From an optimization exercise on the open Yosys and OpenROAD flow, aimed at small area and a short achievable clock period; shortcuts taken in it are not production practice. The RTL was checked by simulation tests, not by an equivalence proof against the original design. Not every run is shown, and edits may drop behaviour that the tests do not exercise.

--- design/flow/run.sh ---
#!/bin/bash
# synth_recipe.tcl (not shown) runs the flow's synth.tcl, then flattens the netlist and writes it again
# the make line also repeats each setting of config.mk as NAME=value (left out here)
make -C /OpenROAD-flow-scripts/flow DESIGN_CONFIG=/design/flow/config.mk WORK_HOME=/design/flow/orfs CLKGATE_MAP_FILE= SYNTH_SCRIPT=/design/flow/synth_recipe.tcl finish
--- design/flow/config.mk ---
export PLATFORM = sky130hd
export DESIGN_NAME = SingleCPU
export DESIGN_NICKNAME = SingleCPU
export VERILOG_FILES = /design/flow/design.v
export SDC_FILE = /design/flow/constraint.sdc
export NUM_CORES = 4
export LEC_CHECK = 0
export CAP_MARGIN = 20
export CORE_MARGIN = 2
export CORE_UTILIZATION = 30
export PLACE_DENSITY = 0.45
export SLEW_MARGIN = 20
--- design/flow/constraint.sdc ---
create_clock -name core_clock -period 17.0 [get_ports {CLK}]
set_input_delay 3.4000 -clock core_clock [delete_from_list [all_inputs] [get_ports {CLK}]]
set_output_delay 3.4000 -clock core_clock [all_outputs]
set_load 0.01 [all_outputs]
--- design/flow/design.v ---
module ALU(
    input [2:0] ALUOp,   
    input [15:0] A,      
    input [15:0] B,      
    output reg [15:0] ALUResult,    
    output reg zero     
);
    always @(*) begin
        case(ALUOp)
            3'b000 : ALUResult = A + B;
            3'b001 : ALUResult = A - B;
            3'b010 : ALUResult = A & B;
            3'b011 : ALUResult = A | B;
            3'b100 : ALUResult = (A == B);
            3'b101 : ALUResult = (A <= B);
            default : ALUResult = 16'b0;
        endcase
            if (ALUResult) zero = 0;
            else zero = 1;
    end
endmodule
module ControlUnit(
    input  wire[3:0]  op,    
    input wire zero,  
    output reg[1:0]    m2reg,  
    output reg[1:0]    PCsrc,     
    output reg    wmem,  
    output reg memc,     
    output reg[2:0]  ALUOp,  
    output reg    alucsrc,   
    output reg    wreg   
);
always @(*) begin
    m2reg = 0;
    PCsrc = 0;
    wmem = 0;
    memc = 0;
    ALUOp = 0;
    alucsrc = 0;
    wreg = 0;
    case(op)
        4'b0000:begin    
            m2reg = 2;
            PCsrc = 1;  
            wmem = 0;
            ALUOp = 3'b000;
            alucsrc = 0;    
            wreg = 1'b1;
        end
        4'b0001:begin    
            m2reg = 2;
            PCsrc = 2;  
            wmem = 0;
            ALUOp = 3'b000;
            alucsrc = 1;     
            wreg = 1'b1;
        end
        4'b0010:begin    
            PCsrc = 0;
            memc = 0;
            m2reg = 1'b0;    
            wmem = 1'b0;
            ALUOp = 3'b100;
            alucsrc = 0;
            wreg = 1'b0;
            if (!zero) begin     
                PCsrc = 2'b01;   
            end
            else begin   
                PCsrc = 2'b00;   
            end
        end
        4'b0011:begin    
            m2reg = 1'b0;    
            wmem = 1'b0;
            ALUOp = 3'b101;
            alucsrc = 1'b0;
            wreg = 1'b0;
            if (!zero) begin     
                PCsrc = 2'b01;   
            end
            else begin   
                PCsrc = 2'b00;   
            end
        end
        4'b0100:begin    
            m2reg = 1'b1;
            PCsrc = 0;
            wmem = 1'b0;
            memc = 0;
            ALUOp = 0;
            alucsrc = 1;
            wreg = 1;
        end
        4'b0101:begin    
            m2reg = 1;
            PCsrc = 0;
            wmem = 0;
            memc = 1;
            ALUOp = 0;
            alucsrc = 1;
            wreg = 1;
        end
        4'b0110:begin    
            m2reg = 0;
            PCsrc = 0;
            wmem = 1;
            memc = 0;
            ALUOp = 0;
            alucsrc = 1;
            wreg = 0;
        end
        4'b0111:begin    
            m2reg = 0;
            PCsrc = 0;  
            wmem = 1'b1;
            memc = 1;
            ALUOp = 0;
            alucsrc = 1;
            wreg = 0;
        end
        4'b1000:begin    
            m2reg = 0;
            PCsrc = 0;
            wmem = 0;
            memc = 0;
            ALUOp = 3'b000;
            alucsrc = 1'b0;
            wreg = 1'b1;
        end
        4'b1001:begin    
            m2reg = 0;
            PCsrc = 0;
            wmem = 0;
            memc = 0;
            ALUOp = 3'b001;
            alucsrc = 1'b0;
            wreg = 1'b1;
        end
        4'b1010:begin    
            m2reg = 0;
            PCsrc = 0;
            wmem = 0;
            memc = 0;
            ALUOp = 3'b010;
            alucsrc = 1'b0;
            wreg = 1'b1;
        end
        4'b1011:begin    
            m2reg = 0;
            PCsrc = 0;
            wmem = 0;
            memc = 0;
            ALUOp = 3'b011;
            alucsrc = 1'b0;
            wreg = 1'b1;
        end
        4'b1100:begin    
            m2reg = 0;
            PCsrc = 0;
            wmem = 0;
            memc = 0;
            ALUOp = 3'b000;
            alucsrc = 1'b1;
            wreg = 1'b1;
        end
        4'b1101:begin    
            m2reg = 0;
            PCsrc = 0;
            wmem = 0;
            memc = 0;
            ALUOp = 3'b001;
            alucsrc = 1'b1;
            wreg = 1'b1;
        end
        4'b1110:begin    
            m2reg = 3;
            PCsrc = 0;
            wmem = 0;
            memc = 0;
            ALUOp = 3'b000;
            alucsrc = 0;
            wreg = 1'b1;
        end
    endcase
end
endmodule
module ImmExt(
    input [15:0] instruction,    
    output reg[15:0] immExt     
);  
    reg[3:0] op;
    reg[3:0] imm_4;
    reg[7:0] imm_8;
always @(*)begin
    imm_4 = 4'b0;
    imm_8 = 8'b0;
    immExt = 16'b0;
    op = instruction[3:0];
    case(op)    
        4'b0000:begin    
            imm_8 = (instruction[15:8]);
            immExt = {{7{imm_8[7]}}, imm_8, 1'b0};
        end
        4'b0001:begin    
            imm_4 = instruction[15:12];
            immExt = {{11{imm_4[3]}}, imm_4, 1'b0};                        
        end
        4'b0010, 4'b0011:begin   
            imm_4 = instruction[7:4];
            immExt = {{11{imm_4[3]}}, imm_4, 1'b0};   
        end
        4'b0100, 4'b0101:begin   
            imm_4 = instruction[15:12];
            immExt[15:4] = imm_4[3] ? 12'b1111_1111_1111 : 0;
            immExt[3:0] = imm_4; 
        end
        4'b0110, 4'b0111:begin   
            imm_4 = instruction[7:4];
            immExt[15:4] = imm_4[3] ? 12'b1111_1111_1111 : 0;
            immExt[3:0] = imm_4; 
        end
        4'b1100, 4'b1101:begin   
            imm_4 = instruction[15:12];
            immExt[15:4] = imm_4[3] ? 12'b1111_1111_1111 : 0;
            immExt[3:0] = imm_4; 
        end
        4'b1110: begin   
            imm_8 = instruction[15:8];
            immExt = {imm_8, 8'b0};
        end
    endcase
end
endmodule
module InstructionMemory(
    input CLK,
    input instr_mem_write_enable,      
    input [15:0] MachineCodeAddress,     
    input [15:0] MachineCodeData,    
    input [15:0] ROMDataAddress,     
    input [15:0] IAddress,    
    output reg[3:0] op,     
    output reg[3:0] rs,     
    output reg[3:0] rt,     
    output reg[3:0] rd,     
    output reg[15:0] instruction,  
    output reg[15:0] DataFromROM
);
    reg[15:0] ROM[0:255];  
    integer i;
    always @(posedge CLK)begin
        if(instr_mem_write_enable) begin
            ROM[MachineCodeAddress[7:0]] <= MachineCodeData;
        end
    end
    always @(*)begin
        op = ROM[IAddress[8:1]][3:0];
        rd = ROM[IAddress[8:1]][7:4];
        rs = ROM[IAddress[8:1]][11:8];
        rt = ROM[IAddress[8:1]][15:12];
        instruction = ROM[IAddress[8:1]];
        if(ROMDataAddress[0] == 0)
            DataFromROM = {8'b0, ROM[ROMDataAddress[8:1]][15:8]};
        else
            DataFromROM = {8'b0, ROM[ROMDataAddress[8:1]][7:0]};
    end
endmodule
module Multiplexer21 (
    input control,
    input [15:0] in0,
    input [15:0] in1,
    output [15:0] out
);
    assign out = control ? in1 : in0;
endmodule
module Multiplexer31 (
    input [1:0] PCsrc,
    input [15:0] currentAddress_2,
    input [15:0] currentAddress_immediate,
    input [15:0] result,
    output reg[15:0] newAddress
);
    always @(*)begin
        case(PCsrc)
            0:  newAddress = currentAddress_2;
            1:  newAddress = currentAddress_immediate;
            2:  newAddress = result;
            default: newAddress = currentAddress_2;
        endcase
    end
endmodule
module Multiplexer41 (
    input [1:0] control,
    input [15:0] in0,
    input [15:0] in1,
    input [15:0] in2,
    input [15:0] in3,
    output reg[15:0] out
);
    always @(*)begin
        case(control)
            0:  out = in0;
            1:  out = in1;
            2:  out = in2;
            3:  out = in3;
        endcase
    end
endmodule
module PC(
    input  CLK,      
    input  RESET,    
    input PCWre,     
    input  [15:0] newAddress,    
    output reg [15:0] currentAddress     
);
    always @(posedge CLK or negedge RESET)
    begin
        if(!RESET) begin
            currentAddress <= 0;
        end
        else if(PCWre)
            currentAddress <= newAddress;
        else
            currentAddress <= currentAddress;
    end
endmodule
module RegisterFile(
    input CLK,
    input RESET,
    input wreg,    
    input [3:0] rs,             
    input [3:0] rt,             
    input [3:0] rd,              
    input [15:0] WriteData,     
    output [15:0] ReadData1,    
    output [15:0] ReadData2     
);
    reg [15:0] register[0:15];   
    integer i;
    assign ReadData1 = register[rs];
    assign ReadData2 = register[rt];
    always @(posedge CLK or negedge RESET)
    begin
        if(!RESET) begin
            for(i = 0; i < 16; i = i + 1) register[i] <= 16'b0;
        end
        else begin
            if (wreg) begin
                register[rd] <= WriteData;
            end
        end
    end
endmodule
module SixDigitDisplay 
#(
    parameter SCAN_MAX = 50000
)
(
    input sys_clk,            
    input sys_rst_n,          
    input [7:0] data0,    
    input [7:0] data1,    
    input [7:0] data2,    
    input [7:0] data3,    
    input [7:0] data4,    
    input [7:0] data5,    
    output reg dig1,     
    output reg dig2,
    output reg dig3,
    output reg dig4, 
    output reg dig5, 
    output reg dig6, 
    output reg[6:0] out 
);
reg[2:0] digit_select;  
reg[15:0] dig_counter;  
always @(posedge sys_clk or negedge sys_rst_n) begin
        if(!sys_rst_n) begin
            digit_select <= 2'b00;
            dig_counter <= 0;
        end
        else begin
            if (dig_counter < SCAN_MAX) begin       
                dig_counter <= dig_counter + 1;
            end
            else begin       
                dig_counter <= 0;
                if (digit_select == 3'b101) begin
                    digit_select <= 3'b000;
                end
                else begin
                    digit_select <= digit_select + 1;
                end
            end 
        end
    end
always@(posedge sys_clk) begin
        case(digit_select)
            3'b000: begin
                dig1 <= 1'b1; dig2 <= 1'b0; dig3 <= 1'b0; dig4 <= 1'b0; dig5 <= 1'b0; dig6 <= 1'b0;
                case(data5[3:0])
                    4'b0000: out <= 7'b1000000;  
                    4'b0001: out <= 7'b1111001;  
                    4'b0010: out <= 7'b0100100;  
                    4'b0011: out <= 7'b0110000;  
                    4'b0100: out <= 7'b0011001;  
                    4'b0101: out <= 7'b0010010;  
                    4'b0110: out <= 7'b0000010;  
                    4'b0111: out <= 7'b1111000;  
                    4'b1000: out <= 7'b0000000;  
                    4'b1001: out <= 7'b0010000;  
                    4'b1010: out <= 7'b0001000;  
                    4'b1011: out <= 7'b0000011;  
                    4'b1100: out <= 7'b1000110;  
                    4'b1101: out <= 7'b0100001;  
                    4'b1110: out <= 7'b0000110;  
                    4'b1111: out <= 7'b0001110;  
                endcase
            end
            3'b001: begin
                dig1 <= 1'b0; dig2 <= 1'b1; dig3 <= 1'b0; dig4 <= 1'b0; dig5 <= 1'b0; dig6 <= 1'b0;
                case(data4[3:0])
                    4'b0000: out <= 7'b1000000;  
                    4'b0001: out <= 7'b1111001;  
                    4'b0010: out <= 7'b0100100;  
                    4'b0011: out <= 7'b0110000;  
                    4'b0100: out <= 7'b0011001;  
                    4'b0101: out <= 7'b0010010;  
                    4'b0110: out <= 7'b0000010;  
                    4'b0111: out <= 7'b1111000;  
                    4'b1000: out <= 7'b0000000;  
                    4'b1001: out <= 7'b0010000;  
                    4'b1010: out <= 7'b0001000;  
                    4'b1011: out <= 7'b0000011;  
                    4'b1100: out <= 7'b1000110;  
                    4'b1101: out <= 7'b0100001;  
                    4'b1110: out <= 7'b0000110;  
                    4'b1111: out <= 7'b0001110;  
                endcase
            end
            3'b010: begin
                dig1 <= 1'b0; dig2 <= 1'b0; dig3 <= 1'b1; dig4 <= 1'b0; dig5 <= 1'b0; dig6 <= 1'b0;
                case(data3[3:0])
                    4'b0000: out <= 7'b1000000;  
                    4'b0001: out <= 7'b1111001;  
                    4'b0010: out <= 7'b0100100;  
                    4'b0011: out <= 7'b0110000;  
                    4'b0100: out <= 7'b0011001;  
                    4'b0101: out <= 7'b0010010;  
                    4'b0110: out <= 7'b0000010;  
                    4'b0111: out <= 7'b1111000;  
                    4'b1000: out <= 7'b0000000;  
                    4'b1001: out <= 7'b0010000;  
                    4'b1010: out <= 7'b0001000;  
                    4'b1011: out <= 7'b0000011;  
                    4'b1100: out <= 7'b1000110;  
                    4'b1101: out <= 7'b0100001;  
                    4'b1110: out <= 7'b0000110;  
                    4'b1111: out <= 7'b0001110;  
                endcase
            end
            3'b011: begin
                dig1 <= 1'b0; dig2 <= 1'b0; dig3 <= 1'b0; dig4 <= 1'b1; dig5 <= 1'b0; dig6 <= 1'b0;
                case(data2[3:0])
                    4'b0000: out <= 7'b1000000;  
                    4'b0001: out <= 7'b1111001;  
                    4'b0010: out <= 7'b0100100;  
                    4'b0011: out <= 7'b0110000;  
                    4'b0100: out <= 7'b0011001;  
                    4'b0101: out <= 7'b0010010;  
                    4'b0110: out <= 7'b0000010;  
                    4'b0111: out <= 7'b1111000;  
                    4'b1000: out <= 7'b0000000;  
                    4'b1001: out <= 7'b0010000;  
                    4'b1010: out <= 7'b0001000;  
                    4'b1011: out <= 7'b0000011;  
                    4'b1100: out <= 7'b1000110;  
                    4'b1101: out <= 7'b0100001;  
                    4'b1110: out <= 7'b0000110;  
                    4'b1111: out <= 7'b0001110;  
                endcase
            end
            3'b100: begin
                dig1 <= 1'b0; dig2 <= 1'b0; dig3 <= 1'b0; dig4 <= 1'b0; dig5 <= 1'b1; dig6 <= 1'b0;
                case(data1[3:0])
                    4'b0000: out <= 7'b1000000;  
                    4'b0001: out <= 7'b1111001;  
                    4'b0010: out <= 7'b0100100;  
                    4'b0011: out <= 7'b0110000;  
                    4'b0100: out <= 7'b0011001;  
                    4'b0101: out <= 7'b0010010;  
                    4'b0110: out <= 7'b0000010;  
                    4'b0111: out <= 7'b1111000;  
                    4'b1000: out <= 7'b0000000;  
                    4'b1001: out <= 7'b0010000;  
                    4'b1010: out <= 7'b0001000;  
                    4'b1011: out <= 7'b0000011;  
                    4'b1100: out <= 7'b1000110;  
                    4'b1101: out <= 7'b0100001;  
                    4'b1110: out <= 7'b0000110;  
                    4'b1111: out <= 7'b0001110;  
                endcase
            end
            3'b101: begin
                dig1 <= 1'b0; dig2 <= 1'b0; dig3 <= 1'b0; dig4 <= 1'b0; dig5 <= 1'b0; dig6 <= 1'b1;
                case(data0[3:0])
                    4'b0000: out <= 7'b1000000;  
                    4'b0001: out <= 7'b1111001;  
                    4'b0010: out <= 7'b0100100;  
                    4'b0011: out <= 7'b0110000;  
                    4'b0100: out <= 7'b0011001;  
                    4'b0101: out <= 7'b0010010;  
                    4'b0110: out <= 7'b0000010;  
                    4'b0111: out <= 7'b1111000;  
                    4'b1000: out <= 7'b0000000;  
                    4'b1001: out <= 7'b0010000;  
                    4'b1010: out <= 7'b0001000;  
                    4'b1011: out <= 7'b0000011;  
                    4'b1100: out <= 7'b1000110;  
                    4'b1101: out <= 7'b0100001;  
                    4'b1110: out <= 7'b0000110;  
                    4'b1111: out <= 7'b0001110;  
                endcase
            end
        endcase
    end
endmodule
module DataMemory(
    input CLK,
    input RESET,
    input wmem,            
    input [15:0] DAddress,   
    input [15:0] DataIn,      
    input memc,              
    input [15:0] DataFromROM,
    output reg [15:0] DataOut,   
    output reg led1,      
    output reg led2,
    output reg led3,
    output reg led4,
    output reg [15:0] ROMDataAddress,
    output  dig1,     
    output  dig2,
    output  dig3,
    output  dig4, 
    output  dig5, 
    output  dig6, 
    output [6:0] out 
); 
    localparam RAMStartAddress = 16'h1000;
    localparam ledAddr = 16'h2000;
    localparam digitAddress = 16'h3000;
    reg[7:0] RAM[0:63]; 
    reg[7:0] digit[0:5];
    wire [15:0] RAM_address_standard;    
    wire [15:0] RAMaddress;       
    assign RAMaddress = {4'b0, DAddress[11:0]};      
    assign RAM_address_standard = (RAMaddress >> 1) << 1;
    integer i;
    always @(posedge CLK or negedge RESET)
    begin
        if (!RESET) begin
            for(i = 0; i < 64; i = i + 1) RAM[i] <= 8'b0;
            led1 <= 1'b0;    led2 <= 1'b0;    led3 <= 1'b0;    led4 <= 1'b0;
            for(i = 0; i < 6; i = i + 1) digit[i] <= 8'b0;
        end
        else if (wmem) begin
            if(DAddress == ledAddr) begin
                led1 <= DataIn[0];
            end
            else if(DAddress == ledAddr + 1) begin
                led2 <= DataIn[0];
            end
            else if(DAddress == ledAddr + 2) begin
                led3 <= DataIn[0];
            end
            else if(DAddress == ledAddr + 3) begin
                led4 <= DataIn[0];
            end
            else if(DAddress >= RAMStartAddress && DAddress < ledAddr)begin
                    if(memc == 1) begin
                        RAM[RAM_address_standard[5:0] + 6'd1] <= DataIn[15:8];
                        RAM[RAM_address_standard[5:0]] <= DataIn[7:0];
                    end
                    else begin
                        RAM[RAMaddress[5:0]] <= DataIn[7:0];
                    end
            end
            else if(DAddress >= digitAddress && DAddress < digitAddress + 6)begin
                digit[DAddress[2:0]] <= DataIn[7:0];
            end
        end
    end
    always@(*)begin
        ROMDataAddress = DAddress;
        if (DAddress < RAMStartAddress) begin
                ROMDataAddress = DAddress;
                DataOut = DataFromROM;
        end
        else begin
            if(memc == 1) begin
                DataOut[15:8] = RAM[RAM_address_standard[5:0] + 6'd1];
                DataOut[7:0] = RAM[RAM_address_standard[5:0]];
            end
            else begin
                DataOut[7:0] = RAM[RAMaddress[5:0]];
                DataOut[15:8] = 8'b0;
            end
        end
    end   
SixDigitDisplay #(.SCAN_MAX(3)) display(CLK, RESET, digit[0], digit[1], digit[2], digit[3],digit[4], digit[5], dig1, dig2, dig3, dig4, dig5, dig6, out);
endmodule
`timescale 1ns / 1ps
module uart_rx
#(
    parameter BPS =  9600,    
    CLK_FRE = 50_000_000,     
    CNT_BIT_CLK_MAX = 5208,       
    CNT_BYTE_BIT = 10         
)
(
    input wire sys_clk,       
    input wire sys_rst_n,     
    input wire rx,      
    output reg [7:0] po_data,    
    output reg po_flag         
);
    reg rx_reg1 ;            
    reg rx_reg2 ;            
    reg rx_reg3 ;            
    reg start_nedge ;        
    reg work_en ;            
    reg [12:0] baud_cnt;     
    reg bit_flag ;           
    reg [3:0] bit_cnt ;      
    reg [7:0] rx_data ;      
    reg rx_flag ;            
always@(posedge sys_clk or negedge sys_rst_n)
    if(sys_rst_n == 1'b0)
        rx_reg1 <= 1'b1;
    else
        rx_reg1 <= rx;
always@(posedge sys_clk or negedge sys_rst_n)
    if(sys_rst_n == 1'b0)
        rx_reg2 <= 1'b1;
    else
        rx_reg2 <= rx_reg1;
always@(posedge sys_clk or negedge sys_rst_n)
    if(sys_rst_n == 1'b0)
        rx_reg3 <= 1'b1;
    else
        rx_reg3 <= rx_reg2;
always@(posedge sys_clk or negedge sys_rst_n)
    if(sys_rst_n == 1'b0)
        start_nedge <= 1'b0;
    else if((~rx_reg2) && (rx_reg3))     
        start_nedge <= 1'b1;
    else
    start_nedge <= 1'b0;
always@(posedge sys_clk or negedge sys_rst_n)
    if(sys_rst_n == 1'b0)
        work_en <= 1'b0;
    else if(start_nedge == 1'b1)
        work_en <= 1'b1;
    else if((bit_cnt == 4'd8) && (bit_flag == 1'b1))
        work_en <= 1'b0;
always@(posedge sys_clk or negedge sys_rst_n)
    if(sys_rst_n == 1'b0)
        baud_cnt <= 13'b0;
    else if((baud_cnt == CNT_BIT_CLK_MAX - 1) || (work_en == 1'b0))
        baud_cnt <= 13'b0;
    else if(work_en == 1'b1)
        baud_cnt <= baud_cnt + 1;
always@(posedge sys_clk or negedge sys_rst_n)
    if(sys_rst_n == 1'b0)
        bit_flag <= 1'b0;
    else if(baud_cnt == CNT_BIT_CLK_MAX/2 - 1)
        bit_flag <= 1'b1;
    else
        bit_flag <= 1'b0;
always@(posedge sys_clk or negedge sys_rst_n)
    if(sys_rst_n == 1'b0)
        bit_cnt <= 4'b0;
    else if((bit_cnt == 8) && (bit_flag == 1))
        bit_cnt <= 4'b0;
    else if(bit_flag == 1)
        bit_cnt <= bit_cnt + 1;
 always@(posedge sys_clk or negedge sys_rst_n)
    if(sys_rst_n == 1'b0)
        rx_data <= 8'b0;
    else if((bit_cnt >= 4'd1)&&(bit_cnt <= 4'd8)&&(bit_flag == 1'b1))
        rx_data <= {rx_reg3, rx_data[7:1]};  
 always@(posedge sys_clk or negedge sys_rst_n)
    if(sys_rst_n == 1'b0)
        rx_flag <= 1'b0;
    else if((bit_cnt == 4'd8) && (bit_flag == 1'b1))
        rx_flag <= 1'b1;
    else
        rx_flag <= 1'b0;        
 always@(posedge sys_clk or negedge sys_rst_n)
    if(sys_rst_n == 1'b0)
        po_data <= 8'b0;
    else if(rx_flag == 1'b1)
        po_data <= rx_data;
 always@(posedge sys_clk or negedge sys_rst_n)
    if(sys_rst_n == 1'b0)
        po_flag <= 1'b0;
    else
        po_flag <= rx_flag;
endmodule
`timescale 1ns / 1ps
module SingleCPU(
    input CLK,
    input RESET,     
    input wait_transport,    
    input uart_rx_pin,     
    output  led1,      
    output  led2,
    output  led3,
    output  led4,     
    output  dig1,     
    output  dig2,
    output  dig3,
    output  dig4, 
    output  dig5, 
    output  dig6, 
    output [6:0] out 
    );
    localparam S_WAIT_COUNT    = 4'b0001;  
    localparam S_WAIT_COUNT_MSB    = 4'b0010;  
    localparam S_LOADING_INSTR_LSB = 4'b0011;  
    localparam S_LOADING_INSTR_MSB = 4'b0100;  
    localparam S_LOAD_DONE         = 4'b0101;  
    localparam S_RUNNING           = 4'b0110;  
    reg [3:0] state_reg;
    reg [7:0] temp_lsb_reg;  
    reg [15:0] expected_instr_count_reg;     
    reg [15:0] received_instr_count_reg;     
    wire [7:0] uart_received_byte;  
    wire uart_byte_valid;    
    wire [15:0] MachineCodeData;    
    reg [15:0] MachineCodeAddress;     
    wire cpu_rst;  
    wire cpu_run_enable;         
    wire instr_mem_write_enable;  
    wire [3:0] op;
    wire [3:0] rs;
    wire [3:0] rt;
    wire [3:0] rd;
    wire [15:0] ReadData1;
    wire [15:0] ReadData2;
    wire [15:0] WriteData;
    wire [15:0] DataOut;
    wire [15:0] currentAddress;
    wire [15:0] result;
    wire [15:0] DataFromROM;
    wire [15:0] ROMDataAddress;     
    wire [2:0] ALUOp; 
    wire[1:0]  m2reg;
    wire wmem, alucsrc, wreg, memc;   
    wire[1:0] PCsrc;
    wire [15:0] newAddress;
    wire [15:0] currentAddress_2, currentAddress_immediate;
    wire [15:0] B;
    wire [15:0] immExt; 
    wire [15:0] instruction;
    wire [15:0] back_regiser;
    wire zero;
    wire led1_from_DM;
    wire led2_from_DM;
    wire led3_from_DM;
    wire led4_from_DM;
    assign MachineCodeData = {uart_received_byte, temp_lsb_reg};  
    assign led1 = ((state_reg == S_LOAD_DONE) || (state_reg == S_RUNNING)) ? led1_from_DM : 1'b0;
    assign led2 = ((state_reg == S_LOAD_DONE) || (state_reg == S_RUNNING)) ? led2_from_DM : 1'b0;
    assign led3 = ((state_reg == S_LOAD_DONE) || (state_reg == S_RUNNING)) ? led3_from_DM : 1'b0;
    assign led4 = ((state_reg == S_LOAD_DONE) || (state_reg == S_RUNNING)) ? led4_from_DM : 1'b1;
    assign cpu_run_enable = (state_reg == S_RUNNING);
    assign cpu_rst = RESET || !((state_reg == S_LOAD_DONE) || (state_reg == S_RUNNING));
    always @(posedge CLK or negedge RESET) begin
        if (!RESET) begin
            state_reg <= S_RUNNING;
        end
        else if(wait_transport == 0)
            state_reg <= S_WAIT_COUNT;
        else begin
            case (state_reg)
                S_WAIT_COUNT: begin
                    if (uart_byte_valid) begin
                        temp_lsb_reg <= uart_received_byte;
                        state_reg <= S_WAIT_COUNT_MSB;
                    end
                end
                S_WAIT_COUNT_MSB: begin
                    if (uart_byte_valid) begin
                        expected_instr_count_reg <= MachineCodeData;  
                        received_instr_count_reg <= 0;
                        MachineCodeAddress <= 0;
                        if (MachineCodeData == 0) begin
                            state_reg <= S_LOAD_DONE;
                        end else begin
                            state_reg <= S_LOADING_INSTR_LSB;
                        end
                    end
                end
                S_LOADING_INSTR_LSB: begin
                    if (uart_byte_valid) begin
                        temp_lsb_reg <= uart_received_byte;
                        state_reg <= S_LOADING_INSTR_MSB;
                    end
                end
                S_LOADING_INSTR_MSB: begin
                    if (uart_byte_valid) begin
                        received_instr_count_reg <= received_instr_count_reg + 1;
                        MachineCodeAddress <= MachineCodeAddress + 1;
                        if ((received_instr_count_reg + 1) == expected_instr_count_reg) begin
                            state_reg <= S_LOAD_DONE;
                        end else begin
                            state_reg <= S_LOADING_INSTR_LSB;  
                        end
                    end
                end
                S_LOAD_DONE: begin
                end
                S_RUNNING: begin
                end
            endcase
        end
    end
    assign instr_mem_write_enable = (state_reg == S_LOADING_INSTR_MSB) && uart_byte_valid;
    uart_rx #(.CNT_BIT_CLK_MAX(16)) u_uart_rx (
        .sys_clk(CLK),
        .sys_rst_n(RESET),  
        .rx(uart_rx_pin),
        .po_data(uart_received_byte),
        .po_flag(uart_byte_valid)
    );
    ControlUnit cu(op, zero, m2reg, PCsrc, wmem, memc, ALUOp, alucsrc, wreg);
    PC pc(CLK, RESET, cpu_run_enable,  newAddress, currentAddress);
    InstructionMemory im(CLK, instr_mem_write_enable, MachineCodeAddress, MachineCodeData, ROMDataAddress, currentAddress, op, rs, rt, rd, instruction, DataFromROM);
    ImmExt ImmE(instruction, immExt);
    RegisterFile rf(CLK, RESET, wreg && cpu_run_enable, rs, rt, rd, WriteData, ReadData1, ReadData2);
    ALU alu(ALUOp, ReadData1, B,  result, zero);
    DataMemory DM(CLK, RESET, wmem && cpu_run_enable, result, ReadData2, memc ,DataFromROM, DataOut, led1_from_DM, led2_from_DM, led3_from_DM, led4_from_DM, ROMDataAddress, dig1, dig2, dig3, dig4, dig5, dig6, out);
    assign currentAddress_2 = currentAddress + 2;
    assign currentAddress_immediate = currentAddress + immExt;
    Multiplexer21 m21(alucsrc, ReadData2, immExt, B);
    Multiplexer41 m41(m2reg, result, DataOut, currentAddress_2, immExt, WriteData);
    Multiplexer31 m31(PCsrc, currentAddress_2, currentAddress_immediate, result, newAddress);
endmodule
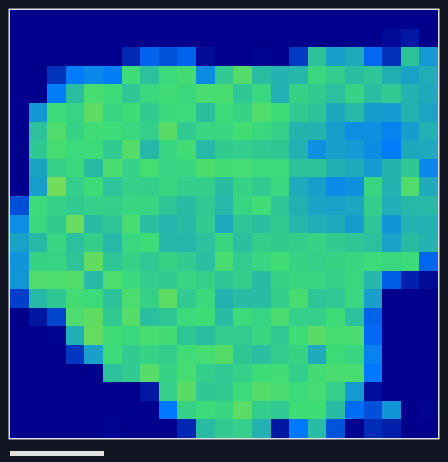
*Placement density heat map, run 1*
Scale bar: 200 um. 23 x 23 tiles, from dark blue (low) to red (high), 0 to 100% covered.
nearly empty tiles = 23%
mean over tiles = 32%
emptiest ninth of the die = south-west
Initial Util: 30.06%
Final Core Density: 34.50%

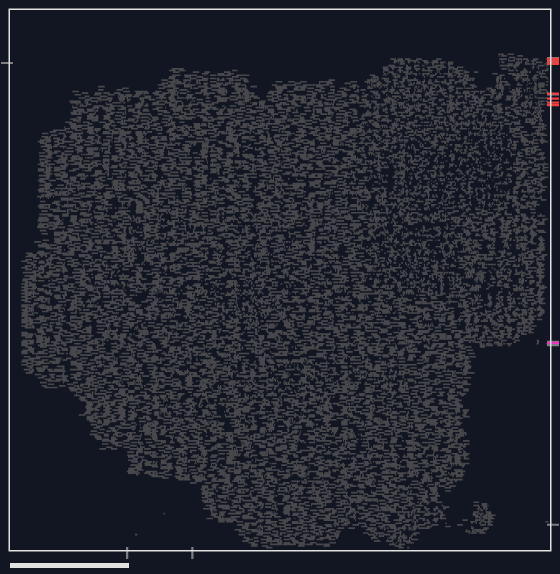
*Pin placement, run 1*
Scale bar: 200 um. Pins as bars across the die edge, other pins in grey.
magenta -> led1  # pins 1, direction output, edge east
red -> out  # pins 7, direction output, edge east

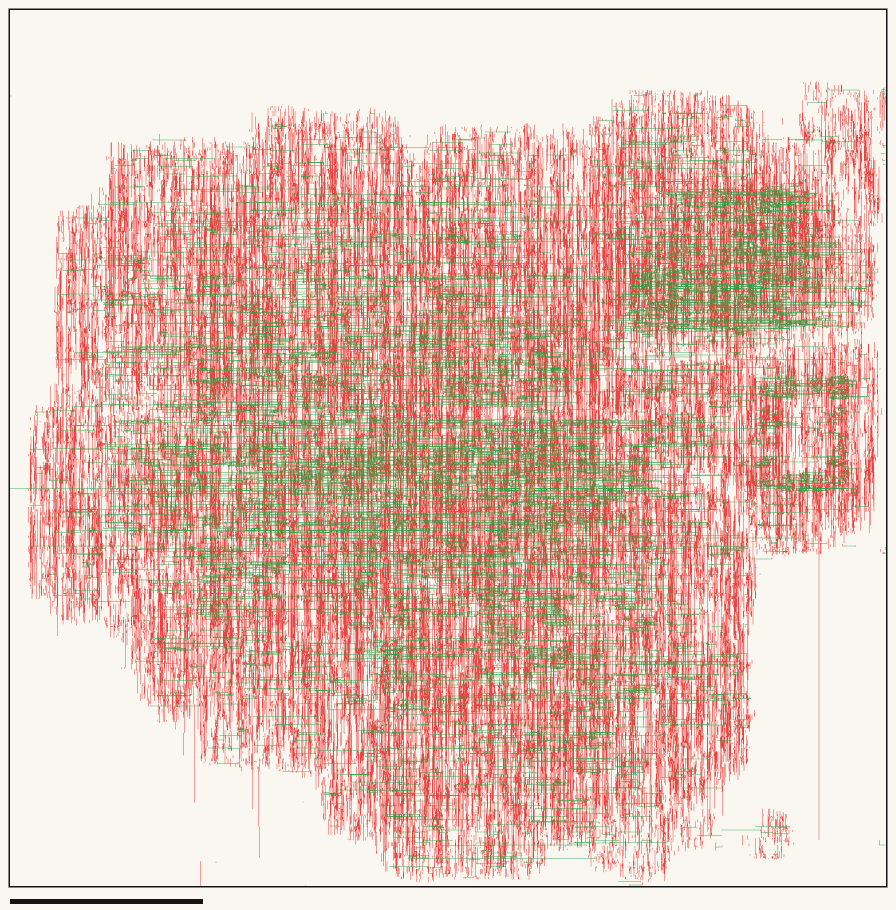
*Signal wires by layer, run 1*
Scale bar: 200 um. Only two layers are drawn.
green -> M3  # wire length 145 mm
red -> M2  # wire length 525 mm

==> impl_metrics.ini, run 1 <==
[final_layout]
drive_above_1_share_pct = 21.80
seq_cells = 5032
fin_cells = 29526
final_area_um2 = 281400
regArea_um2 = 146800
clkbuf_count = 760
antennaDiodeCount = 135
syn2layout_area_growth_pct = 14.75

[timing]
setup_tns_ns = 0
max_freq_mhz = 66.28
setup_violations = 0
hold_viol = 0
slew_viol_final = 0
tightest_slew_ns = 1.325
fin_crit_sh_pct = 88.75

[grt]
grt_use_total_pct = 28.70
first_global_vias = 171384
antenna_found_initial = 145

[cts]
cts_tree = yes
cts_hold_buf = 0
cts_setup_buffers = 0

[floorplanning]
rows = 332
coreArea_um2 = 815800

[critical_path]
crit_fanout = 61
cp_num_buf_inv = 9
worst_path_most_repeated_cell = buf_4
critPathTopFamily = buffers and inverters
slowest_delay_ns = 0.91

[yosys]
synth_top_area_share_pct = 50.90
synth.ff_latch_count = 5032
syn_inst = 17971
yosys.area_share.xor_xnor_pct = 0.2928
avgSynthCellArea_um2 = 13.65
synth-async-reset-ratio_pct = 17.39
synth_edf_count = 4157
ys_warn_count = 17
yosysTopAreaCell = edfxtp_1
yosys.cell_types.count = 113
synth_area_um2 = 245300

[worst_hold_path]
hp-class = register to register

[place]
place_hpwl_mm = 803.0

[detailed_routing]
drt-total-wl_mm = 1228
ant_nets = 0
vias = 183178

[run]
drv_cap = 0

[run_status]
status = complete, no violations
[run 1: kinds of logic (layout without fill, tap and decap cells)]
family | after synthesis | in the layout
AO/OA/AOI/OAI | 2901 | 2901
XOR/XNOR | 82 | 82
adder cells (fa/ha/maj) | 121 | 121
buffers and inverters | 1576 | 2128
flip-flops | 5032 | 5032
multiplexers | 2373 | 2373
other | 1 | 149
AND/OR/NAND/NOR | 5885 | 5885
[run 1: cell usage after synthesis, types with 138 or more instances]
library cell / number
edfxtp_1: 4157
nand2_1: 3156
mux4_2: 1494
nand3_1: 1117
dfrtp_1: 870
nor2_1: 735
o21ai_0: 691
mux2i_1: 626
clkbuf_1: 615
a21oi_1: 443
a22oi_1: 437
buf_2: 417
nand4_1: 255
mux2_2: 253
buf_4: 197
a221oi_1: 160
inv_1: 159
nor3_1: 143
a31oi_1: 139
and3_1: 138
[run 1: stage by stage]
stage          hold slack (ns)  util, %  worst slack (ns)
6_report                0.3551    34.50             1.913
5_1_grt                 0.3646    34.47             2.016
4_1_cts                 0.3560    34.43             2.183
3_5_place_dp            0.3468    32.17             2.201
3_3_place_gp            0.3516    32.12             1.473
2_1_floorplan           0.3452        -             6.136
[run 1: worst paths after layout]
kind | from | to | slack (ns)
max in group asynchronous | RESET | DM.RAM[41][7] | 11.23
worst max-delay path | pc.currentAddress[2] | rf.register[2][1] | 1.91
worst min-delay path | u_uart_rx.rx_reg1 | u_uart_rx.rx_reg2 | 0.36
min in group asynchronous | RESET | u_uart_rx.po_data[7] | 2.17
worst min register to register | u_uart_rx.rx_reg1 | u_uart_rx.rx_reg2 | 0.36
worst max register to register | pc.currentAddress[2] | rf.register[2][1] | 1.91
[run 1: worst reg2reg max path: cells and delay by family (launching register included)]
kind / cells / cell delay, ns
adders and majority gates: 1 / 0.30
AOI/OAI and AO/OA: 13 / 3.67
muxes: 5 / 2.89
and+or+nand+nor: 8 / 3.30
xor gates and xnor gates: 1 / 0.15
DFF: 1 / 0.91
buffers and inverters: 9 / 3.76
[run 1: routing by layer]
metal  wire (um)  vias to the layer above  GRT usage [%]
li1            -                    70785              -
met4       90140                       60          17.53
met5         741                        -         0.4800
met1      467700                    96365          37.38
met2      524500                    13047          41.86
met3      145300                     2921          8.778
### The worst timing path, run 1

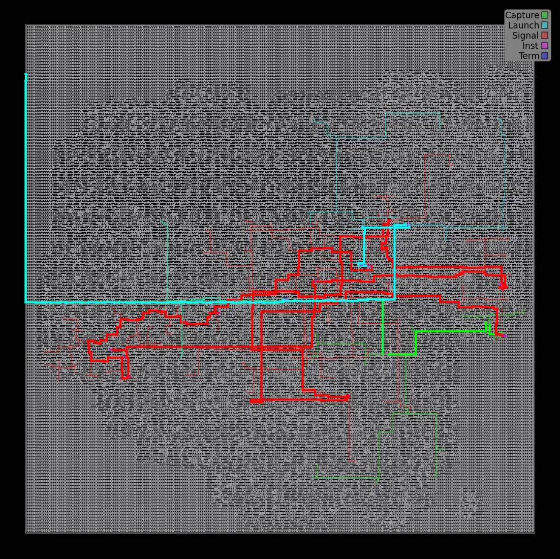

==> run 2: a larger rewrite; changed files in full <==
==> design/flow/design.v <==
module SingleCPU(
    input CLK,
    input RESET,
    input wait_transport,
    input uart_rx_pin,
    output led1,
    output led2,
    output led3,
    output led4,
    output reg dig1,
    output reg dig2,
    output reg dig3,
    output reg dig4,
    output reg dig5,
    output reg dig6,
    output reg [6:0] out
);
    reg rx_reg1, rx_reg2, rx_reg3;
    reg start_nedge, work_en, bit_flag, rx_flag, po_flag;
    reg [3:0] baud_cnt;
    reg [3:0] bit_cnt;
    reg [7:0] rx_data;
    wire last_bit = (bit_cnt == 4'd8) && bit_flag;
    always @(posedge CLK or negedge RESET) begin
        if (!RESET) begin
            rx_reg1 <= 1'b1;
            rx_reg2 <= 1'b1;
            rx_reg3 <= 1'b1;
            start_nedge <= 1'b0;
            work_en <= 1'b0;
            baud_cnt <= 4'd0;
            bit_flag <= 1'b0;
            bit_cnt <= 4'd0;
            rx_flag <= 1'b0;
            po_flag <= 1'b0;
        end else begin
            rx_reg1 <= uart_rx_pin;
            rx_reg2 <= rx_reg1;
            rx_reg3 <= rx_reg2;
            start_nedge <= ~rx_reg2 & rx_reg3;
            if (start_nedge)
                work_en <= 1'b1;
            else if (last_bit)
                work_en <= 1'b0;
            if (!work_en)
                baud_cnt <= 4'd0;
            else
                baud_cnt <= baud_cnt + 4'd1;
            bit_flag <= (baud_cnt == 4'd7);
            if (last_bit)
                bit_cnt <= 4'd0;
            else if (bit_flag)
                bit_cnt <= bit_cnt + 4'd1;
            rx_flag <= last_bit;
            po_flag <= rx_flag;
        end
    end
    always @(posedge CLK) begin
        if (bit_flag && bit_cnt != 4'd0 && bit_cnt <= 4'd8)
            rx_data <= {rx_reg3, rx_data[7:1]};
    end
    localparam S_WAIT_COUNT     = 3'd1;
    localparam S_WAIT_COUNT_MSB = 3'd2;
    localparam S_LOAD_LSB       = 3'd3;
    localparam S_LOAD_MSB       = 3'd4;
    localparam S_LOAD_DONE      = 3'd5;
    localparam S_RUNNING        = 3'd6;
    reg [2:0] state;
    reg [7:0] temp_lsb;
    reg [15:0] remaining;        
    reg [7:0] waddr;             
    wire [15:0] rx_word = {rx_data, temp_lsb};
    wire running = (state == S_RUNNING);
    wire show_leds = (state == S_LOAD_DONE) || running;
    always @(posedge CLK or negedge RESET) begin
        if (!RESET)
            state <= S_RUNNING;
        else if (!wait_transport)
            state <= S_WAIT_COUNT;
        else if (po_flag) begin
            case (state)
                S_WAIT_COUNT:     state <= S_WAIT_COUNT_MSB;
                S_WAIT_COUNT_MSB: state <= (rx_word == 16'd0) ? S_LOAD_DONE : S_LOAD_LSB;
                S_LOAD_LSB:       state <= S_LOAD_MSB;
                S_LOAD_MSB:       state <= (remaining == 16'd1) ? S_LOAD_DONE : S_LOAD_LSB;
                default:          state <= state;
            endcase
        end
    end
    always @(posedge CLK) begin
        if (wait_transport && po_flag) begin
            if (state == S_WAIT_COUNT || state == S_LOAD_LSB)
                temp_lsb <= rx_data;
            if (state == S_WAIT_COUNT_MSB) begin
                remaining <= rx_word;
                waddr <= 8'd0;
            end else if (state == S_LOAD_MSB) begin
                remaining <= remaining - 16'd1;
                waddr <= waddr + 8'd1;
            end
        end
    end
    wire imem_we = (state == S_LOAD_MSB) && po_flag;
    reg [15:0] imem [0:255];
    always @(posedge CLK) begin
        if (imem_we)
            imem[waddr] <= rx_word;
    end
    reg [15:0] pc;
    reg [15:0] ir;
    reg first;                   
    reg [15:0] regs [0:15];
    wire [15:0] instr = first ? imem[0] : ir;
    wire [3:0] op = instr[3:0];
    wire [3:0] f1 = instr[7:4];
    wire [3:0] f2 = instr[11:8];
    wire [3:0] f3 = instr[15:12];
    wire [15:0] ra = regs[ir[11:8]];
    wire [15:0] rb = regs[ir[15:12]];
    wire is_jalr  = (op == 4'd1);
    wire is_store = (op[3:1] == 3'b011);
    wire [3:0] imm4 = is_store ? f1 : f3;
    wire [15:0] agen_off = is_jalr ? {{11{f3[3]}}, f3, 1'b0} : {{12{imm4[3]}}, imm4};
    wire [15:0] addr = ra + agen_off;
    wire [15:0] opb = op[2] ? {{12{f3[3]}}, f3} : rb;
    wire [15:0] sum = ra + opb;
    wire [15:0] dif = ra - opb;
    reg [15:0] alu;
    always @(*) begin
        case (op[1:0])
            2'd0: alu = sum;
            2'd1: alu = dif;
            2'd2: alu = ra & rb;
            default: alu = ra | rb;
        endcase
    end
    wire eq = (ra == rb);
    wire le = (ra <= rb);
    wire taken = (op == 4'd2 && eq) || (op == 4'd3 && le);
    wire [15:0] pc_plus2 = pc + 16'd2;
    wire [15:0] br_off = (op == 4'd0) ? {{7{f3[3]}}, f3, f2, 1'b0} : {{11{f1[3]}}, f1, 1'b0};
    wire [15:0] pc_br = pc + br_off;
    reg [15:0] npc;
    always @(*) begin
        if (op == 4'd0 || taken)
            npc = pc_br;
        else if (is_jalr)
            npc = addr;
        else
            npc = pc_plus2;
    end
    wire [15:0] rom_word = imem[addr[8:1]];
    wire [7:0] rom_byte = addr[0] ? rom_word[7:0] : rom_word[15:8];
    reg [7:0] ram [0:63];
    wire [15:0] ram_word = {ram[{addr[5:1], 1'b1}], ram[{addr[5:1], 1'b0}]};
    wire [7:0] ram_byte = addr[0] ? ram_word[15:8] : ram_word[7:0];
    wire in_rom = (addr[15:12] == 4'd0);
    wire [15:0] load_data = in_rom ? {8'd0, rom_byte} :
                            op[0] ? ram_word : {8'd0, ram_byte};
    reg [15:0] wdata;
    reg wreg;
    always @(*) begin
        wreg = 1'b1;
        case (op)
            4'd0, 4'd1:       wdata = pc_plus2;
            4'd4, 4'd5:       wdata = load_data;
            4'd14:            wdata = {f3, f2, 8'd0};
            4'd2, 4'd3, 4'd6, 4'd7, 4'd15: begin
                wdata = alu;
                wreg = 1'b0;
            end
            default:          wdata = alu;
        endcase
    end
    integer i;
    always @(posedge CLK or negedge RESET) begin
        if (!RESET) begin
            for (i = 0; i < 16; i = i + 1)
                regs[i] <= 16'd0;
        end else if (running && wreg) begin
            regs[f1] <= wdata;
        end
    end
    always @(posedge CLK or negedge RESET) begin
        if (!RESET) begin
            pc <= 16'd0;
            first <= 1'b1;
        end else begin
            first <= 1'b0;
            if (running)
                pc <= npc;
        end
    end
    always @(posedge CLK)
        ir <= imem[npc[8:1]];
    wire store = running && is_store;
    wire st_ram = store && (addr[15:12] == 4'd1);
    wire st_led = store && (addr[15:2] == 14'h0800);
    wire st_dig = store && (addr[15:3] == 13'h0600) && (addr[2:1] != 2'b11);
    reg ledr1, ledr2, ledr3, ledr4;
    reg [3:0] digit [0:5];
    always @(posedge CLK or negedge RESET) begin
        if (!RESET) begin
            for (i = 0; i < 64; i = i + 1)
                ram[i] <= 8'd0;
            ledr1 <= 1'b0;
            ledr2 <= 1'b0;
            ledr3 <= 1'b0;
            ledr4 <= 1'b0;
            for (i = 0; i < 6; i = i + 1)
                digit[i] <= 4'd0;
        end else begin
            if (st_ram) begin
                if (op[0]) begin
                    ram[{addr[5:1], 1'b0}] <= rb[7:0];
                    ram[{addr[5:1], 1'b1}] <= rb[15:8];
                end else begin
                    ram[addr[5:0]] <= rb[7:0];
                end
            end
            if (st_led) begin
                case (addr[1:0])
                    2'd0: ledr1 <= rb[0];
                    2'd1: ledr2 <= rb[0];
                    2'd2: ledr3 <= rb[0];
                    default: ledr4 <= rb[0];
                endcase
            end
            if (st_dig)
                digit[addr[2:0]] <= rb[3:0];
        end
    end
    assign led1 = show_leds ? ledr1 : 1'b0;
    assign led2 = show_leds ? ledr2 : 1'b0;
    assign led3 = show_leds ? ledr3 : 1'b0;
    assign led4 = show_leds ? ledr4 : 1'b1;
    reg [1:0] scan_cnt;
    reg [2:0] digit_select;
    always @(posedge CLK or negedge RESET) begin
        if (!RESET) begin
            scan_cnt <= 2'd0;
            digit_select <= 3'd0;
        end else begin
            scan_cnt <= scan_cnt + 2'd1;
            if (scan_cnt == 2'd3)
                digit_select <= (digit_select == 3'd5) ? 3'd0 : digit_select + 3'd1;
        end
    end
    reg [3:0] shown;
    always @(*) begin
        case (digit_select)
            3'd0: shown = digit[5];
            3'd1: shown = digit[4];
            3'd2: shown = digit[3];
            3'd3: shown = digit[2];
            3'd4: shown = digit[1];
            default: shown = digit[0];
        endcase
    end
    always @(posedge CLK) begin
        dig1 <= (digit_select == 3'd0);
        dig2 <= (digit_select == 3'd1);
        dig3 <= (digit_select == 3'd2);
        dig4 <= (digit_select == 3'd3);
        dig5 <= (digit_select == 3'd4);
        dig6 <= (digit_select == 3'd5);
        case (shown)
            4'h0: out <= 7'b1000000;
            4'h1: out <= 7'b1111001;
            4'h2: out <= 7'b0100100;
            4'h3: out <= 7'b0110000;
            4'h4: out <= 7'b0011001;
            4'h5: out <= 7'b0010010;
            4'h6: out <= 7'b0000010;
            4'h7: out <= 7'b1111000;
            4'h8: out <= 7'b0000000;
            4'h9: out <= 7'b0010000;
            4'hA: out <= 7'b0001000;
            4'hB: out <= 7'b0000011;
            4'hC: out <= 7'b1000110;
            4'hD: out <= 7'b0100001;
            4'hE: out <= 7'b0000110;
            default: out <= 7'b0001110;
        endcase
    end
endmodule
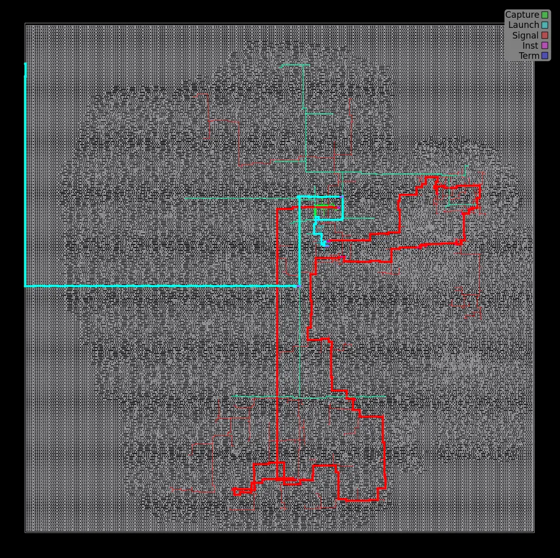
*The worst timing path, run 2*
setup ws final: 6.255 ns
setup TNS: 0 ns
final critical-path required period: 10.74 ns
final non-filler cell total: 26917

==> run 2 against run 1 <==
Routed wire length fell by 19%. Non-clock buffer count is 217 lower. Clock skew fell by 0.0080 ns. Fmax rose by 40%. Largest cell class unchanged.
==> impl_metrics.ini, run 2 <==
[final_layout]
regArea_um2 = 145700
syn2layout_area_growth_pct = 14.88
drive_above_1_share_pct = 26.40
layout.nets = 15741
final_common_cell = edfxtp_1
final_area_um2 = 277900

[critical_path]
arrival_ns = 11.61
crit_start = ir[13]
timing.rr.end = ir[15]
cp-endpoint = ir[15]
r2r-start = ir[13]
crit_fanout = 55
rrSetupSlack_ns = 6.26

[yosys]
synth_edf_count = 4136
ys_warn_count = 4
synth_top_area_share_pct = 51.34
yosysTopAreaCell = edfxtp_1
syn_inst = 15515
synth.ff_latch_count = 5002
yosys.cell_types.count = 111
synth-async-reset-ratio_pct = 16.73
synth_most_common_cell = edfxtp_1
synth_commonest_cells = edfxtp_1 (4136), mux2i_1 (1700), mux4_2 (1486)
yosys.area_share.xor_xnor_pct = 0.3326

[detailed_routing]
wl_met2_mm = 455.5
highest_layer = met5
m1WireLength_mm = 413.6
vias = 158110
drt-total-wl_mm = 995.0
ant_nets = 0
drt_pass1_iterations = 9

[timing]
fin_crit_sh_pct = 63.20
tightest_slew_ns = 1.276
max_freq_mhz = 93.07
slew_viol_final = 0
hold_ws_ns = 0.3531
hold_viol = 0

[cts]
cts_setup_buffers = 0
cts_hold_buf = 0

[place]
dp_slack_ns = 6.640
place_hpwl_mm = 618.9

[run]
drv_cap = 0

[grt]
antenna_found_initial = 65
grt_use_total_pct = 23.65
first_global_vias = 155258

[floorplanning]
coreArea_um2 = 803100
rows = 329
initial_core_util_pct = 30.12
die_w_um = 902.0

[run_status]
status = complete, no violations

[worst_hold_path]
hp-start = rx_flag
hp-class = register to register
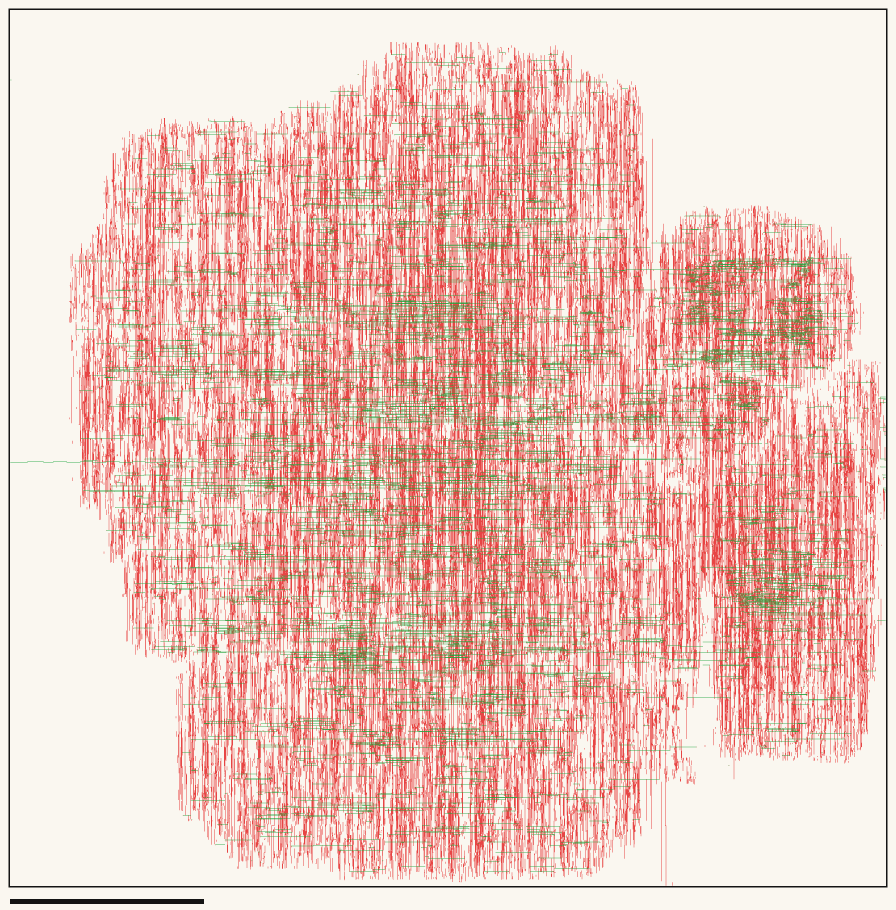
*Signal wires by layer, run 2*
Scale bar: 200 um. Only two layers are drawn.
red -> M2  # wire length 455 mm
green -> M3  # wire length 77.6 mm

==> run 2: changes by cell type after synthesis, sizes merged, moves of 193 or more <==
| cell | previous run | this run |
|---|---|---|
| nand3 | 1119 | 389 |
| nand2 | 3157 | 1014 |
| o21ai | 705 | 334 |
| a22oi | 438 | 181 |
| o221ai | 18 | 474 |
| mux2 | 253 | 651 |
| mux2i | 626 | 1700 |
| nand4 | 257 | 64 |
==> run 2: how the worst min path moves through the flow <==
stage          depth (start not counted)       to  slack, ns
4_1_cts                                0  po_flag       0.35
3_5_place_dp                           0  po_flag       0.34
6_report                               0  po_flag       0.35
3_3_place_gp                           0  po_flag       0.34
5_1_grt                                0  rx_reg2       0.36
2_1_floorplan                          0  po_flag       0.33
==> run 2: cell type report <==
type | count | share of cell area [%]
Tap cell | 10757 | 4.843
Antenna cell | 57 | 0.05133
Multi-Input combinational cell | 9211 | 33.46
Inverter | 100 | 0.1409
Clock buffer | 766 | 5.717
Timing Repair Buffer | 713 | 2.219
Sequential cell | 5002 | 52.45
Clock inverter | 311 | 1.127
==> run 2: per-stage QoR <==
stage               util, %  instances
CTS                   34.58      26859
global route          34.60      26898
global placement      32.14      25759
floorplan                 -      15515
detailed placement    32.21      25782
finish                34.60      26917
==> run 2: worst max-delay path, cell delays in order, from the launching register on <==
cell	delay [ns]
dfxtp_4	0.58
buf_4	0.64
inv_1	0.53
nor3_1	0.56
a221oi_1	0.19
o22a_1	0.28
a31oi_4	0.18
buf_4	0.39
inv_1	0.17
ha_1	0.34
nand4_1	0.19
or4_1	0.48
o211ai_1	0.50
a31o_4	0.65
mux2_8	0.70
buf_4	0.64
buf_4	0.59
buf_4	0.52
o221ai_1	0.21
o22ai_1	0.23
nor3_1	0.12
buf_4	0.19
nor4_4	1.02
nor4_1	0.30
==> run 2: routing by layer <==
metal / GRT usage, % / vias up
met4: 9.729 / 16
met5: 0 / -
met1: 32.49 / 85117
met3: 3.929 / 1562
met2: 37.32 / 7606
li1: - / 63809
==> run 2 -> run 3 <==
--- a/design/flow/design.v
+++ b/design/flow/design.v
@@ -101,27 +101,91 @@
         end
     end
     wire imem_we = (state == S_LOAD_MSB) && po_flag;
-    reg [15:0] imem [0:255];
+    reg [7:0] nrot;              
+    reg [7:0] pend_addr;
+    reg [15:0] pend_data;
+    reg [15:0] word0;
+    always @(posedge CLK)
+        nrot <= nrot - 8'd1;
     always @(posedge CLK) begin
-        if (imem_we)
-            imem[waddr] <= rx_word;
+        if (imem_we) begin
+            pend_addr <= waddr;
+            pend_data <= rx_word;
+            if (waddr == 8'd0)
+                word0 <= rx_word;
+        end
     end
+    wire [15:0] slot [0:255];
+    genvar k;
+    generate
+        for (k = 0; k < 256; k = k + 1) begin : ring
+            reg [15:0] q;
+            if (k < 255) begin : mid
+                always @(posedge CLK)
+                    q <= slot[k + 1];
+            end else begin : ins
+                always @(posedge CLK)
+                    q <= (pend_addr + nrot == 8'd0) ? pend_data : slot[0];
+            end
+            assign slot[k] = q;
+        end
+    endgenerate
+    function [15:0] ring_read;
+        input [255:0] sel;
+        integer j;
+        begin
+            ring_read = 16'd0;
+            for (j = 0; j < 256; j = j + 1)
+                ring_read = ring_read | (slot[j] & {16{sel[j]}});
+        end
+    endfunction
+    function [15:0] reg_read;
+        input [15:0] sel;
+        input [255:0] flat;
+        integer j;
+        begin
+            reg_read = 16'd0;
+            for (j = 0; j < 16; j = j + 1)
+                reg_read = reg_read | (flat[16*j +: 16] & {16{sel[j]}});
+        end
+    endfunction
     reg [15:0] pc;
     reg [15:0] ir;
+    reg [15:0] sel_a, sel_b;     
     reg first;                   
     reg [15:0] regs [0:15];
-    wire [15:0] instr = first ? imem[0] : ir;
+    wire [255:0] regs_flat;
+    generate
+        for (k = 0; k < 16; k = k + 1) begin : rflat
+            assign regs_flat[16*k +: 16] = regs[k];
+        end
+    endgenerate
+    wire [15:0] instr = first ? word0 : ir;
     wire [3:0] op = instr[3:0];
     wire [3:0] f1 = instr[7:4];
     wire [3:0] f2 = instr[11:8];
     wire [3:0] f3 = instr[15:12];
-    wire [15:0] ra = regs[ir[11:8]];
-    wire [15:0] rb = regs[ir[15:12]];
+    wire [15:0] ra = reg_read(sel_a, regs_flat);
+    wire [15:0] rb = reg_read(sel_b, regs_flat);
+    wire [8:0] nrot2 = {nrot, 1'b0};
+    function [5:0] agen_of;
+        input [15:0] w;
+        begin
+            if (w[3:0] == 4'd1)
+                agen_of = {w[15], w[15:12], 1'b0};
+            else if (w[3:1] == 3'b011)
+                agen_of = {w[7], w[7], w[7:4]};
+            else
+                agen_of = {w[15], w[15], w[15:12]};
+        end
+    endfunction
+    reg [5:0] agen_q;
+    wire [5:0] agen = first ? agen_of(word0) : agen_q;
+    wire [15:0] agen_off = {{11{agen[5]}}, agen[4:0]};
     wire is_jalr  = (op == 4'd1);
     wire is_store = (op[3:1] == 3'b011);
-    wire [3:0] imm4 = is_store ? f1 : f3;
-    wire [15:0] agen_off = is_jalr ? {{11{f3[3]}}, f3, 1'b0} : {{12{imm4[3]}}, imm4};
     wire [15:0] addr = ra + agen_off;
+    wire [8:0] addr_phys = ra[8:0] + (agen_off[8:0] + nrot2);
     wire [15:0] opb = op[2] ? {{12{f3[3]}}, f3} : rb;
     wire [15:0] sum = ra + opb;
     wire [15:0] dif = ra - opb;
@@ -140,16 +204,26 @@
     wire [15:0] pc_plus2 = pc + 16'd2;
     wire [15:0] br_off = (op == 4'd0) ? {{7{f3[3]}}, f3, f2, 1'b0} : {{11{f1[3]}}, f1, 1'b0};
     wire [15:0] pc_br = pc + br_off;
+    reg [7:0] pphys_q;
+    wire [7:0] pphys = first ? nrot : pphys_q;
+    wire [7:0] seq_phys = pphys + 8'd1;
+    wire [7:0] br_phys = pphys + br_off[8:1];
     reg [15:0] npc;
+    reg [7:0] npc_phys;
     always @(*) begin
-        if (op == 4'd0 || taken)
+        if (op == 4'd0 || taken) begin
             npc = pc_br;
-        else if (is_jalr)
+            npc_phys = br_phys;
+        end else if (is_jalr) begin
             npc = addr;
-        else
+            npc_phys = addr_phys[8:1];
+        end else begin
             npc = pc_plus2;
+            npc_phys = seq_phys;
+        end
     end
-    wire [15:0] rom_word = imem[addr[8:1]];
+    wire [15:0] rom_ring = ring_read(256'd1 << addr_phys[8:1]);
+    wire [15:0] rom_word = (addr[8:1] == pend_addr) ? pend_data : rom_ring;
     wire [7:0] rom_byte = addr[0] ? rom_word[7:0] : rom_word[15:8];
     reg [7:0] ram [0:63];
     wire [15:0] ram_word = {ram[{addr[5:1], 1'b1}], ram[{addr[5:1], 1'b0}]};
@@ -191,8 +265,15 @@
                 pc <= npc;
         end
     end
-    always @(posedge CLK)
-        ir <= imem[npc[8:1]];
+    wire [15:0] fetch_ring = ring_read(256'd1 << npc_phys);
+    wire [15:0] fetch = (npc[8:1] == pend_addr) ? pend_data : fetch_ring;
+    always @(posedge CLK) begin
+        ir <= fetch;
+        pphys_q <= npc_phys - 8'd1;
+        agen_q <= agen_of(fetch);
+        sel_a <= 16'd1 << fetch[11:8];
+        sel_b <= 16'd1 << fetch[15:12];
+    end
     wire store = running && is_store;
     wire st_ram = store && (addr[15:12] == 4'd1);
     wire st_led = store && (addr[15:2] == 14'h0800);
--- a/design/flow/config.mk
+++ b/design/flow/config.mk
@@ -7,6 +7,6 @@
 export LEC_CHECK = 0
 export CAP_MARGIN = 20
 export CORE_MARGIN = 2
-export CORE_UTILIZATION = 30
-export PLACE_DENSITY = 0.45
+export CORE_UTILIZATION = 55
+export PLACE_DENSITY = 0.65
 export SLEW_MARGIN = 20
==> run 3 against run 2 <==
Synthesized area is 24% lower. Synthesized cell count is 9.2% higher. The run now fails in 5_1_grt.
==> impl_metrics.ini, run 3 <==
[grt]
first_global_vias = 217570
grt-ovfl-total = 47713
grt_use_total_pct = 112.7

[yosys]
synth_edf_count = 80
synth_commonest_cells = dfxtp_1 (4178), a22oi_1 (2620), nand2_1 (1078)
yosys.cell_types.count = 101
avgSynthCellArea_um2 = 10.90
synth-async-reset-ratio_pct = 16.43
synth.area.top_cells = dfxtp_1 (45%), dfrtp_1 (11%), a22oi_1 (11%)
synth-main-ff-cell = dfxtp_1
yosysTopAreaCell = dfxtp_1
synth_top_area_share_pct = 45.25
synth_most_common_cell = dfxtp_1
syn_inst = 16950
synth_area_um2 = 184800
ys_warn_count = 4
synth.ff_latch_count = 5095

[cts]
cts-buffers-inserted = 469
clockBufferDepth = 4
htreeDepth = 5
post_cts_resize_count = 0
cts_hold_buf = 0
cts_setup_buffers = 0

[floorplanning]
initial_core_util_pct = 55.35
rows = 212
die_w_um = 583.7

[place]
dp_slack_ns = 6.147
place_hpwl_mm = 1135
dp.cells = 21310

[run_status]
tool.error = [ERROR GRT-0116] Global routing finished with congestion. Check the congestion regions in the DRC Viewer.
status = did not finish
lastStage = 5_1_grt
run 3: logic make-up after synthesis:
kind of cell	Yosys count	share of synthesized area, %
AOI/OAI and AO/OA	5847	23.87
DFF	5095	57.89
and+or+nand+nor	3995	11.14
buffers and inverters	1289	2.746
muxes	438	2.645
adders and majority gates	147	1.048
xor gates and xnor gates	138	0.6708
other	1	0.002029
run 3: worst max-delay path by stage:
stage	from	to	slack, ns
after CTS	first	regs[0][5]	6.11
after detailed placement	first	regs[0][5]	6.15
after global placement	first	regs[12][5]	5.86
after floorplan	first	agen_q[0]	8.81
run 3: metrics by stage:
stage	instance area [um2]	util [%]
after floorplan	184800	-
after global placement	199700	59.81
after detailed placement	199900	59.85
after CTS	216000	64.68
run 3: routing by layer:
layer  GRT overflow  track usage [%]
met5            690            93.48
met4           4880            106.7
met3           6489            102.8
met2          22322            127.9
met1          13332            110.2
==> run 3 -> run 4 <==
--- a/design/flow/config.mk
+++ b/design/flow/config.mk
@@ -7,6 +7,6 @@
 export LEC_CHECK = 0
 export CAP_MARGIN = 20
 export CORE_MARGIN = 2
-export CORE_UTILIZATION = 55
-export PLACE_DENSITY = 0.65
+export CORE_UTILIZATION = 40
+export PLACE_DENSITY = 0.5
 export SLEW_MARGIN = 20
==> run 4 against run 3 <==
The flow again stops in 5_1_grt. Synthesized cell count unchanged. Synthesized area unchanged.
==> impl_metrics.ini, run 4 <==
[run_status]
status = did not finish
lastStage = 5_1_grt
tool.error = [ERROR GRT-0116] Global routing finished with congestion. Check the congestion regions in the DRC Viewer.

[yosys]
synth-main-ff-cell = dfxtp_1
syn_inst = 16950
synth_edf_count = 80
synth-async-reset-ratio_pct = 16.43
synth_most_common_cell = dfxtp_1
yosys.cell_types.count = 101
synth.ff_latch_count = 5095
synth_commonest_cells = dfxtp_1 (4178), a22oi_1 (2620), nand2_1 (1078)
ys_warn_count = 4
synth_top_area_share_pct = 45.25
synth.area.top_cells = dfxtp_1 (45%), dfrtp_1 (11%), a22oi_1 (11%)
avgSynthCellArea_um2 = 10.90
synth_area_um2 = 184800
yosysTopAreaCell = dfxtp_1

[cts]
htreeDepth = 6
cts_setup_buffers = 0
post_cts_resize_count = 0
cts-buffers-inserted = 551
clockBufferDepth = 4
cts_hold_buf = 0

[grt]
grt-ovfl-total = 16630
first_global_vias = 248026
grt_use_total_pct = 99.12

[place]
place_hpwl_mm = 1544
dp.cells = 23380

[floorplanning]
die_w_um = 683.8
rows = 249
[run 4: cell counts after synthesis]
Identical to the previous run, type by type.
[run 4: cell families after synthesis]
kind of cell	share of synthesized area, %
xor gates and xnor gates	0.6708
muxes	2.645
adders and majority gates	1.048
DFF	57.89
and+or+nand+nor	11.14
other	0.002029
buffers and inverters	2.746
AOI/OAI and AO/OA	23.87
[run 4: per-layer routing]
| metal | GRT overflow | track usage [%] |
|---|---|---|
| met5 | 327 | 86.66 |
| met4 | 3214 | 98.80 |
| met3 | 2913 | 96.58 |
| met2 | 7082 | 104.6 |
| met1 | 3094 | 97.34 |
[run 4: worst max-delay path by stage]
stage               slack [ns]     endpoint      start
CTS                       5.45     sel_a[2]  sel_a[14]
detailed placement        5.55  regs[14][5]      first
global placement          5.61   regs[6][0]  sel_a[13]
floorplan                 8.81    agen_q[0]      first
[run 4: through the flow]
| stage | setup slack, ns | instance area [um2] |
|---|---|---|
| 4_1_cts | 5.451 | 224300 |
| 3_5_place_dp | 5.545 | 205000 |
| 3_3_place_gp | 5.612 | 204600 |
| 2_1_floorplan | 8.806 | 184800 |
==> run 4 -> run 5 <==
--- a/design/flow/design.v
+++ b/design/flow/design.v
@@ -101,18 +101,35 @@
         end
     end
     wire imem_we = (state == S_LOAD_MSB) && po_flag;
+    function [5:0] agen_of;
+        input [15:0] w;
+        begin
+            if (w[3:0] == 4'd1)
+                agen_of = {w[15], w[15:12], 1'b0};
+            else if (w[3:1] == 3'b011)
+                agen_of = {w[7], w[7], w[7:4]};
+            else
+                agen_of = {w[15], w[15], w[15:12]};
+        end
+    endfunction
     reg [7:0] nrot;              
     reg [7:0] pend_addr;
     reg [15:0] pend_data;
     reg [15:0] word0;
+    reg [5:0] agen0;             
     always @(posedge CLK)
-        nrot <= nrot - 8'd1;
+        if (nrot == nrot)
+            nrot <= nrot - 8'd1;
+        else
+            nrot <= 8'd0;
     always @(posedge CLK) begin
         if (imem_we) begin
             pend_addr <= waddr;
             pend_data <= rx_word;
-            if (waddr == 8'd0)
+            if (waddr == 8'd0) begin
                 word0 <= rx_word;
+                agen0 <= agen_of(rx_word);
+            end
         end
     end
     wire [15:0] slot [0:255];
@@ -130,15 +147,25 @@
             assign slot[k] = q;
         end
     endgenerate
-    function [15:0] ring_read;
-        input [255:0] sel;
-        integer j;
-        begin
-            ring_read = 16'd0;
-            for (j = 0; j < 256; j = j + 1)
-                ring_read = ring_read | (slot[j] & {16{sel[j]}});
+    genvar h;
+    wire [255:0] fsel;
+    wire [255:0] rsel;
+    wire [2047:0] fetch_pairs_flat, rom_pairs_flat;
+    generate
+        for (k = 0; k < 128; k = k + 1) begin : pr
+            for (h = 0; h < 4; h = h + 1) begin : nib
+                pair_read u_pair (
+                    .q0(slot[2*k][4*h +: 4]), .q1(slot[2*k+1][4*h +: 4]),
+                    .sa0(fsel[2*k]), .sa1(fsel[2*k+1]),
+                    .sb0(rsel[2*k]), .sb1(rsel[2*k+1]),
+                    .ya_n(fetch_pairs_flat[16*k + 4*h +: 4]),
+                    .yb_n(rom_pairs_flat[16*k + 4*h +: 4]));
+            end
         end
-    endfunction
+    endgenerate
+    wire [15:0] fetch_or, rom_or;
+    or_tree u_fetch_or (.x_n(fetch_pairs_flat), .y(fetch_or));
+    or_tree u_rom_or (.x_n(rom_pairs_flat), .y(rom_or));
     function [15:0] reg_read;
         input [15:0] sel;
         input [255:0] flat;
@@ -153,6 +180,7 @@
     reg [15:0] ir;
     reg [15:0] sel_a, sel_b;     
     reg first;                   
+    reg first_k, first_p;
     reg [15:0] regs [0:15];
     wire [255:0] regs_flat;
     generate
@@ -168,19 +196,7 @@
     wire [15:0] ra = reg_read(sel_a, regs_flat);
     wire [15:0] rb = reg_read(sel_b, regs_flat);
     wire [8:0] nrot2 = {nrot, 1'b0};
-    function [5:0] agen_of;
-        input [15:0] w;
-        begin
-            if (w[3:0] == 4'd1)
-                agen_of = {w[15], w[15:12], 1'b0};
-            else if (w[3:1] == 3'b011)
-                agen_of = {w[7], w[7], w[7:4]};
-            else
-                agen_of = {w[15], w[15], w[15:12]};
-        end
-    endfunction
-    reg [5:0] agen_q;
-    wire [5:0] agen = first ? agen_of(word0) : agen_q;
+    wire [5:0] agen = first_k ? agen0 : agen_of(ir);
     wire [15:0] agen_off = {{11{agen[5]}}, agen[4:0]};
     wire is_jalr  = (op == 4'd1);
     wire is_store = (op[3:1] == 3'b011);
@@ -205,11 +221,25 @@
     wire [15:0] br_off = (op == 4'd0) ? {{7{f3[3]}}, f3, f2, 1'b0} : {{11{f1[3]}}, f1, 1'b0};
     wire [15:0] pc_br = pc + br_off;
     reg [7:0] pphys_q;
-    wire [7:0] pphys = first ? nrot : pphys_q;
+    wire [7:0] pphys = first_p ? nrot : pphys_q;
     wire [7:0] seq_phys = pphys + 8'd1;
     wire [7:0] br_phys = pphys + br_off[8:1];
     reg [15:0] npc;
     reg [7:0] npc_phys;
+    function [15:0] dec16;
+        input [3:0] v;
+        dec16 = 16'd1 << v;
+    endfunction
+    wire use_br = (op == 4'd0) || taken;
+    wire [15:0] fsel_hi = use_br ? dec16(br_phys[7:4]) :
+                          is_jalr ? dec16(addr_phys[8:5]) : dec16(seq_phys[7:4]);
+    wire [15:0] fsel_lo = use_br ? dec16(br_phys[3:0]) :
+                          is_jalr ? dec16(addr_phys[4:1]) : dec16(seq_phys[3:0]);
+    generate
+        for (h = 0; h < 16; h = h + 1) begin : fsel_g
+            assign fsel[16*h +: 16] = fsel_lo & {16{fsel_hi[h]}};
+        end
+    endgenerate
     always @(*) begin
         if (op == 4'd0 || taken) begin
             npc = pc_br;
@@ -222,7 +252,8 @@
             npc_phys = seq_phys;
         end
     end
-    wire [15:0] rom_ring = ring_read(256'd1 << addr_phys[8:1]);
+    assign rsel = 256'd1 << addr_phys[8:1];
+    wire [15:0] rom_ring = rom_or;
     wire [15:0] rom_word = (addr[8:1] == pend_addr) ? pend_data : rom_ring;
     wire [7:0] rom_byte = addr[0] ? rom_word[7:0] : rom_word[15:8];
     reg [7:0] ram [0:63];
@@ -259,18 +290,21 @@
         if (!RESET) begin
             pc <= 16'd0;
             first <= 1'b1;
+            first_k <= 1'b1;
+            first_p <= 1'b1;
         end else begin
             first <= 1'b0;
+            first_k <= !running;
+            first_p <= !show_leds;
             if (running)
                 pc <= npc;
         end
     end
-    wire [15:0] fetch_ring = ring_read(256'd1 << npc_phys);
+    wire [15:0] fetch_ring = fetch_or;
     wire [15:0] fetch = (npc[8:1] == pend_addr) ? pend_data : fetch_ring;
     always @(posedge CLK) begin
         ir <= fetch;
         pphys_q <= npc_phys - 8'd1;
-        agen_q <= agen_of(fetch);
         sel_a <= 16'd1 << fetch[11:8];
         sel_b <= 16'd1 << fetch[15:12];
     end
@@ -365,3 +399,55 @@
         endcase
     end
 endmodule
+module pair_read(
+    input [3:0] q0,
+    input [3:0] q1,
+    input sa0,
+    input sa1,
+    input sb0,
+    input sb1,
+    output [3:0] ya_n,
+    output [3:0] yb_n
+);
+    assign ya_n = ~((q0 & {4{sa0}}) | (q1 & {4{sa1}}));
+    assign yb_n = ~((q0 & {4{sb0}}) | (q1 & {4{sb1}}));
+endmodule
+module or_tree(
+    input [2047:0] x_n,
+    output [15:0] y
+);
+    wire [16*32-1:0] b;
+    wire [16*16-1:0] c;
+    wire [16*4-1:0] d;
+    genvar g;
+    generate
+        for (g = 0; g < 32; g = g + 1) begin : l1
+            nand4_16 u (.a(x_n[64*g +: 16]), .b(x_n[64*g+16 +: 16]), .c(x_n[64*g+32 +: 16]),
+                        .d(x_n[64*g+48 +: 16]), .y(b[16*g +: 16]));
+        end
+        for (g = 0; g < 16; g = g + 1) begin : l2
+            nor2_16 u (.a(b[32*g +: 16]), .b(b[32*g+16 +: 16]), .y(c[16*g +: 16]));
+        end
+        for (g = 0; g < 4; g = g + 1) begin : l3
+            nand4_16 u (.a(c[64*g +: 16]), .b(c[64*g+16 +: 16]), .c(c[64*g+32 +: 16]),
+                        .d(c[64*g+48 +: 16]), .y(d[16*g +: 16]));
+        end
+    endgenerate
+    assign y = d[0 +: 16] | d[16 +: 16] | d[32 +: 16] | d[48 +: 16];
+endmodule
+module nand4_16(
+    input [15:0] a,
+    input [15:0] b,
+    input [15:0] c,
+    input [15:0] d,
+    output [15:0] y
+);
+    assign y = ~(a & b & c & d);
+endmodule
+module nor2_16(
+    input [15:0] a,
+    input [15:0] b,
+    output [15:0] y
+);
+    assign y = ~(a | b);
+endmodule
==> design/flow/flow/run.sh (new file) <==
#!/bin/bash
set -euo pipefail
bash standard.sh synth > synth.log 2>&1
export SETUP_SLACK_MARGIN=12
export TNS_END_PERCENT=10
bash standard.sh > layout.log 2>&1
==> design/flow/standard.sh (new file) <==
#!/bin/bash
# synth_recipe.tcl (not shown) runs the flow's synth.tcl, then flattens the netlist and writes it again
# the make line also repeats each setting of config.mk as NAME=value (left out here)
make -C /OpenROAD-flow-scripts/flow DESIGN_CONFIG=/design/flow/config.mk WORK_HOME=/design/flow/orfs CLKGATE_MAP_FILE= SYNTH_SCRIPT=/design/flow/synth_recipe.tcl "${@:-finish}"
--- a/design/flow/config.mk
+++ b/design/flow/config.mk
@@ -7,6 +7,9 @@
 export LEC_CHECK = 0
 export CAP_MARGIN = 20
 export CORE_MARGIN = 2
-export CORE_UTILIZATION = 40
-export PLACE_DENSITY = 0.5
+export CORE_UTILIZATION = 50
+export CTS_CLUSTER_DIAMETER = 70
+export CTS_CLUSTER_SIZE = 25
+export PLACE_DENSITY = 0.6
 export SLEW_MARGIN = 20
+export SYNTH_HIERARCHICAL = 1
removed: design/flow/run.sh
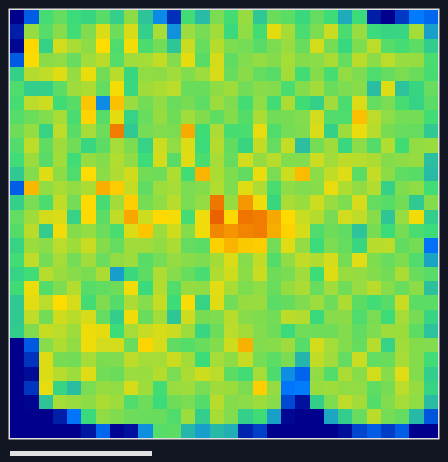
*Placement density heat map, run 5*
Scale bar: 200 um. 30 x 30 tiles, from dark blue (low) to red (high), 0 to 100% covered.
Initial Util: 50.16%
Core Area: 355400 um2
Final Core Density: 58.69%

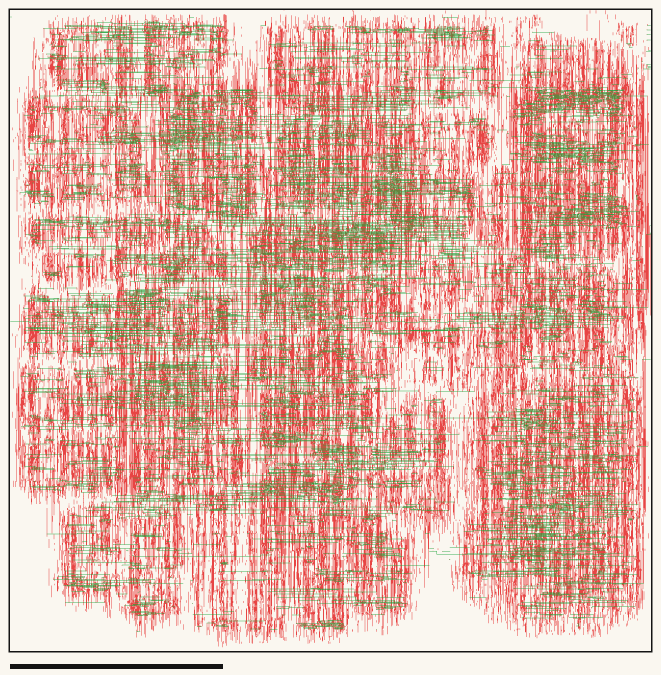
*Signal wires by layer, run 5*
Scale bar: 200 um. Only two layers are drawn.
WL/cell: 33.60 um
Global Route Usage Sum: 38.17%
via count: 151453

==> run 5 against run 4 <==
The run now finishes clean. Synthesized cell count decreased by 4.7%. Synthesized area decreased by 3.5%.
==> impl_metrics.ini, run 5 <==
[yosys]
yosysTopAreaCell = dfxtp_1
synth.area.top_cells = dfxtp_1 (47%), a22oi_1 (18%), dfrtp_1 (12%)
ys_warn_count = 13
avgSynthCellArea_um2 = 11.04
synth-main-ff-cell = dfxtp_1
synth.ff_latch_count = 5097
syn_inst = 16153
synth_most_common_cell = a22oi_1
synth_top_area_share_pct = 46.86
synth_edf_count = 85
synth_area_um2 = 178300
yosys.cell_types.count = 105

[cts]
cts_tree = yes
clockBufferDepth = 4
cts-buffers-inserted = 278
htreeDepth = 5
cts_hold_buf = 0

[worst_hold_path]
hp-start = ring[64].q[9]
hold_depth = 0
worstHoldEndpoint = ring[63].q[9]
hp-class = register to register

[final_layout]
syn2layout_area_growth_pct = 17.00
fin_cells = 21978
drive_above_1_share_pct = 17.06
final_area_um2 = 208600
final_common_cell = a22oi_1
layout.nets = 17193

[critical_path]
cp_num_buf_inv = 5
arrival_ns = 8.92
timing.rr.end = regs[7][0]
crit_start = sel_a[8]
crit_cells = 27
rrSetupSlack_ns = 8.90
cp-endpoint = regs[7][0]
critPathTopFamily = simple AND/OR/NAND/NOR gates
worst_path_max_delay_cell = or4_4
r2r-start = sel_a[8]

[timing]
period_minus_slack_ns = 8.102
setup_violations = 0
hold_viol = 0
tightest_slew_ns = 1.249
max_freq_mhz = 123.4
finalWorstSetupSlack_ns = 8.898
setup_tns_ns = 0

[detailed_routing]
drt-total-wl_mm = 738.4
ant_nets = 0

[place]
postPlaceCellArea_um2 = 189300
dp_slack_ns = 7.492
place_hpwl_mm = 481.8

[grt]
grt-ovfl-total = 0
antenna_found_initial = 39
first_global_vias = 137423

[run_status]
status = complete, no violations
run 5: changes by cell type after synthesis, sizes merged, moves of 244 or more:
| cell | delta |
|---|---|
| a21oi | -305 |
| a221oi | -386 |
| a22o | -549 |
| a22oi | +1705 |
| clkbuf | -602 |
| nand3 | -267 |
| nand4 | +244 |
| nor2 | +880 |
| nor3 | -323 |
run 5: cells by family after synthesis:
kind of cell | after synthesis | synth area share (%)
AO/OA/AOI/OAI | 5717 | 23.14
other | 1 | 0.002103
XOR/XNOR | 153 | 0.7783
adder cells (fa/ha/maj) | 150 | 1.107
flip-flops | 5097 | 60.07
AND/OR/NAND/NOR | 4049 | 10.94
buffers and inverters | 558 | 1.243
multiplexers | 428 | 2.717
run 5: per-module statistics from Yosys (local to each module, per instance):
module | copies in the design | flip-flops and latches | cell area, um2
SingleCPU | 1 | 5097 | 138200
nor2_16 | 32 | 0 | 60.06
nand4_16 | 72 | 0 | 100.1
pair_read | 512 | 0 | 60.06
or_tree | 2 | 0 | 120.1
run 5: area by class of cell:
| class | count | area, um2 |
|---|---|---|
| repair buffers | 1043 | 10310 |
| diodes | 34 | 85.08 |
| well taps | 4751 | 5944 |
| multi-input cells | 10531 | 75790 |
| inverters | 88 | 344.1 |
| clock inverters | 104 | 1313 |
| fillers | 29717 | 146800 |
| clock buffers | 330 | 7655 |
| flip-flops and latches | 5097 | 107200 |
run 5: per-layer routing:
layer / part of all wire [%] / routed length, um / track usage (%) / vias to the layer above
met5: 0.047 / 345 / 0.3171 / -
met4: 7.9 / 58400 / 24.62 / 24
met3: 12 / 85020 / 10.07 / 2149
met2: 42 / 307600 / 54.84 / 9719
met1: 39 / 287000 / 50.79 / 74467
li1: - / - / - / 65094
run 5: repair_timing:
action / 4_1_cts / 5_1_grt
endpoints found under the setup margin: 1097 / 1095
pin swaps: 136 / 238
gates cloned: 16 / 39
setup buffers: 178 / 384
gates resized for setup: 465 / 535
hold endpoints to repair: 0 / 0
run 5: through the flow:
step                utilization, %  hold slack (ns)
global route                 58.68           0.3426
finish                       58.69           0.3458
CTS                          56.87           0.3474
global placement             53.24           0.3476
floorplan                        -           0.3312
detailed placement           53.25           0.3471
### The worst timing path, run 5

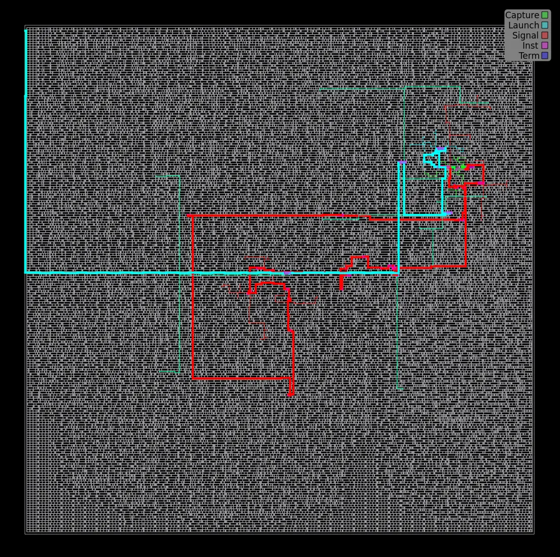

==> run 5 -> run 6 <==
--- a/design/flow/design.v
+++ b/design/flow/design.v
@@ -418,7 +418,8 @@
 );
     wire [16*32-1:0] b;
     wire [16*16-1:0] c;
-    wire [16*4-1:0] d;
+    wire [16*8-1:0] d;
+    wire [16*4-1:0] e;
     genvar g;
     generate
         for (g = 0; g < 32; g = g + 1) begin : l1
@@ -428,12 +429,21 @@
         for (g = 0; g < 16; g = g + 1) begin : l2
             nor2_16 u (.a(b[32*g +: 16]), .b(b[32*g+16 +: 16]), .y(c[16*g +: 16]));
         end
-        for (g = 0; g < 4; g = g + 1) begin : l3
-            nand4_16 u (.a(c[64*g +: 16]), .b(c[64*g+16 +: 16]), .c(c[64*g+32 +: 16]),
-                        .d(c[64*g+48 +: 16]), .y(d[16*g +: 16]));
+        for (g = 0; g < 8; g = g + 1) begin : l3
+            nand2_16 u (.a(c[32*g +: 16]), .b(c[32*g+16 +: 16]), .y(d[16*g +: 16]));
+        end
+        for (g = 0; g < 4; g = g + 1) begin : l4
+            nor2_16 u (.a(d[32*g +: 16]), .b(d[32*g+16 +: 16]), .y(e[16*g +: 16]));
         end
     endgenerate
-    assign y = d[0 +: 16] | d[16 +: 16] | d[32 +: 16] | d[48 +: 16];
+    nand4_16 u_l5 (.a(e[0 +: 16]), .b(e[16 +: 16]), .c(e[32 +: 16]), .d(e[48 +: 16]), .y(y));
+endmodule
+module nand2_16(
+    input [15:0] a,
+    input [15:0] b,
+    output [15:0] y
+);
+    assign y = ~(a & b);
 endmodule
 module nand4_16(
     input [15:0] a,
--- a/design/flow/config.mk
+++ b/design/flow/config.mk
@@ -7,9 +7,9 @@
 export LEC_CHECK = 0
 export CAP_MARGIN = 20
 export CORE_MARGIN = 2
-export CORE_UTILIZATION = 50
+export CORE_UTILIZATION = 45
 export CTS_CLUSTER_DIAMETER = 70
 export CTS_CLUSTER_SIZE = 25
-export PLACE_DENSITY = 0.6
+export PLACE_DENSITY = 0.55
 export SLEW_MARGIN = 20
 export SYNTH_HIERARCHICAL = 1
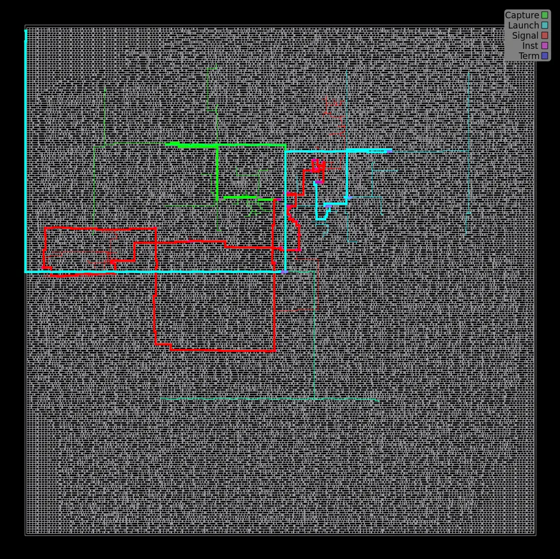
*The worst timing path, run 6*
Final Core Density: 53.83%
final critical-path required period: 7.150 ns
final non-filler cell total: 23006

==> run 6 against run 5 <==
Largest cell class unchanged. Still clean on timing, DRC and antenna. First-iteration DRC count down 4.3%. Synthesized cell count up 1.6%. Die area up 11%. Critical endpoint is now ir[6]. Worst setup slack better by 0.95 ns. Flip-flop and latch count unchanged. Fmax up 13%.
==> impl_metrics.ini, run 6 <==
[detailed_routing]
ant_nets = 0
vias = 153126
drt_pass1_iterations = 9
drt-total-wl_mm = 741.0
wl_met3_mm = 85.96
m1WireLength_mm = 306.9

[critical_path]
arrival_ns = 8.02
cp_num_buf_inv = 4
worst_path_most_repeated_cell = nor2_4
slowest_delay_ns = 0.68

[grt]
grt_use_met1_pct = 49.03
use_met3_pct = 9.799
first_global_vias = 143385
grt_use_total_pct = 35.33
grt_util_met2_pct = 50.75
grt-ovfl-total = 0
antenna_found_initial = 31

[yosys]
yosys.cell_types.count = 105
yosysTopAreaCell = dfxtp_1
synth.ff_latch_count = 5097
synth_edf_count = 85
synth_top_area_share_pct = 46.70
syn_inst = 16409
ys_warn_count = 13
synth_area_um2 = 178900
avgSynthCellArea_um2 = 10.90
synth-main-ff-cell = dfxtp_1

[final_layout]
drive_above_1_share_pct = 18.05
layout.nets = 17723
final_common_cell = a22oi_1

[timing]
hold_viol = 0
hold_ws_ns = 0.3318
setup_violations = 0
setup_tns_ns = 0
tightest_slew_ns = 1.264
max_freq_mhz = 139.9
slew_viol_final = 0

[floorplanning]
io-pin-count = 21
rows = 231
coreArea_um2 = 395700

[worst_hold_path]
hp-class = register to register

[cts]
clockBufferDepth = 4
cts-buffers-inserted = 294
htreeDepth = 5
cts_tree = yes
cts_hold_buf = 0

[place]
place_hpwl_mm = 475.1
postPlaceCellArea_um2 = 190300

[run_status]
status = complete, no violations

[run]
drv_cap = 0
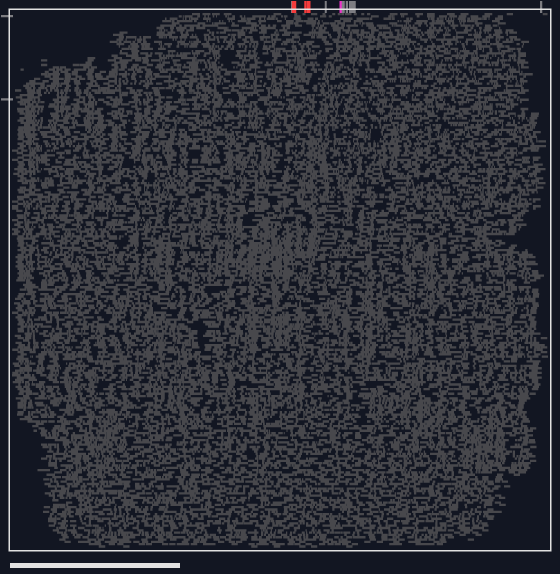
*Pin placement, run 6*
Scale bar: 200 um. Pins as bars across the die edge, other pins in grey.
red -> out  # pins 7, direction output, edge north
magenta -> led1  # pins 1, direction output, edge north
all pins by edge = 19 north, 2 west
die width: 634.5 um
Die Ht: 634.5 um
port bufs: 20

## run 6: cell types whose count changed after synthesis
cell / change
nand2_1: +256
nor2_1: +128
nand4_1: -96
or4_1: -32
## run 6: cell type report
| type | instances | area, um2 |
|---|---|---|
| well taps | 5242 | 6559 |
| inverters | 88 | 351.6 |
| diodes | 18 | 45.04 |
| fillers | 34511 | 182700 |
| clock buffers | 339 | 7900 |
| clock inverters | 134 | 1605 |
| flip-flops and latches | 5097 | 107100 |
| repair buffers | 1271 | 12490 |
| multi-input cells | 10817 | 76890 |
## run 6: path summary, 6_finish.rpt
| kind | start | to | cells past startpoint |
|---|---|---|---|
| worst max register to register | first | ir[6] | 26 |
| worst max-delay path | first | ir[6] | 26 |
| worst min register to register | ring[147].q[4] | ring[146].q[4] | 0 |
| worst min-delay path | ring[147].q[4] | ring[146].q[4] | 0 |
| min in group asynchronous | RESET | ram[36][5] | 1 |
| max in group asynchronous | RESET | regs[3][10] | 4 |
## run 6: modules after synthesis, one instance, submodules excluded, excerpt
module	area (um2)	flops+latches	copies in the design
SingleCPU	138200	5097	1
nand4_16	100.1	0	66
pair_read	60.06	0	512
nor2_16	60.06	0	40
nand2_16	60.06	0	16
## run 6: repair_timing
| action | 4_1_cts | 5_1_grt |
|---|---|---|
| gates resized for setup | 881 | 249 |
| pin swaps | 392 | 110 |
| cloned | 77 | 7 |
| setup buffers | 725 | 66 |
| endpoints found under the setup margin | 1026 | 1150 |
## run 6: cell families after synthesis
logic type / after synthesis / share of synthesized area [%]
AOI/OAI and AO/OA: 5717 / 23.06
DFF: 5097 / 59.87
and+or+nand+nor: 4305 / 11.24
buffers and inverters: 558 / 1.239
muxes: 428 / 2.708
xor gates and xnor gates: 153 / 0.7757
adders and majority gates: 150 / 1.104
other: 1 / 0.002096
## run 6: metrics by stage
step	setup slack, ns
floorplan	11.23
global placement	7.631
detailed placement	7.908
CTS	10.01
global route	9.832
finish	9.850
### Signal wires by layer, run 6

Scale bar: 200 um. Only two layers are drawn.
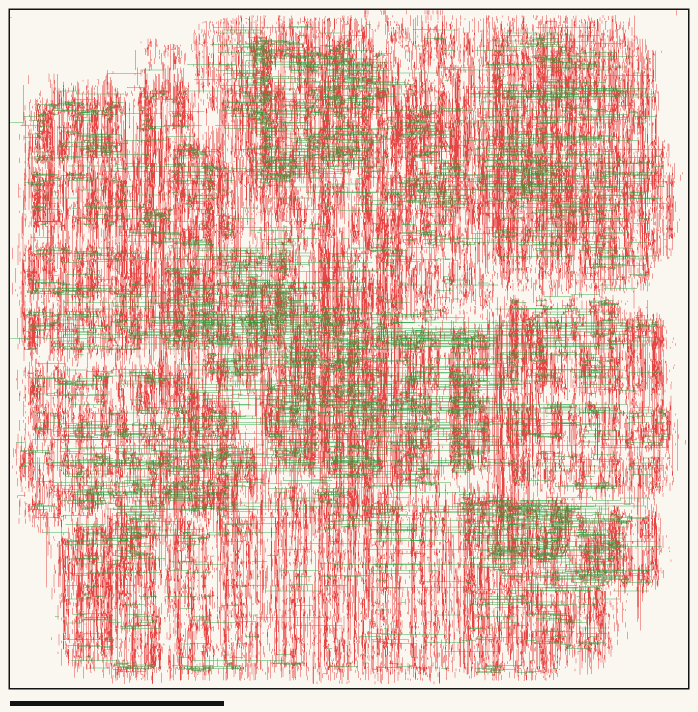

==> run 6 -> run 7 <==
--- a/design/flow/design.v
+++ b/design/flow/design.v
@@ -179,8 +179,8 @@
     reg [15:0] pc;
     reg [15:0] ir;
     reg [15:0] sel_a, sel_b;     
-    reg first;                   
-    reg first_k, first_p;
+    reg ran;
+    reg ran_k, ran_p;
     reg [15:0] regs [0:15];
     wire [255:0] regs_flat;
     generate
@@ -188,7 +188,7 @@
             assign regs_flat[16*k +: 16] = regs[k];
         end
     endgenerate
-    wire [15:0] instr = first ? word0 : ir;
+    wire [15:0] instr = ran ? ir : word0;
     wire [3:0] op = instr[3:0];
     wire [3:0] f1 = instr[7:4];
     wire [3:0] f2 = instr[11:8];
@@ -196,7 +196,7 @@
     wire [15:0] ra = reg_read(sel_a, regs_flat);
     wire [15:0] rb = reg_read(sel_b, regs_flat);
     wire [8:0] nrot2 = {nrot, 1'b0};
-    wire [5:0] agen = first_k ? agen0 : agen_of(ir);
+    wire [5:0] agen = ran_k ? agen_of(ir) : agen0;
     wire [15:0] agen_off = {{11{agen[5]}}, agen[4:0]};
     wire is_jalr  = (op == 4'd1);
     wire is_store = (op[3:1] == 3'b011);
@@ -221,7 +221,7 @@
     wire [15:0] br_off = (op == 4'd0) ? {{7{f3[3]}}, f3, f2, 1'b0} : {{11{f1[3]}}, f1, 1'b0};
     wire [15:0] pc_br = pc + br_off;
     reg [7:0] pphys_q;
-    wire [7:0] pphys = first_p ? nrot : pphys_q;
+    wire [7:0] pphys = ran_p ? pphys_q : nrot;
     wire [7:0] seq_phys = pphys + 8'd1;
     wire [7:0] br_phys = pphys + br_off[8:1];
     reg [15:0] npc;
@@ -289,13 +289,13 @@
     always @(posedge CLK or negedge RESET) begin
         if (!RESET) begin
             pc <= 16'd0;
-            first <= 1'b1;
-            first_k <= 1'b1;
-            first_p <= 1'b1;
+            ran <= 1'b0;
+            ran_k <= 1'b0;
+            ran_p <= 1'b0;
         end else begin
-            first <= 1'b0;
-            first_k <= !running;
-            first_p <= !show_leds;
+            ran <= 1'b1;
+            ran_k <= running;
+            ran_p <= show_leds;
             if (running)
                 pc <= npc;
         end
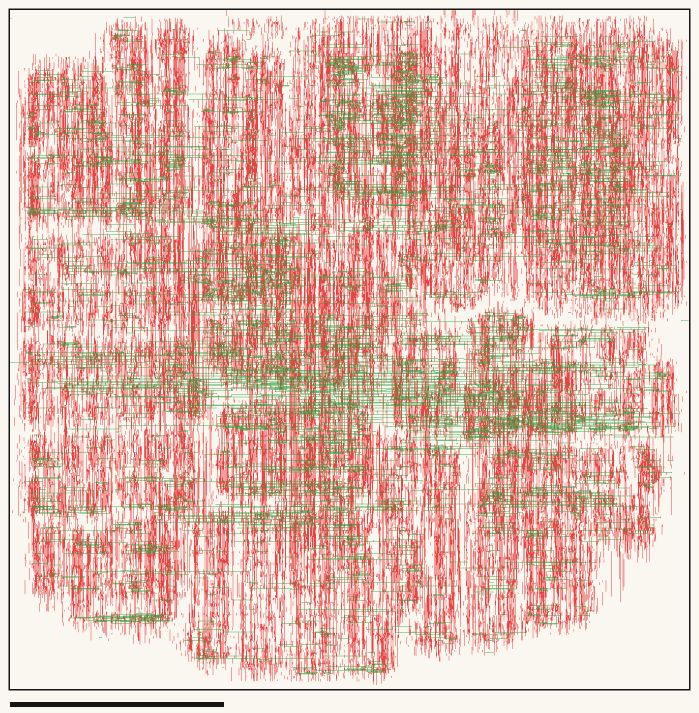
*Signal wires by layer, run 7*
Scale bar: 200 um. Only two layers are drawn.
red -> M2  # wire length 309 mm
green -> M3  # wire length 76.6 mm

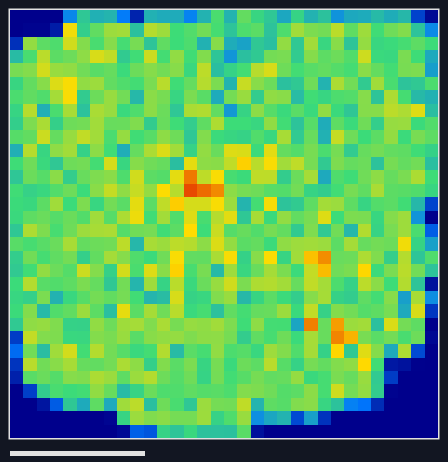
*Placement density heat map, run 7*
Scale bar: 200 um. 32 x 32 tiles, from dark blue (low) to red (high), 0 to 100% covered.
Core Area: 396300 um2
Final Core Density: 53.11%

==> run 7 against run 6 <==
Sequential share of layout area is 0.62 points higher. Hold slack better by 0.011 ns. Final cell count is 1.2% lower. Routed wire length is 1.4% lower. Fmax is 2.0% lower. Critical endpoint is now regs[6][4].
==> impl_metrics.ini, run 7 <==
[timing]
tightest_slew_ns = 1.229
setup_tns_ns = 0
finalWorstSetupSlack_ns = 9.705
max_freq_mhz = 137.1
fin_crit_sh_pct = 42.91

[final_layout]
layout.nets = 17443
syn2layout_area_growth_pct = 17.44
drive_above_1_share_pct = 17.10
final_common_cell = a22oi_1

[place]
place_hpwl_mm = 477.8
dp.cells = 21625

[critical_path]
r2r-start = sel_a[8]
crit_start = sel_a[8]

[detailed_routing]
vias = 150689
post_drt_wl_per_cell_um = 32.15
ant_nets = 0

[floorplanning]
fp.dieH_um = 635.0
rows = 231

[yosys]
synth.ff_latch_count = 5097
synth_edf_count = 85
avgSynthCellArea_um2 = 10.95
synth-async-reset-ratio_pct = 16.46
yosys.cell_types.count = 112

[cts]
cts-buffers-inserted = 291
htreeDepth = 5
cts_tree = yes

[run_status]
status = complete, no violations

[worst_hold_path]
hp-class = register to register

[grt]
antenna_found_initial = 24
==> run 7: final timing paths <==
| path | to | slack (ns) | depth (start not counted) |
|---|---|---|---|
| worst max-delay path | regs[6][4] | 9.70 | 28 |
| worst min-delay path | ring[35].q[14] | 0.34 | 0 |
| worst max register to register | regs[6][4] | 9.70 | 28 |
| worst min register to register | ring[35].q[14] | 0.34 | 0 |
| max in group asynchronous | ram[49][6] | 12.19 | 3 |
| min in group asynchronous | ram[15][7] | 2.46 | 1 |
==> run 7: area by class of cell <==
| type | count | area, um2 |
|---|---|---|
| diodes | 9 | 22.52 |
| clock buffers | 332 | 7829 |
| inverters | 92 | 352.8 |
| clock inverters | 145 | 1892 |
| fillers | 34820 | 185800 |
| repair buffers | 1095 | 10830 |
| well taps | 5242 | 6559 |
| multi-input cells | 10712 | 75800 |
| flip-flops and latches | 5097 | 107200 |
==> run 7: worst max-delay path: cells and delay by family, from the launching register on <==
kind / cells / cell delay [ns]
multiplexers: 1 / 0.68
flip-flops: 1 / 0.47
buffers and inverters: 7 / 1.00
adder cells (fa/ha/maj): 2 / 0.99
XOR/XNOR: 1 / 0.14
AND/OR/NAND/NOR: 11 / 2.79
AO/OA/AOI/OAI: 6 / 1.00
==> run 7: cell families after synthesis <==
| logic type | Yosys count | share of synthesized area (%) |
|---|---|---|
| xor+xnor | 154 | 0.7716 |
| other cells | 1 | 0.002093 |
| fa+ha+maj | 150 | 1.102 |
| mux | 452 | 2.845 |
| compound gates | 5659 | 22.83 |
| simple gates | 4281 | 11.32 |
| buf+inv | 575 | 1.364 |
| flops | 5097 | 59.77 |
==> run 7: layer usage <==
metal	up-vias	track usage (%)	part of all wire, %	wire (um)
li1	65449	-	-	-
met1	74583	46.40	41	298500
met2	8786	50.87	42	309400
met3	1855	8.560	10	76590
met4	16	18.25	6.3	45830
met5	-	0.6144	0.057	420
==> run 7: what timing repair did <==
action	4_1_cts	5_1_grt
buffers inserted	474	92
pin swaps	217	139
setup endpoints to repair	869	997
cloned	33	11
hold buffers	0	0
resized for setup	799	333

## Gallery

Pin placement.
Scale bar: 200 um. Pins as bars across the die edge, other pins in grey.
picture 1
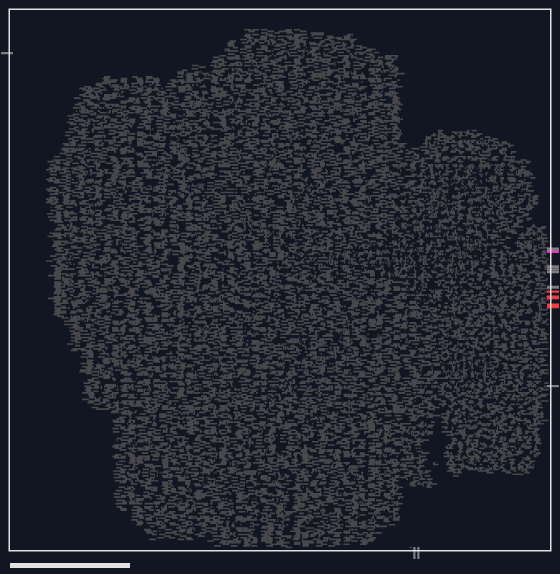
picture 2
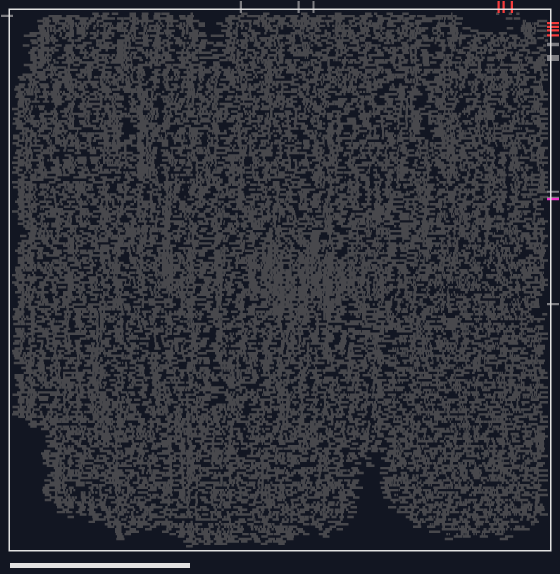
picture 3
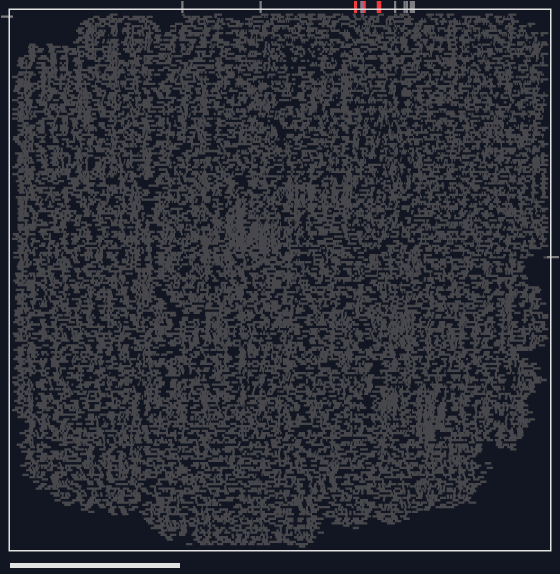
- picture 1 = run 2
- picture 3 = run 7
- picture 2 = run 5
The one with the largest die is picture 1.

## afterwards: timing with drivers on the ports
The flow's constraints put no driver on any port. The routed layouts listed below were extracted and timed again, unchanged, in two steps. Step 1 sets driving cells, clkbuf_16 on the clock port and buf_2 on the other inputs (assumed; they add their load-dependent delay and slew). Step 2, shift: input delay + t, output delay - t, t = (earliest + latest rising clock arrival at the registers) / 2. This alone moves slack from input paths to output paths. a / b / c = no drivers / after step 1 / after step 2; a / b = the first two.
| run | t, ns | setup slack, ns | latest minus earliest clock arrival (ns) |
|---|---|---|---|
| run 1 | 1.274 | 1.913 / 1.913 / 1.913 | 0.094 / 0.094 |
| run 2 | 1.259 | 6.255 / 6.255 / 6.255 | 0.083 / 0.083 |
| run 5 | 1.072 | 8.898 / 8.898 / 8.898 | 0.081 / 0.080 |
| run 6 | 1.101 | 9.850 / 9.850 / 9.850 | 0.068 / 0.068 |
| run 7 | 1.094 | 9.705 / 9.705 / 9.705 | 0.079 / 0.078 |
After both steps every run listed still meets setup and hold.
